What follows belongs to an exercise in optimizing a design on an open flow for small area and few clock cycles; a production flow would make more cautious choices. Only simulation tests tie the RTL to the original design; equivalence was not proved.

===== flow/design.v =====
`timescale 1ns / 1ps
`default_nettype none
module fp_round_pack (
  input wire sign_in,
  input wire signed [11:0] exp_in,
  input wire [23:0] mant_in,
  input wire rnd_in,
  input wire sticky_in,
  output logic [31:0] result);
  logic inc;
  logic [24:0] mant_r;
  logic signed [11:0] exp_r;
  always_comb begin
    inc = rnd_in & (sticky_in | mant_in[0]);
    mant_r = {1'b0, mant_in} + {24'b0, inc};
    exp_r = mant_r[24] ? exp_in + 12'sd1 : exp_in;
    if (exp_r >= 12'sd255) begin
      result = {sign_in, 8'hff, 23'b0};
    end else if (exp_r <= 12'sd0) begin
      result = {sign_in, 31'b0};
    end else begin
      result = {sign_in, exp_r[7:0], mant_r[24] ? 23'b0 : mant_r[22:0]};
    end
  end
endmodule
`default_nettype wire
`timescale 1ns / 1ps
`default_nettype none
module float_add #(parameter SIZE=32) (
  input wire [SIZE-1:0] s_axis_a_tdata,
  output logic s_axis_a_tready,
  input wire s_axis_a_tvalid,
  input wire [SIZE-1:0] s_axis_b_tdata,
  output logic s_axis_b_tready,
  input wire s_axis_b_tvalid,
  output logic [SIZE-1:0] m_axis_result_tdata,
  input wire m_axis_result_tready,
  output logic m_axis_result_tvalid,
  input wire aclk,
  input wire aresetn);
  localparam [31:0] QNAN = 32'h7fc00000;
  logic can_advance;
  logic valid_1, valid_2;
  logic sa, sb;
  logic [7:0] ea, eb;
  logic za, zb, ia, ib, na, nb;
  logic [30:0] mag_a, mag_b;
  assign sa = s_axis_a_tdata[31];
  assign sb = s_axis_b_tdata[31];
  assign ea = s_axis_a_tdata[30:23];
  assign eb = s_axis_b_tdata[30:23];
  assign za = ea == 8'h00;
  assign zb = eb == 8'h00;
  assign ia = ea == 8'hff && s_axis_a_tdata[22:0] == 0;
  assign ib = eb == 8'hff && s_axis_b_tdata[22:0] == 0;
  assign na = ea == 8'hff && s_axis_a_tdata[22:0] != 0;
  assign nb = eb == 8'hff && s_axis_b_tdata[22:0] != 0;
  assign mag_a = za ? 31'b0 : s_axis_a_tdata[30:0];
  assign mag_b = zb ? 31'b0 : s_axis_b_tdata[30:0];
  logic swap;
  logic [30:0] mag_big, mag_small;
  logic [7:0] shift;
  logic [26:0] small_ext, small_shifted;
  logic small_sticky;
  always_comb begin
    swap = mag_b > mag_a;
    mag_big = swap ? mag_b : mag_a;
    mag_small = swap ? mag_a : mag_b;
    shift = mag_big[30:23] - mag_small[30:23];
    small_ext = {(mag_small[30:23] != 0), mag_small[22:0], 3'b000};
    if (shift >= 8'd27) begin
      small_shifted = 27'b0;
      small_sticky = |small_ext;
    end else begin
      small_shifted = small_ext >> shift;
      small_sticky = |(small_ext & ~(27'h7ffffff << shift));
    end
  end
  logic [26:0] big_1, small_1;
  logic [7:0] exp_1;
  logic sign_1, sub_1, zsign_1, nan_1, inf_1, isign_1;
  always_ff @(posedge aclk) begin
    if (can_advance) begin
      big_1 <= {(mag_big[30:23] != 0), mag_big[22:0], 3'b000};
      small_1 <= {small_shifted[26:1], small_shifted[0] | small_sticky};
      exp_1 <= mag_big[30:23];
      sign_1 <= swap ? sb : sa;
      sub_1 <= sa ^ sb;
      zsign_1 <= sa & sb;
      nan_1 <= na | nb | (ia & ib & (sa ^ sb));
      inf_1 <= ia | ib;
      isign_1 <= ia ? sa : sb;
    end
  end
  logic [27:0] sum;
  logic [4:0] lz;
  logic [26:0] norm;
  logic signed [11:0] exp_n;
  logic [23:0] mant_n;
  logic rnd_n, sticky_n;
  logic [31:0] rounded;
  always_comb begin
    sum = sub_1 ? {1'b0, big_1} - {1'b0, small_1} : {1'b0, big_1} + {1'b0, small_1};
    lz = 5'd0;
    for (int i = 0; i <= 26; i++) begin
      if (sum[i]) lz = 5'(26 - i);
    end
    norm = sum[26:0] << lz;
    if (sum[27]) begin
      mant_n = sum[27:4];
      rnd_n = sum[3];
      sticky_n = |sum[2:0];
      exp_n = $signed({4'b0, exp_1}) + 12'sd1;
    end else begin
      mant_n = norm[26:3];
      rnd_n = norm[2];
      sticky_n = |norm[1:0];
      exp_n = $signed({4'b0, exp_1}) - $signed({7'b0, lz});
    end
  end
  fp_round_pack rp (
    .sign_in(sign_1),
    .exp_in(exp_n),
    .mant_in(mant_n),
    .rnd_in(rnd_n),
    .sticky_in(sticky_n),
    .result(rounded)
  );
  always_ff @(posedge aclk) begin
    if (can_advance) begin
      if (nan_1) m_axis_result_tdata <= QNAN;
      else if (inf_1) m_axis_result_tdata <= {isign_1, 8'hff, 23'b0};
      else if (sum == 0) m_axis_result_tdata <= {zsign_1, 31'b0};
      else m_axis_result_tdata <= rounded;
    end
  end
  always_ff @(posedge aclk) begin
    if (~aresetn) begin
      valid_1 <= 0;
      valid_2 <= 0;
    end else if (can_advance) begin
      valid_1 <= s_axis_a_tvalid && s_axis_b_tvalid;
      valid_2 <= valid_1;
    end
  end
  always_comb begin
    m_axis_result_tvalid = valid_2;
    can_advance = m_axis_result_tready || !m_axis_result_tvalid;
    s_axis_a_tready = can_advance;
    s_axis_b_tready = can_advance;
  end
endmodule
`default_nettype wire
`timescale 1ns / 1ps
`default_nettype none
module float_mul #(parameter SIZE=32) (
  input wire [SIZE-1:0] s_axis_a_tdata,
  output logic s_axis_a_tready,
  input wire s_axis_a_tvalid,
  input wire [SIZE-1:0] s_axis_b_tdata,
  output logic s_axis_b_tready,
  input wire s_axis_b_tvalid,
  output logic [SIZE-1:0] m_axis_result_tdata,
  input wire m_axis_result_tready,
  output logic m_axis_result_tvalid,
  input wire aclk,
  input wire aresetn);
  localparam [31:0] QNAN = 32'h7fc00000;
  logic can_advance;
  logic valid_1, valid_2;
  logic sa, sb;
  logic [7:0] ea, eb;
  logic za, zb, ia, ib, na, nb;
  assign sa = s_axis_a_tdata[31];
  assign sb = s_axis_b_tdata[31];
  assign ea = s_axis_a_tdata[30:23];
  assign eb = s_axis_b_tdata[30:23];
  assign za = ea == 8'h00;
  assign zb = eb == 8'h00;
  assign ia = ea == 8'hff && s_axis_a_tdata[22:0] == 0;
  assign ib = eb == 8'hff && s_axis_b_tdata[22:0] == 0;
  assign na = ea == 8'hff && s_axis_a_tdata[22:0] != 0;
  assign nb = eb == 8'hff && s_axis_b_tdata[22:0] != 0;
  logic [47:0] prod_1;
  logic signed [11:0] exp_1;
  logic sign_1, nan_1, inf_1, zero_1;
  always_ff @(posedge aclk) begin
    if (can_advance) begin
      prod_1 <= {1'b1, s_axis_a_tdata[22:0]} * {1'b1, s_axis_b_tdata[22:0]};
      exp_1 <= $signed({4'b0, ea}) + $signed({4'b0, eb}) - 12'sd127;
      sign_1 <= sa ^ sb;
      nan_1 <= na | nb | (ia & zb) | (za & ib);
      inf_1 <= ia | ib;
      zero_1 <= za | zb;
    end
  end
  logic [31:0] rounded;
  fp_round_pack rp (
    .sign_in(sign_1),
    .exp_in(prod_1[47] ? exp_1 + 12'sd1 : exp_1),
    .mant_in(prod_1[47] ? prod_1[47:24] : prod_1[46:23]),
    .rnd_in(prod_1[47] ? prod_1[23] : prod_1[22]),
    .sticky_in(prod_1[47] ? |prod_1[22:0] : |prod_1[21:0]),
    .result(rounded)
  );
  always_ff @(posedge aclk) begin
    if (can_advance) begin
      if (nan_1) m_axis_result_tdata <= QNAN;
      else if (inf_1) m_axis_result_tdata <= {sign_1, 8'hff, 23'b0};
      else if (zero_1) m_axis_result_tdata <= {sign_1, 31'b0};
      else m_axis_result_tdata <= rounded;
    end
  end
  always_ff @(posedge aclk) begin
    if (~aresetn) begin
      valid_1 <= 0;
      valid_2 <= 0;
    end else if (can_advance) begin
      valid_1 <= s_axis_a_tvalid && s_axis_b_tvalid;
      valid_2 <= valid_1;
    end
  end
  always_comb begin
    m_axis_result_tvalid = valid_2;
    can_advance = m_axis_result_tready || !m_axis_result_tvalid;
    s_axis_a_tready = can_advance;
    s_axis_b_tready = can_advance;
  end
endmodule
`default_nettype wire
`timescale 1ns / 1ps
`default_nettype none
module float_fused_mul_add #(parameter SIZE=32) (
  input wire [SIZE-1:0] s_axis_a_tdata,
  output logic s_axis_a_tready,
  input wire s_axis_a_tvalid,
  input wire [SIZE-1:0] s_axis_b_tdata,
  output logic s_axis_b_tready,
  input wire s_axis_b_tvalid,
  input wire [SIZE-1:0] s_axis_c_tdata,
  output logic s_axis_c_tready,
  input wire s_axis_c_tvalid,
  output logic [SIZE-1:0] m_axis_result_tdata,
  input wire m_axis_result_tready,
  output logic m_axis_result_tvalid,
  input wire aclk,
  input wire aresetn);
  localparam [31:0] QNAN = 32'h7fc00000;
  localparam signed [11:0] ZERO_EXP = -12'sd512;
  logic can_advance;
  logic valid_1, valid_2, valid_3;
  logic sa, sb, sc;
  logic [7:0] ea, eb, ec;
  logic za, zb, zc, ia, ib, ic, na, nb, nc;
  assign sa = s_axis_a_tdata[31];
  assign sb = s_axis_b_tdata[31];
  assign sc = s_axis_c_tdata[31];
  assign ea = s_axis_a_tdata[30:23];
  assign eb = s_axis_b_tdata[30:23];
  assign ec = s_axis_c_tdata[30:23];
  assign za = ea == 8'h00;
  assign zb = eb == 8'h00;
  assign zc = ec == 8'h00;
  assign ia = ea == 8'hff && s_axis_a_tdata[22:0] == 0;
  assign ib = eb == 8'hff && s_axis_b_tdata[22:0] == 0;
  assign ic = ec == 8'hff && s_axis_c_tdata[22:0] == 0;
  assign na = ea == 8'hff && s_axis_a_tdata[22:0] != 0;
  assign nb = eb == 8'hff && s_axis_b_tdata[22:0] != 0;
  assign nc = ec == 8'hff && s_axis_c_tdata[22:0] != 0;
  logic [47:0] prod_1;
  logic signed [11:0] pexp_1;
  logic psign_1, pzero_1;
  logic [23:0] cmant_1;
  logic signed [11:0] cexp_1;
  logic csign_1, czero_1;
  logic nan_1, inf_1, isign_1;
  always_ff @(posedge aclk) begin
    if (can_advance) begin
      prod_1 <= {1'b1, s_axis_a_tdata[22:0]} * {1'b1, s_axis_b_tdata[22:0]};
      pexp_1 <= $signed({4'b0, ea}) + $signed({4'b0, eb}) - 12'sd127;
      psign_1 <= sa ^ sb;
      pzero_1 <= za | zb;
      cmant_1 <= {1'b1, s_axis_c_tdata[22:0]};
      cexp_1 <= $signed({4'b0, ec});
      csign_1 <= sc;
      czero_1 <= zc;
      nan_1 <= na | nb | nc | (ia & zb) | (za & ib) | ((ia | ib) & ic & (sa ^ sb ^ sc));
      inf_1 <= ia | ib | ic;
      isign_1 <= (ia | ib) ? (sa ^ sb) : sc;
    end
  end
  logic [47:0] pm, cm, big_m, small_m;
  logic signed [11:0] pe, ce, big_e, small_e, diff;
  logic swap;
  logic [50:0] small_ext, small_shifted;
  logic small_sticky;
  logic [5:0] shift;
  always_comb begin
    pm = pzero_1 ? 48'b0 : (prod_1[47] ? prod_1 : {prod_1[46:0], 1'b0});
    pe = pzero_1 ? ZERO_EXP : (prod_1[47] ? pexp_1 + 12'sd1 : pexp_1);
    cm = czero_1 ? 48'b0 : {cmant_1, 24'b0};
    ce = czero_1 ? ZERO_EXP : cexp_1;
    swap = (ce > pe) || (ce == pe && cm > pm);
    big_m = swap ? cm : pm;
    big_e = swap ? ce : pe;
    small_m = swap ? pm : cm;
    small_e = swap ? pe : ce;
    diff = big_e - small_e;
    shift = (diff > 12'sd51) ? 6'd51 : diff[5:0];
    small_ext = {small_m, 3'b000};
    small_shifted = small_ext >> shift;
    small_sticky = |(small_ext & ~(51'h7ffffffffffff << shift));
  end
  logic [50:0] big_2, small_2;
  logic signed [11:0] exp_2;
  logic sign_2, sub_2, zsign_2, nan_2, inf_2, isign_2;
  always_ff @(posedge aclk) begin
    if (can_advance) begin
      big_2 <= {big_m, 3'b000};
      small_2 <= {small_shifted[50:1], small_shifted[0] | small_sticky};
      exp_2 <= big_e;
      sign_2 <= swap ? csign_1 : psign_1;
      sub_2 <= psign_1 ^ csign_1;
      zsign_2 <= psign_1 & csign_1;
      nan_2 <= nan_1;
      inf_2 <= inf_1;
      isign_2 <= isign_1;
    end
  end
  logic [51:0] sum;
  logic [5:0] lz;
  logic [50:0] norm;
  logic signed [11:0] exp_n;
  logic [23:0] mant_n;
  logic rnd_n, sticky_n;
  logic [31:0] rounded;
  always_comb begin
    sum = sub_2 ? {1'b0, big_2} - {1'b0, small_2} : {1'b0, big_2} + {1'b0, small_2};
    lz = 6'd0;
    for (int i = 0; i <= 50; i++) begin
      if (sum[i]) lz = 6'(50 - i);
    end
    norm = sum[50:0] << lz;
    if (sum[51]) begin
      mant_n = sum[51:28];
      rnd_n = sum[27];
      sticky_n = |sum[26:0];
      exp_n = exp_2 + 12'sd1;
    end else begin
      mant_n = norm[50:27];
      rnd_n = norm[26];
      sticky_n = |norm[25:0];
      exp_n = exp_2 - $signed({6'b0, lz});
    end
  end
  fp_round_pack rp (
    .sign_in(sign_2),
    .exp_in(exp_n),
    .mant_in(mant_n),
    .rnd_in(rnd_n),
    .sticky_in(sticky_n),
    .result(rounded)
  );
  always_ff @(posedge aclk) begin
    if (can_advance) begin
      if (nan_2) m_axis_result_tdata <= QNAN;
      else if (inf_2) m_axis_result_tdata <= {isign_2, 8'hff, 23'b0};
      else if (sum == 0) m_axis_result_tdata <= {zsign_2, 31'b0};
      else m_axis_result_tdata <= rounded;
    end
  end
  always_ff @(posedge aclk) begin
    if (~aresetn) begin
      valid_1 <= 0;
      valid_2 <= 0;
      valid_3 <= 0;
    end else if (can_advance) begin
      valid_1 <= s_axis_a_tvalid && s_axis_b_tvalid && s_axis_c_tvalid;
      valid_2 <= valid_1;
      valid_3 <= valid_2;
    end
  end
  always_comb begin
    m_axis_result_tvalid = valid_3;
    can_advance = m_axis_result_tready || !m_axis_result_tvalid;
    s_axis_a_tready = can_advance;
    s_axis_b_tready = can_advance;
    s_axis_c_tready = can_advance;
  end
endmodule
`default_nettype wire
`timescale 1ns / 1ps
`default_nettype none
module float_div #(parameter SIZE=32) (
  input wire [SIZE-1:0] s_axis_a_tdata,
  output logic s_axis_a_tready,
  input wire s_axis_a_tvalid,
  input wire [SIZE-1:0] s_axis_b_tdata,
  output logic s_axis_b_tready,
  input wire s_axis_b_tvalid,
  output logic [SIZE-1:0] m_axis_result_tdata,
  input wire m_axis_result_tready,
  output logic m_axis_result_tvalid,
  input wire aclk,
  input wire aresetn);
  localparam [31:0] QNAN = 32'h7fc00000;
  localparam ITERS = 26;
  localparam PER = 2;
  localparam NST = 13;
  logic can_advance;
  logic [NST:0] valid;
  logic sa, sb;
  logic [7:0] ea, eb;
  logic za, zb, ia, ib, na, nb;
  assign sa = s_axis_a_tdata[31];
  assign sb = s_axis_b_tdata[31];
  assign ea = s_axis_a_tdata[30:23];
  assign eb = s_axis_b_tdata[30:23];
  assign za = ea == 8'h00;
  assign zb = eb == 8'h00;
  assign ia = ea == 8'hff && s_axis_a_tdata[22:0] == 0;
  assign ib = eb == 8'hff && s_axis_b_tdata[22:0] == 0;
  assign na = ea == 8'hff && s_axis_a_tdata[22:0] != 0;
  assign nb = eb == 8'hff && s_axis_b_tdata[22:0] != 0;
  logic [24:0] rem_r [NST-1:0];
  logic [25:0] quo_r [NST-1:0];
  logic [23:0] den_r [NST-1:0];
  logic signed [11:0] exp_r [NST-1:0];
  logic sign_r [NST-1:0];
  logic nan_r [NST-1:0];
  logic inf_r [NST-1:0];
  logic zero_r [NST-1:0];
  genvar s;
  generate
    for (s = 0; s < NST; s = s + 1) begin : stage
      logic [24:0] rem_in, rem_c;
      logic [25:0] diff;
      logic [25:0] quo_in, quo_c;
      logic [23:0] den_in;
      logic signed [11:0] exp_in;
      logic sign_in, nan_in, inf_in, zero_in;
      if (s == 0) begin : first
        assign rem_in = {1'b0, 1'b1, s_axis_a_tdata[22:0]};
        assign quo_in = 26'b0;
        assign den_in = {1'b1, s_axis_b_tdata[22:0]};
        assign exp_in = $signed({4'b0, ea}) - $signed({4'b0, eb}) + 12'sd127;
        assign sign_in = sa ^ sb;
        assign nan_in = na | nb | (za & zb) | (ia & ib);
        assign inf_in = ia | zb;
        assign zero_in = za | ib;
      end else begin : rest
        assign rem_in = rem_r[s-1];
        assign quo_in = quo_r[s-1];
        assign den_in = den_r[s-1];
        assign exp_in = exp_r[s-1];
        assign sign_in = sign_r[s-1];
        assign nan_in = nan_r[s-1];
        assign inf_in = inf_r[s-1];
        assign zero_in = zero_r[s-1];
      end
      always_comb begin
        rem_c = rem_in;
        quo_c = quo_in;
        diff = 26'b0;
        for (int k = s * PER; k < (s + 1) * PER; k++) begin
          if (k < ITERS) begin
            diff = {1'b0, rem_c} - {2'b0, den_in};
            if (!diff[25]) begin
              rem_c = diff[24:0];
              quo_c = {quo_c[24:0], 1'b1};
            end else begin
              quo_c = {quo_c[24:0], 1'b0};
            end
            rem_c = {rem_c[23:0], 1'b0};
          end
        end
      end
      always_ff @(posedge aclk) begin
        if (can_advance) begin
          rem_r[s] <= rem_c;
          quo_r[s] <= quo_c;
          den_r[s] <= den_in;
          exp_r[s] <= exp_in;
          sign_r[s] <= sign_in;
          nan_r[s] <= nan_in;
          inf_r[s] <= inf_in;
          zero_r[s] <= zero_in;
        end
      end
    end
  endgenerate
  logic [25:0] q;
  logic [31:0] rounded;
  assign q = quo_r[NST-1];
  fp_round_pack rp (
    .sign_in(sign_r[NST-1]),
    .exp_in(q[25] ? exp_r[NST-1] : exp_r[NST-1] - 12'sd1),
    .mant_in(q[25] ? q[25:2] : q[24:1]),
    .rnd_in(q[25] ? q[1] : q[0]),
    .sticky_in(q[25] ? (q[0] | (rem_r[NST-1] != 0)) : (rem_r[NST-1] != 0)),
    .result(rounded)
  );
  always_ff @(posedge aclk) begin
    if (can_advance) begin
      if (nan_r[NST-1]) m_axis_result_tdata <= QNAN;
      else if (inf_r[NST-1]) m_axis_result_tdata <= {sign_r[NST-1], 8'hff, 23'b0};
      else if (zero_r[NST-1]) m_axis_result_tdata <= {sign_r[NST-1], 31'b0};
      else m_axis_result_tdata <= rounded;
    end
  end
  always_ff @(posedge aclk) begin
    if (~aresetn) begin
      valid <= '0;
    end else if (can_advance) begin
      valid <= {valid[NST-1:0], s_axis_a_tvalid && s_axis_b_tvalid};
    end
  end
  always_comb begin
    m_axis_result_tvalid = valid[NST];
    can_advance = m_axis_result_tready || !m_axis_result_tvalid;
    s_axis_a_tready = can_advance;
    s_axis_b_tready = can_advance;
  end
endmodule
`default_nettype wire
`timescale 1ns / 1ps
`default_nettype none
module float_sqrt #(parameter SIZE=32) (
  input wire [SIZE-1:0] s_axis_a_tdata,
  output logic s_axis_a_tready,
  input wire s_axis_a_tvalid,
  output logic [SIZE-1:0] m_axis_result_tdata,
  input wire m_axis_result_tready,
  output logic m_axis_result_tvalid,
  input wire aclk,
  input wire aresetn);
  localparam [31:0] QNAN = 32'h7fc00000;
  localparam ITERS = 25;
  localparam PER = 2;
  localparam NST = 13;
  logic can_advance;
  logic [NST:0] valid;
  logic sa;
  logic [7:0] ea;
  logic za, ia, na;
  logic signed [11:0] e_unb;
  assign sa = s_axis_a_tdata[31];
  assign ea = s_axis_a_tdata[30:23];
  assign za = ea == 8'h00;
  assign ia = ea == 8'hff && s_axis_a_tdata[22:0] == 0;
  assign na = ea == 8'hff && s_axis_a_tdata[22:0] != 0;
  assign e_unb = $signed({4'b0, ea}) - 12'sd127;
  logic [29:0] rem_r [NST-1:0];
  logic [24:0] root_r [NST-1:0];
  logic [24:0] rad_r [NST-1:0];
  logic signed [11:0] exp_r [NST-1:0];
  logic sign_r [NST-1:0];
  logic nan_r [NST-1:0];
  logic inf_r [NST-1:0];
  logic zero_r [NST-1:0];
  genvar s;
  generate
    for (s = 0; s < NST; s = s + 1) begin : stage
      logic [29:0] rem_in, rem_c, trial;
      logic [30:0] diff;
      logic [24:0] root_in, root_c;
      logic [24:0] rad_in;
      logic [49:0] n;
      logic signed [11:0] exp_in;
      logic sign_in, nan_in, inf_in, zero_in;
      if (s == 0) begin : first
        assign rem_in = 30'b0;
        assign root_in = 25'b0;
        assign rad_in = e_unb[0] ? {1'b1, s_axis_a_tdata[22:0], 1'b0} : {1'b0, 1'b1, s_axis_a_tdata[22:0]};
        assign exp_in = (e_unb >>> 1) + 12'sd127;
        assign sign_in = sa;
        assign nan_in = na | (sa & ~za);
        assign inf_in = ia;
        assign zero_in = za;
      end else begin : rest
        assign rem_in = rem_r[s-1];
        assign root_in = root_r[s-1];
        assign rad_in = rad_r[s-1];
        assign exp_in = exp_r[s-1];
        assign sign_in = sign_r[s-1];
        assign nan_in = nan_r[s-1];
        assign inf_in = inf_r[s-1];
        assign zero_in = zero_r[s-1];
      end
      assign n = {rad_in, 25'b0};
      always_comb begin
        rem_c = rem_in;
        root_c = root_in;
        trial = 30'b0;
        diff = 31'b0;
        for (int k = s * PER; k < (s + 1) * PER; k++) begin
          if (k < ITERS) begin
            rem_c = {rem_c[27:0], n[2 * (ITERS - 1 - k) + 1], n[2 * (ITERS - 1 - k)]};
            trial = {3'b0, root_c, 2'b01};
            diff = {1'b0, rem_c} - {1'b0, trial};
            if (!diff[30]) begin
              rem_c = diff[29:0];
              root_c = {root_c[23:0], 1'b1};
            end else begin
              root_c = {root_c[23:0], 1'b0};
            end
          end
        end
      end
      always_ff @(posedge aclk) begin
        if (can_advance) begin
          rem_r[s] <= rem_c;
          root_r[s] <= root_c;
          rad_r[s] <= rad_in;
          exp_r[s] <= exp_in;
          sign_r[s] <= sign_in;
          nan_r[s] <= nan_in;
          inf_r[s] <= inf_in;
          zero_r[s] <= zero_in;
        end
      end
    end
  endgenerate
  logic [24:0] q;
  logic [31:0] rounded;
  assign q = root_r[NST-1];
  fp_round_pack rp (
    .sign_in(1'b0),
    .exp_in(exp_r[NST-1]),
    .mant_in(q[24:1]),
    .rnd_in(q[0]),
    .sticky_in(rem_r[NST-1] != 0),
    .result(rounded)
  );
  always_ff @(posedge aclk) begin
    if (can_advance) begin
      if (nan_r[NST-1]) m_axis_result_tdata <= QNAN;
      else if (zero_r[NST-1]) m_axis_result_tdata <= {sign_r[NST-1], 31'b0};
      else if (inf_r[NST-1]) m_axis_result_tdata <= {1'b0, 8'hff, 23'b0};
      else m_axis_result_tdata <= rounded;
    end
  end
  always_ff @(posedge aclk) begin
    if (~aresetn) begin
      valid <= '0;
    end else if (can_advance) begin
      valid <= {valid[NST-1:0], s_axis_a_tvalid};
    end
  end
  always_comb begin
    m_axis_result_tvalid = valid[NST];
    can_advance = m_axis_result_tready || !m_axis_result_tvalid;
    s_axis_a_tready = can_advance;
  end
endmodule
`default_nettype wire
`timescale 1ns / 1ps
`default_nettype none
module float_lt #(parameter SIZE=32) (
  input wire [SIZE-1:0] s_axis_a_tdata,
  output logic s_axis_a_tready,
  input wire s_axis_a_tvalid,
  input wire [SIZE-1:0] s_axis_b_tdata,
  output logic s_axis_b_tready,
  input wire s_axis_b_tvalid,
  output logic [7:0] m_axis_result_tdata,
  input wire m_axis_result_tready,
  output logic m_axis_result_tvalid,
  input wire aclk,
  input wire aresetn);
  logic can_advance;
  logic sa, sb, na, nb;
  logic [30:0] mag_a, mag_b;
  logic lt;
  always_comb begin
    sa = s_axis_a_tdata[31];
    sb = s_axis_b_tdata[31];
    na = s_axis_a_tdata[30:23] == 8'hff && s_axis_a_tdata[22:0] != 0;
    nb = s_axis_b_tdata[30:23] == 8'hff && s_axis_b_tdata[22:0] != 0;
    mag_a = s_axis_a_tdata[30:23] == 8'h00 ? 31'b0 : s_axis_a_tdata[30:0];
    mag_b = s_axis_b_tdata[30:23] == 8'h00 ? 31'b0 : s_axis_b_tdata[30:0];
    if (na || nb) lt = 1'b0;
    else if (mag_a == 0 && mag_b == 0) lt = 1'b0;
    else if (sa != sb) lt = sa;
    else if (sa) lt = mag_a > mag_b;
    else lt = mag_a < mag_b;
  end
  always_ff @(posedge aclk) begin
    if (~aresetn) begin
      m_axis_result_tvalid <= 0;
    end else if (can_advance) begin
      m_axis_result_tvalid <= s_axis_a_tvalid && s_axis_b_tvalid;
    end
    if (can_advance) begin
      m_axis_result_tdata <= {7'b0, lt};
    end
  end
  always_comb begin
    can_advance = m_axis_result_tready || !m_axis_result_tvalid;
    s_axis_a_tready = can_advance;
    s_axis_b_tready = can_advance;
  end
endmodule
`default_nettype wire
`timescale 1ns / 1ps
`default_nettype none
module axi_pipe #(parameter SIZE=32, LATENCY=12) (
  input wire [SIZE-1:0] s_axis_a_tdata,
  output logic s_axis_a_tready,
  input wire s_axis_a_tvalid,
  output logic [SIZE-1:0] m_axis_result_tdata,
  input wire m_axis_result_tready,
  output logic m_axis_result_tvalid,
  input wire aclk,
  input wire aresetn);
  logic [SIZE-1:0] a_pipe [LATENCY-1:0];
  logic valid_pipe [LATENCY-1:0];
  logic can_advance;
  always_comb begin
    m_axis_result_tvalid = valid_pipe[LATENCY-1];
    m_axis_result_tdata = a_pipe[LATENCY-1];
    can_advance = m_axis_result_tready || !m_axis_result_tvalid;
    s_axis_a_tready = can_advance;
  end
  always_ff @(posedge aclk) begin
    if(~aresetn) begin
      for(int i = 0; i < LATENCY; i++) begin
        valid_pipe[i] <= 0;
        a_pipe[i] <= 0;
      end
    end
    if(can_advance) begin
      a_pipe[0] <= s_axis_a_tdata;
      valid_pipe[0] <= s_axis_a_tvalid;
      for(int i = 1; i < LATENCY; i++) begin
        a_pipe[i] <= a_pipe[i-1];
        valid_pipe[i] <= valid_pipe[i-1];
      end
    end
  end
endmodule
`default_nettype wire
`timescale 1ns / 1ps
`default_nettype none
module float_mul_pow2 #(parameter SIZE, POW=1, NEGATE=0) (
  input wire [SIZE-1:0] in_float,
  output logic [SIZE-1:0] result);
  localparam EXP_WIDTH = (SIZE == 32) ? 8 : 11;
  localparam MANT_WIDTH = (SIZE == 32) ? 23 : 52;
  logic sign;
  logic [EXP_WIDTH-1:0] exponent;
  logic [MANT_WIDTH-1:0] mantissa;
  assign sign = NEGATE == 1 ? ~in_float[SIZE-1] : in_float[SIZE-1];
  assign exponent = in_float[SIZE-2 -: EXP_WIDTH] == 0 ? 0 : in_float[SIZE-2 -: EXP_WIDTH] + POW;
  assign mantissa = in_float[MANT_WIDTH-1:0];
  assign result = {sign, exponent, mantissa};
endmodule
`default_nettype wire
`timescale 1ns / 1ps
`default_nettype none
module float_min #(parameter SIZE) (
  input wire [SIZE-1:0] s_axis_a_tdata,
  output logic s_axis_a_tready,
  input wire s_axis_a_tvalid,
  input wire [SIZE-1:0] s_axis_b_tdata,
  output logic s_axis_b_tready,
  input wire s_axis_b_tvalid,
  output logic [SIZE-1:0] m_axis_result_tdata,
  input wire m_axis_result_tready,
  output logic m_axis_result_tvalid,
  input wire aclk,
  input wire aresetn);
  localparam CMP_LATENCY = 1;  
  logic [7:0] cmp_result;
  logic [SIZE-1:0] pipe_a_result;
  logic [SIZE-1:0] pipe_b_result;
  assign m_axis_result_tdata = cmp_result[0] ? pipe_a_result : pipe_b_result;
  axi_pipe #(.LATENCY(CMP_LATENCY)) pipe_a(
    .s_axis_a_tdata(s_axis_a_tdata),
    .s_axis_a_tready(),
    .s_axis_a_tvalid(s_axis_a_tvalid),
    .m_axis_result_tdata(pipe_a_result),
    .m_axis_result_tvalid(),
    .m_axis_result_tready(m_axis_result_tready),
    .aclk(aclk),
    .aresetn(aresetn)
  );
  axi_pipe #(.LATENCY(CMP_LATENCY)) pipe_b(
    .s_axis_a_tdata(s_axis_b_tdata),
    .s_axis_a_tready(),
    .s_axis_a_tvalid(s_axis_b_tvalid),
    .m_axis_result_tdata(pipe_b_result),
    .m_axis_result_tvalid(),
    .m_axis_result_tready(m_axis_result_tready),
    .aclk(aclk),
    .aresetn(aresetn)
  );
  float_lt cmp (
    .s_axis_a_tdata(s_axis_a_tdata),
    .s_axis_a_tready(s_axis_a_tready),
    .s_axis_a_tvalid(s_axis_a_tvalid),
    .s_axis_b_tdata(s_axis_b_tdata),
    .s_axis_b_tready(s_axis_b_tready),
    .s_axis_b_tvalid(s_axis_b_tvalid),
    .m_axis_result_tdata(cmp_result),
    .m_axis_result_tvalid(m_axis_result_tvalid),
    .m_axis_result_tready(m_axis_result_tready),
    .aclk(aclk),
    .aresetn(aresetn)
  );
endmodule
`default_nettype wire
`timescale 1ns / 1ps
`default_nettype none
module float_sum3 #(parameter SIZE) (
  input wire [SIZE-1:0] s_axis_a_tdata,
  output logic s_axis_a_tready,
  input wire s_axis_a_tvalid,
  input wire [SIZE-1:0] s_axis_b_tdata,
  output logic s_axis_b_tready,
  input wire s_axis_b_tvalid,
  input wire [SIZE-1:0] s_axis_c_tdata,
  output logic s_axis_c_tready,
  input wire s_axis_c_tvalid,
  output logic [SIZE-1:0] m_axis_result_tdata,
  input wire m_axis_result_tready,
  output logic m_axis_result_tvalid,
  input wire aclk,
  input wire aresetn);
  localparam PIPE_LATENCY = 2;  
  logic [SIZE-1:0] sum1_result;
  logic sum1_valid;
  logic [SIZE-1:0] pipe_result;
  logic pipe_valid;
  logic sum2_a_ready;
  logic sum2_b_ready;
  float_add sum1(
    .s_axis_a_tdata(s_axis_a_tdata),
    .s_axis_a_tready(s_axis_a_tready),
    .s_axis_a_tvalid(s_axis_a_tvalid),
    .s_axis_b_tdata(s_axis_b_tdata),
    .s_axis_b_tready(s_axis_b_tready),
    .s_axis_b_tvalid(s_axis_b_tvalid),
    .m_axis_result_tdata(sum1_result),
    .m_axis_result_tready(sum2_a_ready),
    .m_axis_result_tvalid(sum1_valid),
    .aclk(aclk),
    .aresetn(aresetn)
  );
  axi_pipe #(.LATENCY(PIPE_LATENCY)) pipe(
    .s_axis_a_tdata(s_axis_c_tdata),
    .s_axis_a_tready(s_axis_c_tready),
    .s_axis_a_tvalid(s_axis_c_tvalid),
    .m_axis_result_tdata(pipe_result),
    .m_axis_result_tready(sum2_b_ready),
    .m_axis_result_tvalid(pipe_valid),
    .aclk(aclk),
    .aresetn(aresetn)
  );
  float_add sum2(
    .s_axis_a_tdata(sum1_result),
    .s_axis_a_tready(sum2_a_ready),
    .s_axis_a_tvalid(sum1_valid),
    .s_axis_b_tdata(pipe_result),
    .s_axis_b_tready(sum2_b_ready),
    .s_axis_b_tvalid(pipe_valid),
    .m_axis_result_tdata(m_axis_result_tdata),
    .m_axis_result_tready(m_axis_result_tready),
    .m_axis_result_tvalid(m_axis_result_tvalid),
    .aclk(aclk),
    .aresetn(aresetn)
  );
endmodule
`default_nettype wire
`timescale 1ns / 1ps
`default_nettype none
module vec_add #(parameter SIZE) (
  input wire [2:0][SIZE-1:0] s_axis_a_tdata,
  output logic s_axis_a_tready,
  input wire s_axis_a_tvalid,
  input wire [2:0][SIZE-1:0] s_axis_b_tdata,
  output logic s_axis_b_tready,
  input wire s_axis_b_tvalid,
  output logic [2:0][SIZE-1:0] m_axis_result_tdata,
  input wire m_axis_result_tready,
  output logic m_axis_result_tvalid,
  input wire aclk,
  input wire aresetn);
  float_add add_1(
    .s_axis_a_tdata(s_axis_a_tdata[0]),
    .s_axis_a_tready(s_axis_a_tready),
    .s_axis_a_tvalid(s_axis_a_tvalid),
    .s_axis_b_tdata(s_axis_b_tdata[0]),
    .s_axis_b_tready(s_axis_b_tready),
    .s_axis_b_tvalid(s_axis_b_tvalid),
    .m_axis_result_tdata(m_axis_result_tdata[0]),
    .m_axis_result_tvalid(m_axis_result_tvalid),
    .m_axis_result_tready(m_axis_result_tready),
    .aclk(aclk),
    .aresetn(aresetn)
  );
  float_add add_2(
    .s_axis_a_tdata(s_axis_a_tdata[1]),
    .s_axis_a_tready(),
    .s_axis_a_tvalid(s_axis_a_tvalid),
    .s_axis_b_tdata(s_axis_b_tdata[1]),
    .s_axis_b_tready(),
    .s_axis_b_tvalid(s_axis_b_tvalid),
    .m_axis_result_tdata(m_axis_result_tdata[1]),
    .m_axis_result_tvalid(),
    .m_axis_result_tready(m_axis_result_tready),
    .aclk(aclk),
    .aresetn(aresetn)
  );
  float_add add_3(
    .s_axis_a_tdata(s_axis_a_tdata[2]),
    .s_axis_a_tready(),
    .s_axis_a_tvalid(s_axis_a_tvalid),
    .s_axis_b_tdata(s_axis_b_tdata[2]),
    .s_axis_b_tready(),
    .s_axis_b_tvalid(s_axis_b_tvalid),
    .m_axis_result_tdata(m_axis_result_tdata[2]),
    .m_axis_result_tvalid(),
    .m_axis_result_tready(m_axis_result_tready),
    .aclk(aclk),
    .aresetn(aresetn)
  );
endmodule
`default_nettype wire
`timescale 1ns / 1ps
`default_nettype none
module vec_dot #(parameter SIZE) (
  input wire [2:0][SIZE-1:0] s_axis_a_tdata,
  output logic s_axis_a_tready,
  input wire s_axis_a_tvalid,
  input wire [2:0][SIZE-1:0] s_axis_b_tdata,
  output logic s_axis_b_tready,
  input wire s_axis_b_tvalid,
  output logic [SIZE-1:0] m_axis_result_tdata,
  input wire m_axis_result_tready,
  output logic m_axis_result_tvalid,
  input wire aclk,
  input wire aresetn);
  logic [SIZE-1:0] mul_1_result;
  logic mul_1_valid;
  logic [SIZE-1:0] mul_2_result;
  logic mul_2_valid;
  logic [SIZE-1:0] mul_3_result;
  logic mul_3_valid;
  logic sum_a_ready;
  logic sum_b_ready;
  logic sum_c_ready;
  float_mul mul_1(
    .s_axis_a_tdata(s_axis_a_tdata[0]),
    .s_axis_a_tready(s_axis_a_tready),
    .s_axis_a_tvalid(s_axis_a_tvalid),
    .s_axis_b_tdata(s_axis_b_tdata[0]),
    .s_axis_b_tready(s_axis_b_tready),
    .s_axis_b_tvalid(s_axis_b_tvalid),
    .m_axis_result_tdata(mul_1_result),
    .m_axis_result_tready(sum_a_ready),
    .m_axis_result_tvalid(mul_1_valid),
    .aclk(aclk),
    .aresetn(aresetn)
  );
  float_mul mul_2(
    .s_axis_a_tdata(s_axis_a_tdata[1]),
    .s_axis_a_tready(),
    .s_axis_a_tvalid(s_axis_a_tvalid),
    .s_axis_b_tdata(s_axis_b_tdata[1]),
    .s_axis_b_tready(),
    .s_axis_b_tvalid(s_axis_b_tvalid),
    .m_axis_result_tdata(mul_2_result),
    .m_axis_result_tready(sum_b_ready),
    .m_axis_result_tvalid(mul_2_valid),
    .aclk(aclk),
    .aresetn(aresetn)
  );
  float_mul mul_3(
    .s_axis_a_tdata(s_axis_a_tdata[2]),
    .s_axis_a_tready(),
    .s_axis_a_tvalid(s_axis_a_tvalid),
    .s_axis_b_tdata(s_axis_b_tdata[2]),
    .s_axis_b_tready(),
    .s_axis_b_tvalid(s_axis_b_tvalid),
    .m_axis_result_tdata(mul_3_result),
    .m_axis_result_tready(sum_c_ready),
    .m_axis_result_tvalid(mul_3_valid),
    .aclk(aclk),
    .aresetn(aresetn)
  );
  float_sum3 #(.SIZE(SIZE)) sum(
    .s_axis_a_tdata(mul_1_result),
    .s_axis_a_tready(sum_a_ready),
    .s_axis_a_tvalid(mul_1_valid),
    .s_axis_b_tdata(mul_2_result),
    .s_axis_b_tready(sum_b_ready),
    .s_axis_b_tvalid(mul_2_valid),
    .s_axis_c_tdata(mul_3_result),
    .s_axis_c_tready(sum_c_ready),
    .s_axis_c_tvalid(mul_3_valid),
    .m_axis_result_tdata(m_axis_result_tdata),
    .m_axis_result_tvalid(m_axis_result_tvalid),
    .m_axis_result_tready(m_axis_result_tready),
    .aclk(aclk),
    .aresetn(aresetn)
  );
endmodule
`default_nettype wire
`timescale 1ns / 1ps
`default_nettype none
module quadratic #(parameter SIZE) (
  input wire [SIZE-1:0] s_axis_a_tdata,
  output logic s_axis_a_tready,
  input wire s_axis_a_tvalid,
  input wire [SIZE-1:0] s_axis_b_tdata,
  output logic s_axis_b_tready,
  input wire s_axis_b_tvalid,
  input wire [SIZE-1:0] s_axis_c_tdata,
  output logic s_axis_c_tready,
  input wire s_axis_c_tvalid,
  output logic [SIZE-1:0] m_axis_result_tdata,
  output logic m_axis_result_undef,
  input wire m_axis_result_tready,
  output logic m_axis_result_tvalid,
  input wire aclk,
  input wire aresetn);
  localparam PIPE_A_LATENCY = 21;  
  localparam PIPE_B_LATENCY = 18;  
  localparam PIPE_UNDEF_LATENCY = 31;  
  logic [SIZE-1:0] b_sq_result;
  logic b_sq_valid;
  logic [SIZE-1:0] ac_result;
  logic ac_valid;
  logic disc_b_sq_ready;
  logic disc_ac_ready;
  logic [SIZE-1:0] disc_result;
  logic disc_valid;
  logic sqrt_ready;
  logic [SIZE-1:0] sqrt_result;
  logic sqrt_valid;
  logic [SIZE-1:0] pipe_a_result;
  logic pipe_a_valid;
  logic [SIZE-1:0] pipe_b_result;
  logic pipe_b_valid;
  logic pm_p_nb_ready;
  logic pm_p_sqrt_ready;
  logic [SIZE-1:0] pm_p_result;
  logic pm_p_valid;
  logic pm_m_nb_ready;
  logic pm_m_sqrt_ready;
  logic [SIZE-1:0] pm_m_result;
  logic pm_m_valid;
  logic cmp_a_ready;
  logic cmp_b_ready;
  logic [SIZE-1:0] cmp_result;
  logic cmp_valid;
  logic div_num_ready;
  logic div_den_ready;
  logic pipe_undef_ready;
  float_mul b_sq(
    .s_axis_a_tdata(s_axis_b_tdata),
    .s_axis_a_tready(s_axis_b_tready),
    .s_axis_a_tvalid(s_axis_b_tvalid),
    .s_axis_b_tdata(s_axis_b_tdata),
    .s_axis_b_tready(),
    .s_axis_b_tvalid(s_axis_b_tvalid),
    .m_axis_result_tdata(b_sq_result),
    .m_axis_result_tready(disc_b_sq_ready),
    .m_axis_result_tvalid(b_sq_valid),
    .aclk(aclk),
    .aresetn(aresetn)
  );
  float_mul ac(
    .s_axis_a_tdata(s_axis_a_tdata),
    .s_axis_a_tready(s_axis_a_tready),
    .s_axis_a_tvalid(s_axis_a_tvalid),
    .s_axis_b_tdata(s_axis_c_tdata),
    .s_axis_b_tready(s_axis_c_tready),
    .s_axis_b_tvalid(s_axis_c_tvalid),
    .m_axis_result_tdata(ac_result),
    .m_axis_result_tready(disc_ac_ready),
    .m_axis_result_tvalid(ac_valid),
    .aclk(aclk),
    .aresetn(aresetn)
  );
  logic [SIZE-1:0] scale_ac_result;
  float_mul_pow2 #(.SIZE(SIZE), .POW(2), .NEGATE(1)) scale_ac(
    .in_float(ac_result),
    .result(scale_ac_result)
  );
  float_add disc(
    .s_axis_a_tdata(b_sq_result),
    .s_axis_a_tready(disc_b_sq_ready),
    .s_axis_a_tvalid(b_sq_valid),
    .s_axis_b_tdata(scale_ac_result),  
    .s_axis_b_tready(disc_ac_ready),
    .s_axis_b_tvalid(ac_valid),
    .m_axis_result_tdata(disc_result),
    .m_axis_result_tready(sqrt_ready),
    .m_axis_result_tvalid(disc_valid),
    .aclk(aclk),
    .aresetn(aresetn)
  );
  axi_pipe #(.LATENCY(PIPE_UNDEF_LATENCY), .SIZE(1)) pipe_undef (
    .s_axis_a_tdata(disc_result[SIZE-1]),
    .s_axis_a_tready(),
    .s_axis_a_tvalid(disc_valid),
    .m_axis_result_tdata(m_axis_result_undef),
    .m_axis_result_tvalid(),
    .m_axis_result_tready(m_axis_result_tready),
    .aclk(aclk),
    .aresetn(aresetn)
  );
  float_sqrt sqrt(
    .s_axis_a_tdata(disc_result),
    .s_axis_a_tready(sqrt_ready),
    .s_axis_a_tvalid(disc_valid),
    .m_axis_result_tdata(sqrt_result),
    .m_axis_result_tvalid(sqrt_valid),
    .m_axis_result_tready(pm_p_sqrt_ready),
    .aclk(aclk),
    .aresetn(aresetn)
  );
  axi_pipe #(.LATENCY(PIPE_A_LATENCY)) pipe_a(
    .s_axis_a_tdata(s_axis_a_tdata),
    .s_axis_a_tready(),
    .s_axis_a_tvalid(s_axis_a_tvalid),
    .m_axis_result_tdata(pipe_a_result),
    .m_axis_result_tvalid(pipe_a_valid),
    .m_axis_result_tready(div_den_ready),
    .aclk(aclk),
    .aresetn(aresetn)
  );
  axi_pipe #(.LATENCY(PIPE_B_LATENCY)) pipe_b(
    .s_axis_a_tdata(s_axis_b_tdata),
    .s_axis_a_tready(),
    .s_axis_a_tvalid(s_axis_b_tvalid),
    .m_axis_result_tdata(pipe_b_result),
    .m_axis_result_tvalid(pipe_b_valid),
    .m_axis_result_tready(pm_p_nb_ready),
    .aclk(aclk),
    .aresetn(aresetn)
  );
  float_add pm_p (
    .s_axis_a_tdata({~pipe_b_result[SIZE-1], pipe_b_result[SIZE-2:0]}),
    .s_axis_a_tready(pm_p_nb_ready),
    .s_axis_a_tvalid(pipe_b_valid),
    .s_axis_b_tdata(sqrt_result),
    .s_axis_b_tready(pm_p_sqrt_ready),
    .s_axis_b_tvalid(sqrt_valid),
    .m_axis_result_tdata(pm_p_result),
    .m_axis_result_tvalid(pm_p_valid),
    .m_axis_result_tready(cmp_a_ready),
    .aclk(aclk),
    .aresetn(aresetn)
  );
  float_add pm_m (
    .s_axis_a_tdata({~pipe_b_result[SIZE-1], pipe_b_result[SIZE-2:0]}),
    .s_axis_a_tready(pm_m_nb_ready),
    .s_axis_a_tvalid(pipe_b_valid),
    .s_axis_b_tdata({~sqrt_result[SIZE-1], sqrt_result[SIZE-2:0]}),
    .s_axis_b_tready(pm_m_sqrt_ready),
    .s_axis_b_tvalid(sqrt_valid),
    .m_axis_result_tdata(pm_m_result),
    .m_axis_result_tvalid(pm_m_valid),
    .m_axis_result_tready(cmp_b_ready),
    .aclk(aclk),
    .aresetn(aresetn)
  );
  float_min #(.SIZE(SIZE)) cmp (
    .s_axis_a_tdata(pm_p_result),
    .s_axis_a_tready(cmp_a_ready),
    .s_axis_a_tvalid(pm_p_valid),
    .s_axis_b_tdata(pm_m_result),
    .s_axis_b_tready(cmp_b_ready),
    .s_axis_b_tvalid(pm_m_valid),
    .m_axis_result_tdata(cmp_result),
    .m_axis_result_tvalid(cmp_valid),
    .m_axis_result_tready(div_num_ready),
    .aclk(aclk),
    .aresetn(aresetn)
  );
  logic [SIZE-1:0] scale_pipe_a_result;
  float_mul_pow2 #(.SIZE(SIZE), .POW(1)) scale_pipe_a(
    .in_float(pipe_a_result),
    .result(scale_pipe_a_result)
  );
  float_div div(
    .s_axis_a_tdata(cmp_result),
    .s_axis_a_tready(div_num_ready),
    .s_axis_a_tvalid(cmp_valid),
    .s_axis_b_tdata(scale_pipe_a_result),  
    .s_axis_b_tready(div_den_ready),
    .s_axis_b_tvalid(pipe_a_valid),
    .m_axis_result_tdata(m_axis_result_tdata),
    .m_axis_result_tvalid(m_axis_result_tvalid),
    .m_axis_result_tready(m_axis_result_tready),
    .aclk(aclk),
    .aresetn(aresetn)
  );
endmodule
`default_nettype wire
`timescale 1ns / 1ps
`default_nettype none
module ray_intersect #(parameter SIZE) (
  input wire [5:0][SIZE-1:0] obj_axis_tdata,
  input wire obj_axis_is_cylinder,
  output logic obj_axis_tready,
  input wire obj_axis_tvalid,
  input wire [5:0][SIZE-1:0] ray_axis_tdata,
  output logic ray_axis_tready,
  input wire ray_axis_tvalid,
  output logic [SIZE-1:0] t_axis_tdata,
  output logic undef_axis_tdata,
  input wire t_axis_tready,
  output logic t_axis_tvalid,
  input wire aclk,
  input wire aresetn);
  localparam PIPE_D_LATENCY = 2;  
  localparam PIPE_CA_LATENCY = 2;  
  localparam PIPE_DCA_LATENCY = 2;  
  localparam PIPE_A_LATENCY = 4;  
  localparam PIPE_B_LATENCY = 2;  
  localparam PIPE_OCOC_LATENCY = 3;  
  localparam PIPE_FLAG_PREC_LATENCY = 8;  
  localparam PIPE_FLAG_QUAD_LATENCY = 13;  
  localparam PIPE_FLAG_FINAL_LATENCY = 48;  
  localparam [SIZE-1:0] NEG_SPHERE_RAD_SQ = 32'hc4be2000;
  localparam [SIZE-1:0] NEG_CYLINDER_RAD_SQ = 32'hc3dc8000;
  logic [2:0][SIZE-1:0] oc_result;
  logic oc_valid;
  logic [SIZE-1:0] dd_result;
  logic dd_valid;
  logic [SIZE-1:0] dca_result;
  logic dca_valid;
  logic ococ_ready;
  logic [SIZE-1:0] ococ_result;
  logic ococ_valid;
  logic [2:0][SIZE-1:0] pipe_d_result;
  logic pipe_d_valid;
  logic [2:0][SIZE-1:0] pipe_ca_result;
  logic pipe_ca_valid;
  logic pipe_is_cylinder_result;
  logic pipe_is_cylinder_valid;
  logic pipe_flag_prec_result;
  logic pipe_flag_prec_valid;
  logic pipe_flag_quad_result;
  logic pipe_flag_quad_valid;
  logic pipe_flag_final_result;
  logic pipe_flag_final_valid;
  logic pipe_dca_ready;
  logic [SIZE-1:0] pipe_dca_result;
  logic pipe_dca_valid;
  logic ocd_oc_ready;
  logic ocd_d_ready;
  logic [SIZE-1:0] ocd_result;
  logic ocd_valid;
  logic occa_oc_ready;
  logic occa_ca_ready;
  logic [SIZE-1:0] occa_result;
  logic occa_valid;
  logic a_dd_ready;
  logic a_dca_ready;
  logic [SIZE-1:0] a_result;
  logic a_valid;
  logic prec_occa_ready;
  logic prec_radius_ready;
  logic [SIZE-1:0] prec_result;
  logic prec_valid;
  logic b_ocd_ready;
  logic b_occa_ready;
  logic b_dca_ready;
  logic [SIZE-1:0] b_result;
  logic b_valid;
  logic c_prec_ready;
  logic c_ococ_ready;
  logic [SIZE-1:0] c_result;
  logic c_valid;
  logic pipe_ococ_ready;
  logic [SIZE-1:0] pipe_ococ_result;
  logic pipe_ococ_valid;
  logic pipe_a_ready;
  logic [SIZE-1:0] pipe_a_result;
  logic pipe_a_valid;
  logic pipe_b_ready;
  logic [SIZE-1:0] pipe_b_result;
  logic pipe_b_valid;
  logic quad_a_ready;
  logic quad_b_ready;
  logic quad_c_ready;
  logic [2:0][SIZE-1:0] neg_valid_obj_loc;
  logic [2:0][SIZE-1:0] valid_obj_dir;
  logic valid_is_cylinder;
  logic [SIZE*3-1:0] neg_obj_loc;
  assign neg_obj_loc = {{~obj_axis_tdata[2][SIZE-1], obj_axis_tdata[2][SIZE-2:0]}, {~obj_axis_tdata[1][SIZE-1], obj_axis_tdata[1][SIZE-2:0]}, {~obj_axis_tdata[0][SIZE-1], obj_axis_tdata[0][SIZE-2:0]}};
  vec_add #(.SIZE(SIZE)) oc(
    .s_axis_a_tdata(ray_axis_tdata[2:0]),
    .s_axis_a_tready(ray_axis_tready),
    .s_axis_a_tvalid(ray_axis_tvalid),
    .s_axis_b_tdata(neg_obj_loc),
    .s_axis_b_tready(obj_axis_tready),
    .s_axis_b_tvalid(obj_axis_tvalid),
    .m_axis_result_tdata(oc_result),
    .m_axis_result_tready(ocd_oc_ready),
    .m_axis_result_tvalid(oc_valid),
    .aclk(aclk),
    .aresetn(aresetn)
  );
  vec_dot #(.SIZE(SIZE)) dd(
    .s_axis_a_tdata(ray_axis_tdata[5:3]),
    .s_axis_a_tready(),
    .s_axis_a_tvalid(ray_axis_tvalid),
    .s_axis_b_tdata(ray_axis_tdata[5:3]),
    .s_axis_b_tready(),
    .s_axis_b_tvalid(ray_axis_tvalid),
    .m_axis_result_tdata(dd_result),
    .m_axis_result_tready(pipe_a_ready),
    .m_axis_result_tvalid(dd_valid),
    .aclk(aclk),
    .aresetn(aresetn)
  );
  vec_dot #(.SIZE(SIZE)) dca(
    .s_axis_a_tdata(ray_axis_tdata[5:3]),
    .s_axis_a_tready(),
    .s_axis_a_tvalid(ray_axis_tvalid),
    .s_axis_b_tdata(obj_axis_tdata[5:3]),
    .s_axis_b_tready(),
    .s_axis_b_tvalid(obj_axis_tvalid),
    .m_axis_result_tdata(dca_result),
    .m_axis_result_tready(pipe_a_ready),
    .m_axis_result_tvalid(dca_valid),
    .aclk(aclk),
    .aresetn(aresetn)
  );
  axi_pipe #(.LATENCY(PIPE_D_LATENCY), .SIZE(SIZE*3)) pipe_d(
    .s_axis_a_tdata(ray_axis_tdata[5:3]),
    .s_axis_a_tready(),
    .s_axis_a_tvalid(ray_axis_tvalid),
    .m_axis_result_tdata(pipe_d_result),
    .m_axis_result_tvalid(pipe_d_valid),
    .m_axis_result_tready(ocd_d_ready),
    .aclk(aclk),
    .aresetn(aresetn)
  );
  axi_pipe #(.LATENCY(PIPE_DCA_LATENCY), .SIZE(SIZE)) pipe_dca(
    .s_axis_a_tdata(dca_result),
    .s_axis_a_tready(pipe_dca_ready),
    .s_axis_a_tvalid(dca_valid),
    .m_axis_result_tdata(pipe_dca_result),
    .m_axis_result_tvalid(pipe_dca_valid),
    .m_axis_result_tready(b_dca_ready),
    .aclk(aclk),
    .aresetn(aresetn)
  );
  axi_pipe #(.LATENCY(PIPE_CA_LATENCY), .SIZE(SIZE*3)) pipe_ca(
    .s_axis_a_tdata(obj_axis_tdata[5:3]),
    .s_axis_a_tready(),
    .s_axis_a_tvalid(obj_axis_tvalid),
    .m_axis_result_tdata(pipe_ca_result),
    .m_axis_result_tvalid(pipe_ca_valid),
    .m_axis_result_tready(occa_ca_ready),
    .aclk(aclk),
    .aresetn(aresetn)
  );
  axi_pipe #(.LATENCY(PIPE_FLAG_PREC_LATENCY), .SIZE(1)) pipe_flag_prec(
    .s_axis_a_tdata(obj_axis_is_cylinder),
    .s_axis_a_tready(),
    .s_axis_a_tvalid(obj_axis_tvalid),
    .m_axis_result_tdata(pipe_flag_prec_result),
    .m_axis_result_tvalid(pipe_flag_prec_valid),
    .m_axis_result_tready(prec_radius_ready),
    .aclk(aclk),
    .aresetn(aresetn)
  );
  axi_pipe #(.LATENCY(PIPE_FLAG_QUAD_LATENCY), .SIZE(1)) pipe_flag_quad(
    .s_axis_a_tdata(obj_axis_is_cylinder),
    .s_axis_a_tready(),
    .s_axis_a_tvalid(obj_axis_tvalid),
    .m_axis_result_tdata(pipe_flag_quad_result),
    .m_axis_result_tvalid(pipe_flag_quad_valid),
    .m_axis_result_tready(quad_a_ready),
    .aclk(aclk),
    .aresetn(aresetn)
  );
  axi_pipe #(.LATENCY(PIPE_FLAG_FINAL_LATENCY), .SIZE(1)) pipe_flag_final(
    .s_axis_a_tdata(obj_axis_is_cylinder),
    .s_axis_a_tready(),
    .s_axis_a_tvalid(obj_axis_tvalid),
    .m_axis_result_tdata(pipe_flag_final_result),
    .m_axis_result_tvalid(pipe_flag_final_valid),
    .m_axis_result_tready(t_axis_tready),
    .aclk(aclk),
    .aresetn(aresetn)
  );
  vec_dot #(.SIZE(SIZE)) ocd(
    .s_axis_a_tdata(oc_result),
    .s_axis_a_tready(ocd_oc_ready),
    .s_axis_a_tvalid(oc_valid),
    .s_axis_b_tdata(pipe_d_result),
    .s_axis_b_tready(ocd_d_ready),
    .s_axis_b_tvalid(pipe_d_valid),
    .m_axis_result_tdata(ocd_result),
    .m_axis_result_tready(pipe_b_ready),
    .m_axis_result_tvalid(ocd_valid),
    .aclk(aclk),
    .aresetn(aresetn)
  );
  vec_dot #(.SIZE(SIZE)) occa(
    .s_axis_a_tdata(oc_result),
    .s_axis_a_tready(occa_oc_ready),
    .s_axis_a_tvalid(oc_valid),
    .s_axis_b_tdata(pipe_ca_result),
    .s_axis_b_tready(occa_ca_ready),
    .s_axis_b_tvalid(pipe_ca_valid),
    .m_axis_result_tdata(occa_result),
    .m_axis_result_tready(b_occa_ready),
    .m_axis_result_tvalid(occa_valid),
    .aclk(aclk),
    .aresetn(aresetn)
  );
  float_fused_mul_add a(
    .s_axis_a_tdata({~dca_result[SIZE-1], dca_result[SIZE-2:0]}),
    .s_axis_a_tready(a_dca_ready),
    .s_axis_a_tvalid(dca_valid),
    .s_axis_b_tdata(dca_result),
    .s_axis_b_tready(),
    .s_axis_b_tvalid(dca_valid),
    .s_axis_c_tdata(dd_result),
    .s_axis_c_tready(a_dd_ready),
    .s_axis_c_tvalid(dd_valid),
    .m_axis_result_tdata(a_result),
    .m_axis_result_tready(pipe_a_ready),
    .m_axis_result_tvalid(a_valid),
    .aclk(aclk),
    .aresetn(aresetn)
  );
  vec_dot #(.SIZE(SIZE)) ococ(
    .s_axis_a_tdata(oc_result),
    .s_axis_a_tready(ococ_ready),
    .s_axis_a_tvalid(oc_valid),
    .s_axis_b_tdata(oc_result),
    .s_axis_b_tready(),
    .s_axis_b_tvalid(oc_valid),
    .m_axis_result_tdata(ococ_result),
    .m_axis_result_tready(pipe_ococ_ready),
    .m_axis_result_tvalid(ococ_valid),
    .aclk(aclk),
    .aresetn(aresetn)
  );
  float_fused_mul_add b(
    .s_axis_a_tdata(pipe_dca_result),
    .s_axis_a_tready(b_dca_ready),
    .s_axis_a_tvalid(pipe_dca_valid),
    .s_axis_b_tdata({~occa_result[SIZE-1], occa_result[SIZE-2:0]}),
    .s_axis_b_tready(b_occa_ready),
    .s_axis_b_tvalid(occa_valid),
    .s_axis_c_tdata(ocd_result),
    .s_axis_c_tready(b_ocd_ready),
    .s_axis_c_tvalid(ocd_valid),
    .m_axis_result_tdata(b_result),
    .m_axis_result_tready(pipe_b_ready),
    .m_axis_result_tvalid(b_valid),
    .aclk(aclk),
    .aresetn(aresetn)
  );
  float_fused_mul_add prec(
    .s_axis_a_tdata(occa_result),
    .s_axis_a_tready(prec_occa_ready),
    .s_axis_a_tvalid(occa_valid),
    .s_axis_b_tdata({~occa_result[SIZE-1], occa_result[SIZE-2:0]}),
    .s_axis_b_tready(),
    .s_axis_b_tvalid(occa_valid),
    .s_axis_c_tdata(pipe_flag_prec_result ? NEG_CYLINDER_RAD_SQ : NEG_SPHERE_RAD_SQ),
    .s_axis_c_tready(prec_radius_ready),
    .s_axis_c_tvalid(pipe_flag_prec_valid),
    .m_axis_result_tdata(prec_result),
    .m_axis_result_tready(c_prec_ready),
    .m_axis_result_tvalid(prec_valid),
    .aclk(aclk),
    .aresetn(aresetn)
  );
  axi_pipe #(.LATENCY(PIPE_OCOC_LATENCY)) pipe_ococ(
    .s_axis_a_tdata(ococ_result),
    .s_axis_a_tready(pipe_ococ_ready),
    .s_axis_a_tvalid(ococ_valid),
    .m_axis_result_tdata(pipe_ococ_result),
    .m_axis_result_tvalid(pipe_ococ_valid),
    .m_axis_result_tready(c_ococ_ready),
    .aclk(aclk),
    .aresetn(aresetn)
  );
  float_add c(
    .s_axis_a_tdata(prec_result),
    .s_axis_a_tready(c_prec_ready),
    .s_axis_a_tvalid(prec_valid),
    .s_axis_b_tdata(pipe_ococ_result),
    .s_axis_b_tready(c_ococ_ready),
    .s_axis_b_tvalid(pipe_ococ_valid),
    .m_axis_result_tdata(c_result),
    .m_axis_result_tready(quad_c_ready),
    .m_axis_result_tvalid(c_valid),
    .aclk(aclk),
    .aresetn(aresetn)
  );
  axi_pipe #(.LATENCY(PIPE_A_LATENCY)) pipe_a(
    .s_axis_a_tdata(a_result),
    .s_axis_a_tready(pipe_a_ready),
    .s_axis_a_tvalid(a_valid),
    .m_axis_result_tdata(pipe_a_result),
    .m_axis_result_tvalid(pipe_a_valid),
    .m_axis_result_tready(quad_a_ready),
    .aclk(aclk),
    .aresetn(aresetn)
  );
  axi_pipe #(.LATENCY(PIPE_B_LATENCY)) pipe_b(
    .s_axis_a_tdata(b_result),
    .s_axis_a_tready(pipe_b_ready),
    .s_axis_a_tvalid(b_valid),
    .m_axis_result_tdata(pipe_b_result),
    .m_axis_result_tvalid(pipe_b_valid),
    .m_axis_result_tready(quad_b_ready),
    .aclk(aclk),
    .aresetn(aresetn)
  );
  logic [SIZE-1:0] quad_result;
  logic [SIZE-1:0] scale_pipe_a_result;
  float_mul_pow2 #(.SIZE(SIZE), .POW(-2)) scale_pipe_a(
    .in_float(pipe_a_result),
    .result(scale_pipe_a_result)
  );
  logic [SIZE-1:0] scale_pipe_b_result;
  float_mul_pow2 #(.SIZE(SIZE), .POW(1)) scale_pipe_b(
    .in_float(pipe_b_result),
    .result(scale_pipe_b_result)
  );
  logic [SIZE-1:0] final_pipe_a_result;
  logic [SIZE-1:0] final_pipe_b_result;
  assign final_pipe_a_result = pipe_flag_quad_result ? scale_pipe_a_result : pipe_a_result;
  assign final_pipe_b_result = pipe_flag_quad_result ? pipe_b_result : scale_pipe_b_result;
  quadratic #(.SIZE(SIZE)) quad(
    .s_axis_a_tdata(final_pipe_a_result),
    .s_axis_a_tready(quad_a_ready),
    .s_axis_a_tvalid(pipe_a_valid),
    .s_axis_b_tdata(final_pipe_b_result),
    .s_axis_b_tready(quad_b_ready),
    .s_axis_b_tvalid(pipe_b_valid),
    .s_axis_c_tdata(c_result),
    .s_axis_c_tready(quad_c_ready),
    .s_axis_c_tvalid(c_valid),
    .m_axis_result_tdata(quad_result),
    .m_axis_result_undef(undef_axis_tdata),
    .m_axis_result_tready(t_axis_tready),
    .m_axis_result_tvalid(t_axis_tvalid),
    .aclk(aclk),
    .aresetn(aresetn)
  );
  logic [SIZE-1:0] scale_quad_result;
  float_mul_pow2 #(.SIZE(SIZE), .POW(-1)) scale_quad(
    .in_float(quad_result),
    .result(scale_quad_result)
  );
  logic [SIZE-1:0] final_quad_result;
  assign t_axis_tdata = pipe_flag_final_result ? scale_quad_result : quad_result;
endmodule
`default_nettype wire
`timescale 1ns / 1ps
`default_nettype none
module ray_intersect_top (
  input wire clk,
  input wire rst_n,
  input wire in_valid,
  output logic in_ready,
  input wire [95:0] ray_origin,
  input wire [95:0] ray_dir,
  input wire [95:0] obj_center,
  input wire [95:0] obj_axis,
  input wire obj_is_cylinder,
  output logic out_valid,
  output logic [31:0] out_t,
  output logic out_undef
  );
  ray_intersect #(.SIZE(32)) r_intersect (
    .obj_axis_tdata({obj_axis, obj_center}),
    .obj_axis_is_cylinder(obj_is_cylinder),
    .obj_axis_tready(),
    .obj_axis_tvalid(1'b1),
    .ray_axis_tdata({ray_dir, ray_origin}),
    .ray_axis_tready(in_ready),
    .ray_axis_tvalid(in_valid),
    .t_axis_tdata(out_t),
    .undef_axis_tdata(out_undef),
    .t_axis_tready(1'b1),
    .t_axis_tvalid(out_valid),
    .aclk(clk),
    .aresetn(rst_n)
  );
endmodule
`default_nettype wire

===== flow/run.sh =====
#!/bin/bash
# synth_recipe.tcl (not shown) runs the flow's synth.tcl, then flattens the netlist and writes it again
# the make line also repeats each setting of config.mk as NAME=value (left out here)
make -C /OpenROAD-flow-scripts/flow DESIGN_CONFIG=/design/flow/config.mk WORK_HOME=/design/flow/orfs CLKGATE_MAP_FILE= SYNTH_SCRIPT=/design/flow/synth_recipe.tcl finish

===== flow/config.mk =====
export PLATFORM = sky130hd
export DESIGN_NAME = ray_intersect_top
export DESIGN_NICKNAME = ray_intersect_top
export VERILOG_FILES = /design/flow/design.v
export SDC_FILE = /design/flow/constraint.sdc
export NUM_CORES = 8
export LEC_CHECK = 0
export CAP_MARGIN = 20
export CORE_MARGIN = 2
export CORE_UTILIZATION = 45
export PLACE_DENSITY = 0.6
export SLEW_MARGIN = 20

===== flow/constraint.sdc =====
create_clock -name core_clock -period 14.0 [get_ports {clk}]
set_input_delay 2.8000 -clock core_clock [delete_from_list [all_inputs] [get_ports {clk}]]
set_output_delay 2.8000 -clock core_clock [all_outputs]
set_load 0.01 [all_outputs]

**The metal 1 layer**

Scale bar: 500 um. Supply wires on this layer in gray.
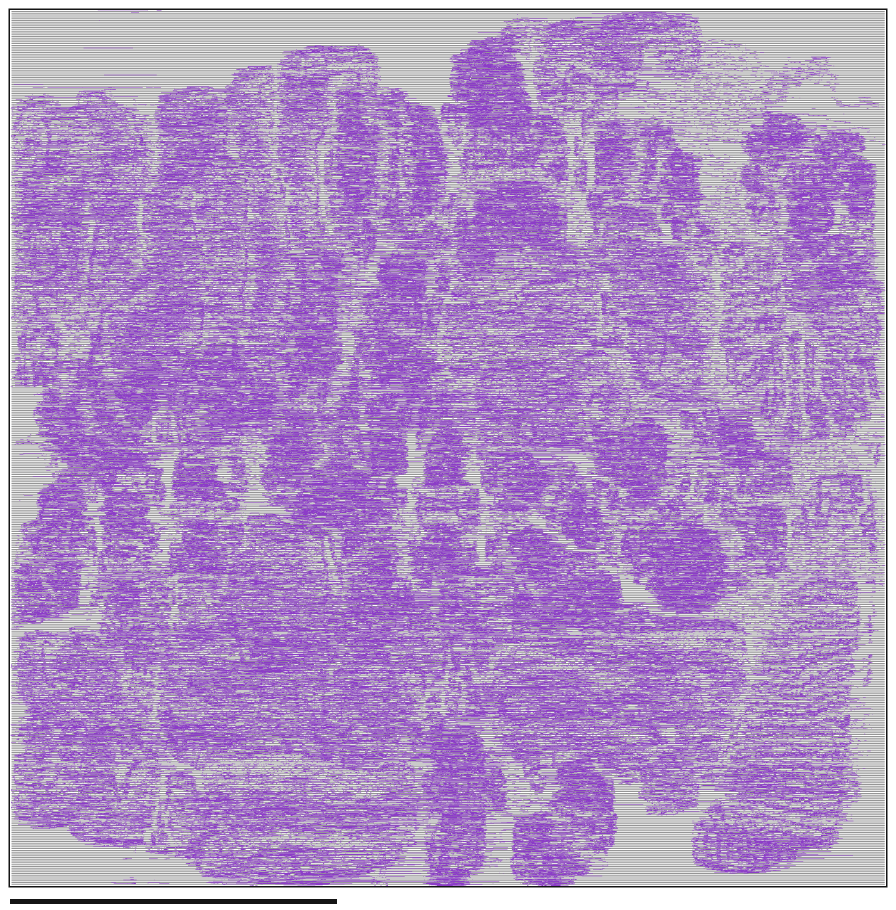
wire length on this layer	1110 mm
nets with wire on the layer	102229
main direction	horizontal
share of all routed wire	42%
routed vias: 657000
routing usage on met1: 38.1%
final wirelength: 2630 mm

**Signal wires on met2**

Scale bar: 500 um.
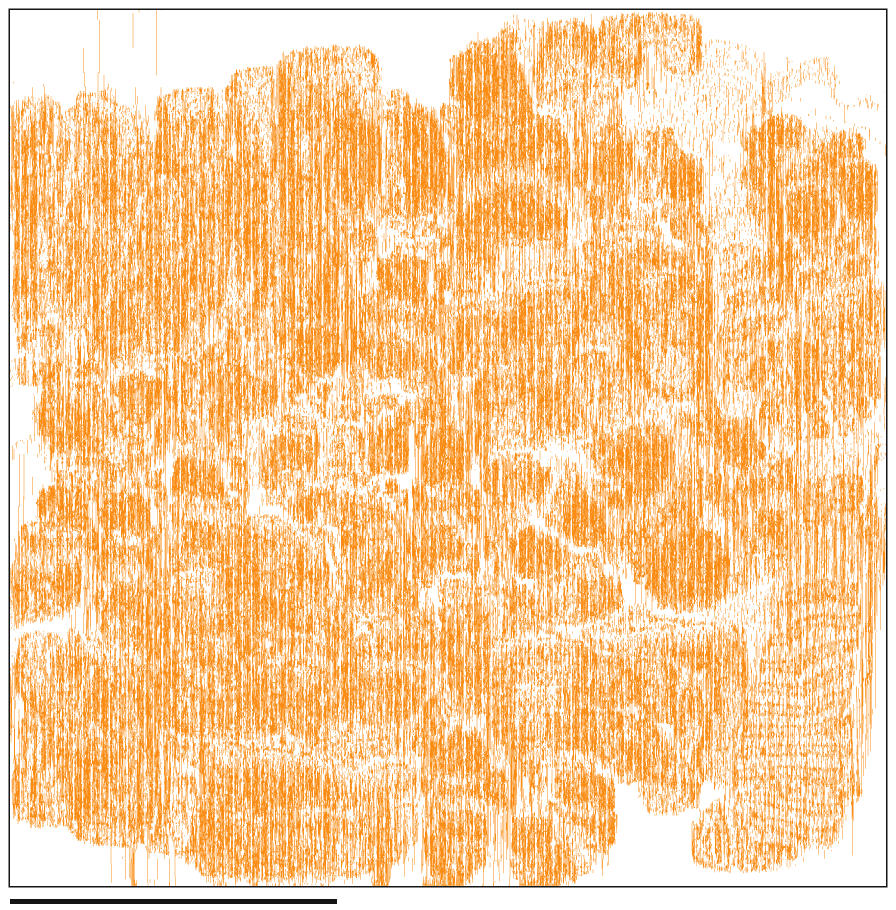
main direction	vertical
longest straight run	291 um

**Signal wires on met3**

Scale bar: 500 um.
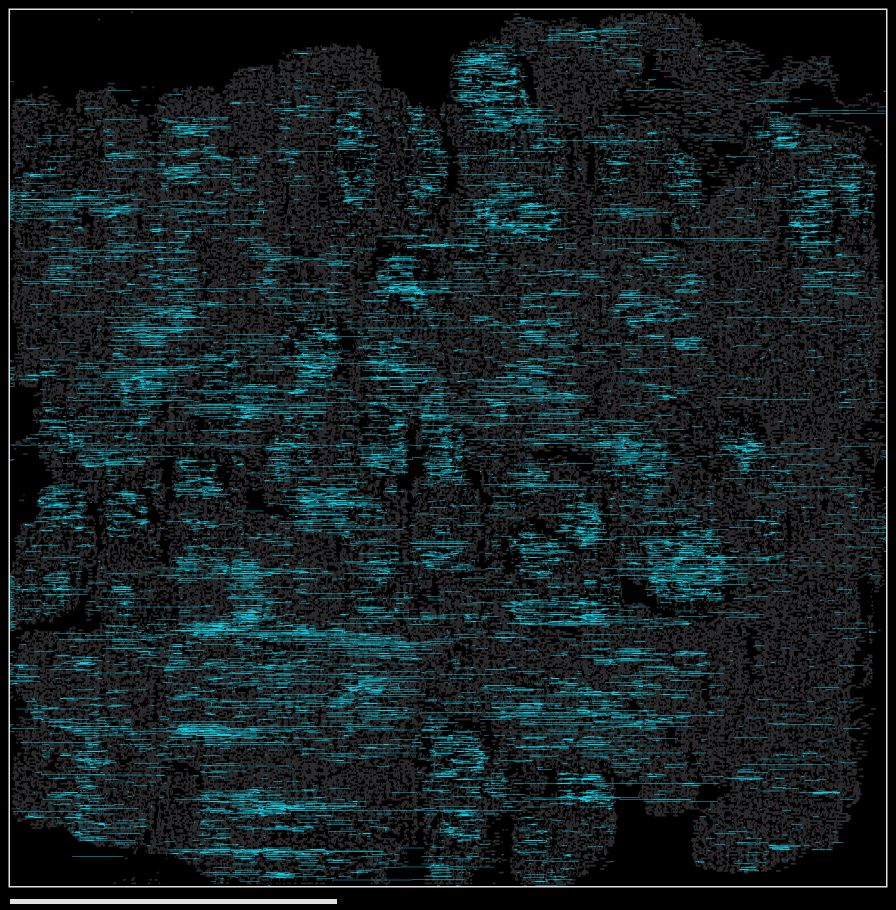
share of all routed wire	6.9%
nets with wire on the layer	6986
main direction	horizontal
wire length on this layer	181 mm
longest straight run	353 um

==> reports/qor.csv <==
stage;metric;value;unit
outcome;status;timing/DRC/antenna clean;
cells_and_area;inverters;13600;
floorplanning;die_width;1.34;mm
sta;layout_setup_ws;1.77;ns
cells_and_area;top_register;r_intersect.quad.pipe_a.a_pipe;
sta;finalCriticalPeriod;12.23;ns
yosys;synth_xor_area_share;4.33;%
yosys;yosys-top-cells-area;fa_1 (23%), dfxtp_1 (20%), ha_1 (9.9%);
sta;rsz0062_at_grt;no;
placed_design;place_congestion;0.972;
yosys;synth_mux_area_share;3.29;%
setup_path;crit_buf_inv;4;
setup_path;critPathCaptureType;flop;
yosys;synth_flop_cell;dfxtp_1;
setup_path;critPathMaxStageDelay;0.44;ns
sta;setup_tns;0;ns
grt;grt.total_usage;28.8;%
placed_design;dpl.hpwl;2060;mm
yosys;ys_seq_elements;8154;
yosys;seq_area_frac_synth;20.4;%
yosys;synth_fa_ha_area_share;32.8;%
drt;drc;0;
setup_path;worstSetupPathType;reg -> reg;
grt;top_usage_layer;met2;
drt;first_pass_iters;8;
cells_and_area;seq_cell_count;8154;
placed_design;placed_area;830000;um^2
grt;met2_usage;47.4;%
grt;grt_first_pass_wirelength;4020;mm
drt;wl_per_cell;22.5;um
setup_path;crit_slowest_cell;o21a_1;
clock_tree;cts.sinks;8154;
drt;wl_met3;181;mm
floorplanning;num_tap_cells;23600;
cells_and_area;clkbuf_count;1158;
yosys;synth_most_common_cell;inv_1;
yosys;synth_simple_gate_area_share;17.3;%
placed_design;dp_cells;115000;
grt;grt_pass1_vias;659000;
setup_path;worstPathArrival;13.49;ns
sta;max_slew_margin;14.4;%
cells_and_area;clock_area_share;3.79;%
setup_path;required;15.26;ns
clock_tree;htree_num_levels;6;
cells_and_area;multi_input_area_share;66.2;%
yosys;synth_top_area_share;23.0;%
sta;fmax;0.0818;GHz
yosys;syn_area;801000;um^2
yosys;synth_area_per_cell;8.54;um^2
yosys;yosys-top-cells-count;inv_1 (13500), nand2_1 (9779), fa_1 (9184);
floorplanning;die_area;1790000;um^2
drt;vias_per_cell;5.62;
cells_and_area;mostFrequentLayoutCell;inv_1;
yosys;yosys_warnings;59;
cells_and_area;final_nets;108000;
sta;slew_violations;0;
clock_tree;postCtsSetupBuffers;0;
clock_tree;hold_buffers;0;
cells_and_area;buffers_excl_clock;1868;
cells_and_area;fin_util;48.6;%
sta;clock_skew;0.154;ns
cells_and_area;dominant_cells;multi-input combinational cells;
run;max-cap-violations;0;
cells_and_area;nonClkBufAreaFrac;1.72;%
sta;whs;0.193;ns
min_path;worst_hold_path_type;reg -> reg;
yosys;synth_top_family_by_area;adder cells;
cells_and_area;diodes;97;
yosys;synth_cell_types;133;
grt;grt_max_degree;122;
cells_and_area;n_fill_cell;171000;
drt;routed.top_layer;met5;
floorplanning;io_pins;423;
cells_and_area;ff_latch_area;163000;um^2
clock_tree;clkTransAtPathRegs;0.06;ns
setup_path;cp_top_family;compound AO/OA/AOI/OAI gates;
cells_and_area;stdcell_count;117000;
setup_path;start_kind;flop;
cells_and_area;drive_above_1_share;5.56;%
clock_tree;cts_buffers;917;
drt;routed-wl-met2;1200;mm
drt;drtAntennaViolNets;0;
drt;drtIter0Drc;55200;
clock_tree;worstSkewPairLatency;1.37;ns
cells_and_area;multi_input_cells;67700;
sta;hold_viol;0;
placed_design;io_buffers;421;
yosys;synth.largest_area_cell;fa_1;
cells_and_area;final_cell_mix;inv_1 (13500), nand2_1 (9777), fa_1 (9184);
yosys;synthArstFlopShare;0;%
grt;antenna_found_initial;239;
clock_tree;cts_root_buf;clkbuf_16;
floorplanning;num_rows;490;
cells_and_area;largest_reg_flops;672;
yosys;synth-compound-area-share;13.4;%
drt;met1_length;1110;mm
sta;worst_pin_slew;1.28;ns
Testbench counts, summed over its fixed seeds: cycles 16,392.
-- worst paths after layout --
| kind | end | slack, ns | from | cells after the start |
|---|---|---|---|---|
| worst max-delay path | r_intersect.quad.div.rem_r[11][21]$_DFF_P_ | 1.77 | r_intersect.quad.div.den_r[10][1]$_DFF_P_ | 55 |
| worst min-delay path | r_intersect.quad.pipe_a.a_pipe[7][23]$_DFF_P_ | 0.19 | r_intersect.quad.pipe_a.a_pipe[6][23]$_DFF_P_ | 0 |
| worst max register to register | r_intersect.quad.div.rem_r[11][21]$_DFF_P_ | 1.77 | r_intersect.quad.div.den_r[10][1]$_DFF_P_ | 55 |
| worst min register to register | r_intersect.quad.pipe_a.a_pipe[7][23]$_DFF_P_ | 0.19 | r_intersect.quad.pipe_a.a_pipe[6][23]$_DFF_P_ | 0 |
-- kinds of logic after synthesis --
group,Yosys count
DFF,8154
xor gates and xnor gates,3962
buffers and inverters,17900
AOI/OAI and AO/OA,16600
muxes,2428
other,2
and+or+nand+nor,29200
adders and majority gates,15500

==> afterwards: timing with drivers on the ports <==
No port has a modelled driver above. Below, the same layout with a new extraction and two added sets of constraints. Step 1: set_driving_cell puts a clkbuf_16 on clk and a buf_2 on each other input, an assumption about the parent block. Step 2 adds t to the input delays and takes it off the output delays; t is the mean of the earliest and latest rising clock arrival at the registers after step 1. Input paths then give back, and output paths get back, about the clock's delay inside the block. Three values: ideal, step 1, step 2; two values: the first two.
t (ns): 1.488
slack for setup (ns): 1.773 / 1.773 / 0.817
worst register clock-pin slew, ns: 0.09 / 0.09
After both steps setup and hold are still met in this run. The setup slack of this run moves by 0.000 ns with the drivers and by -0.956 ns with both steps.
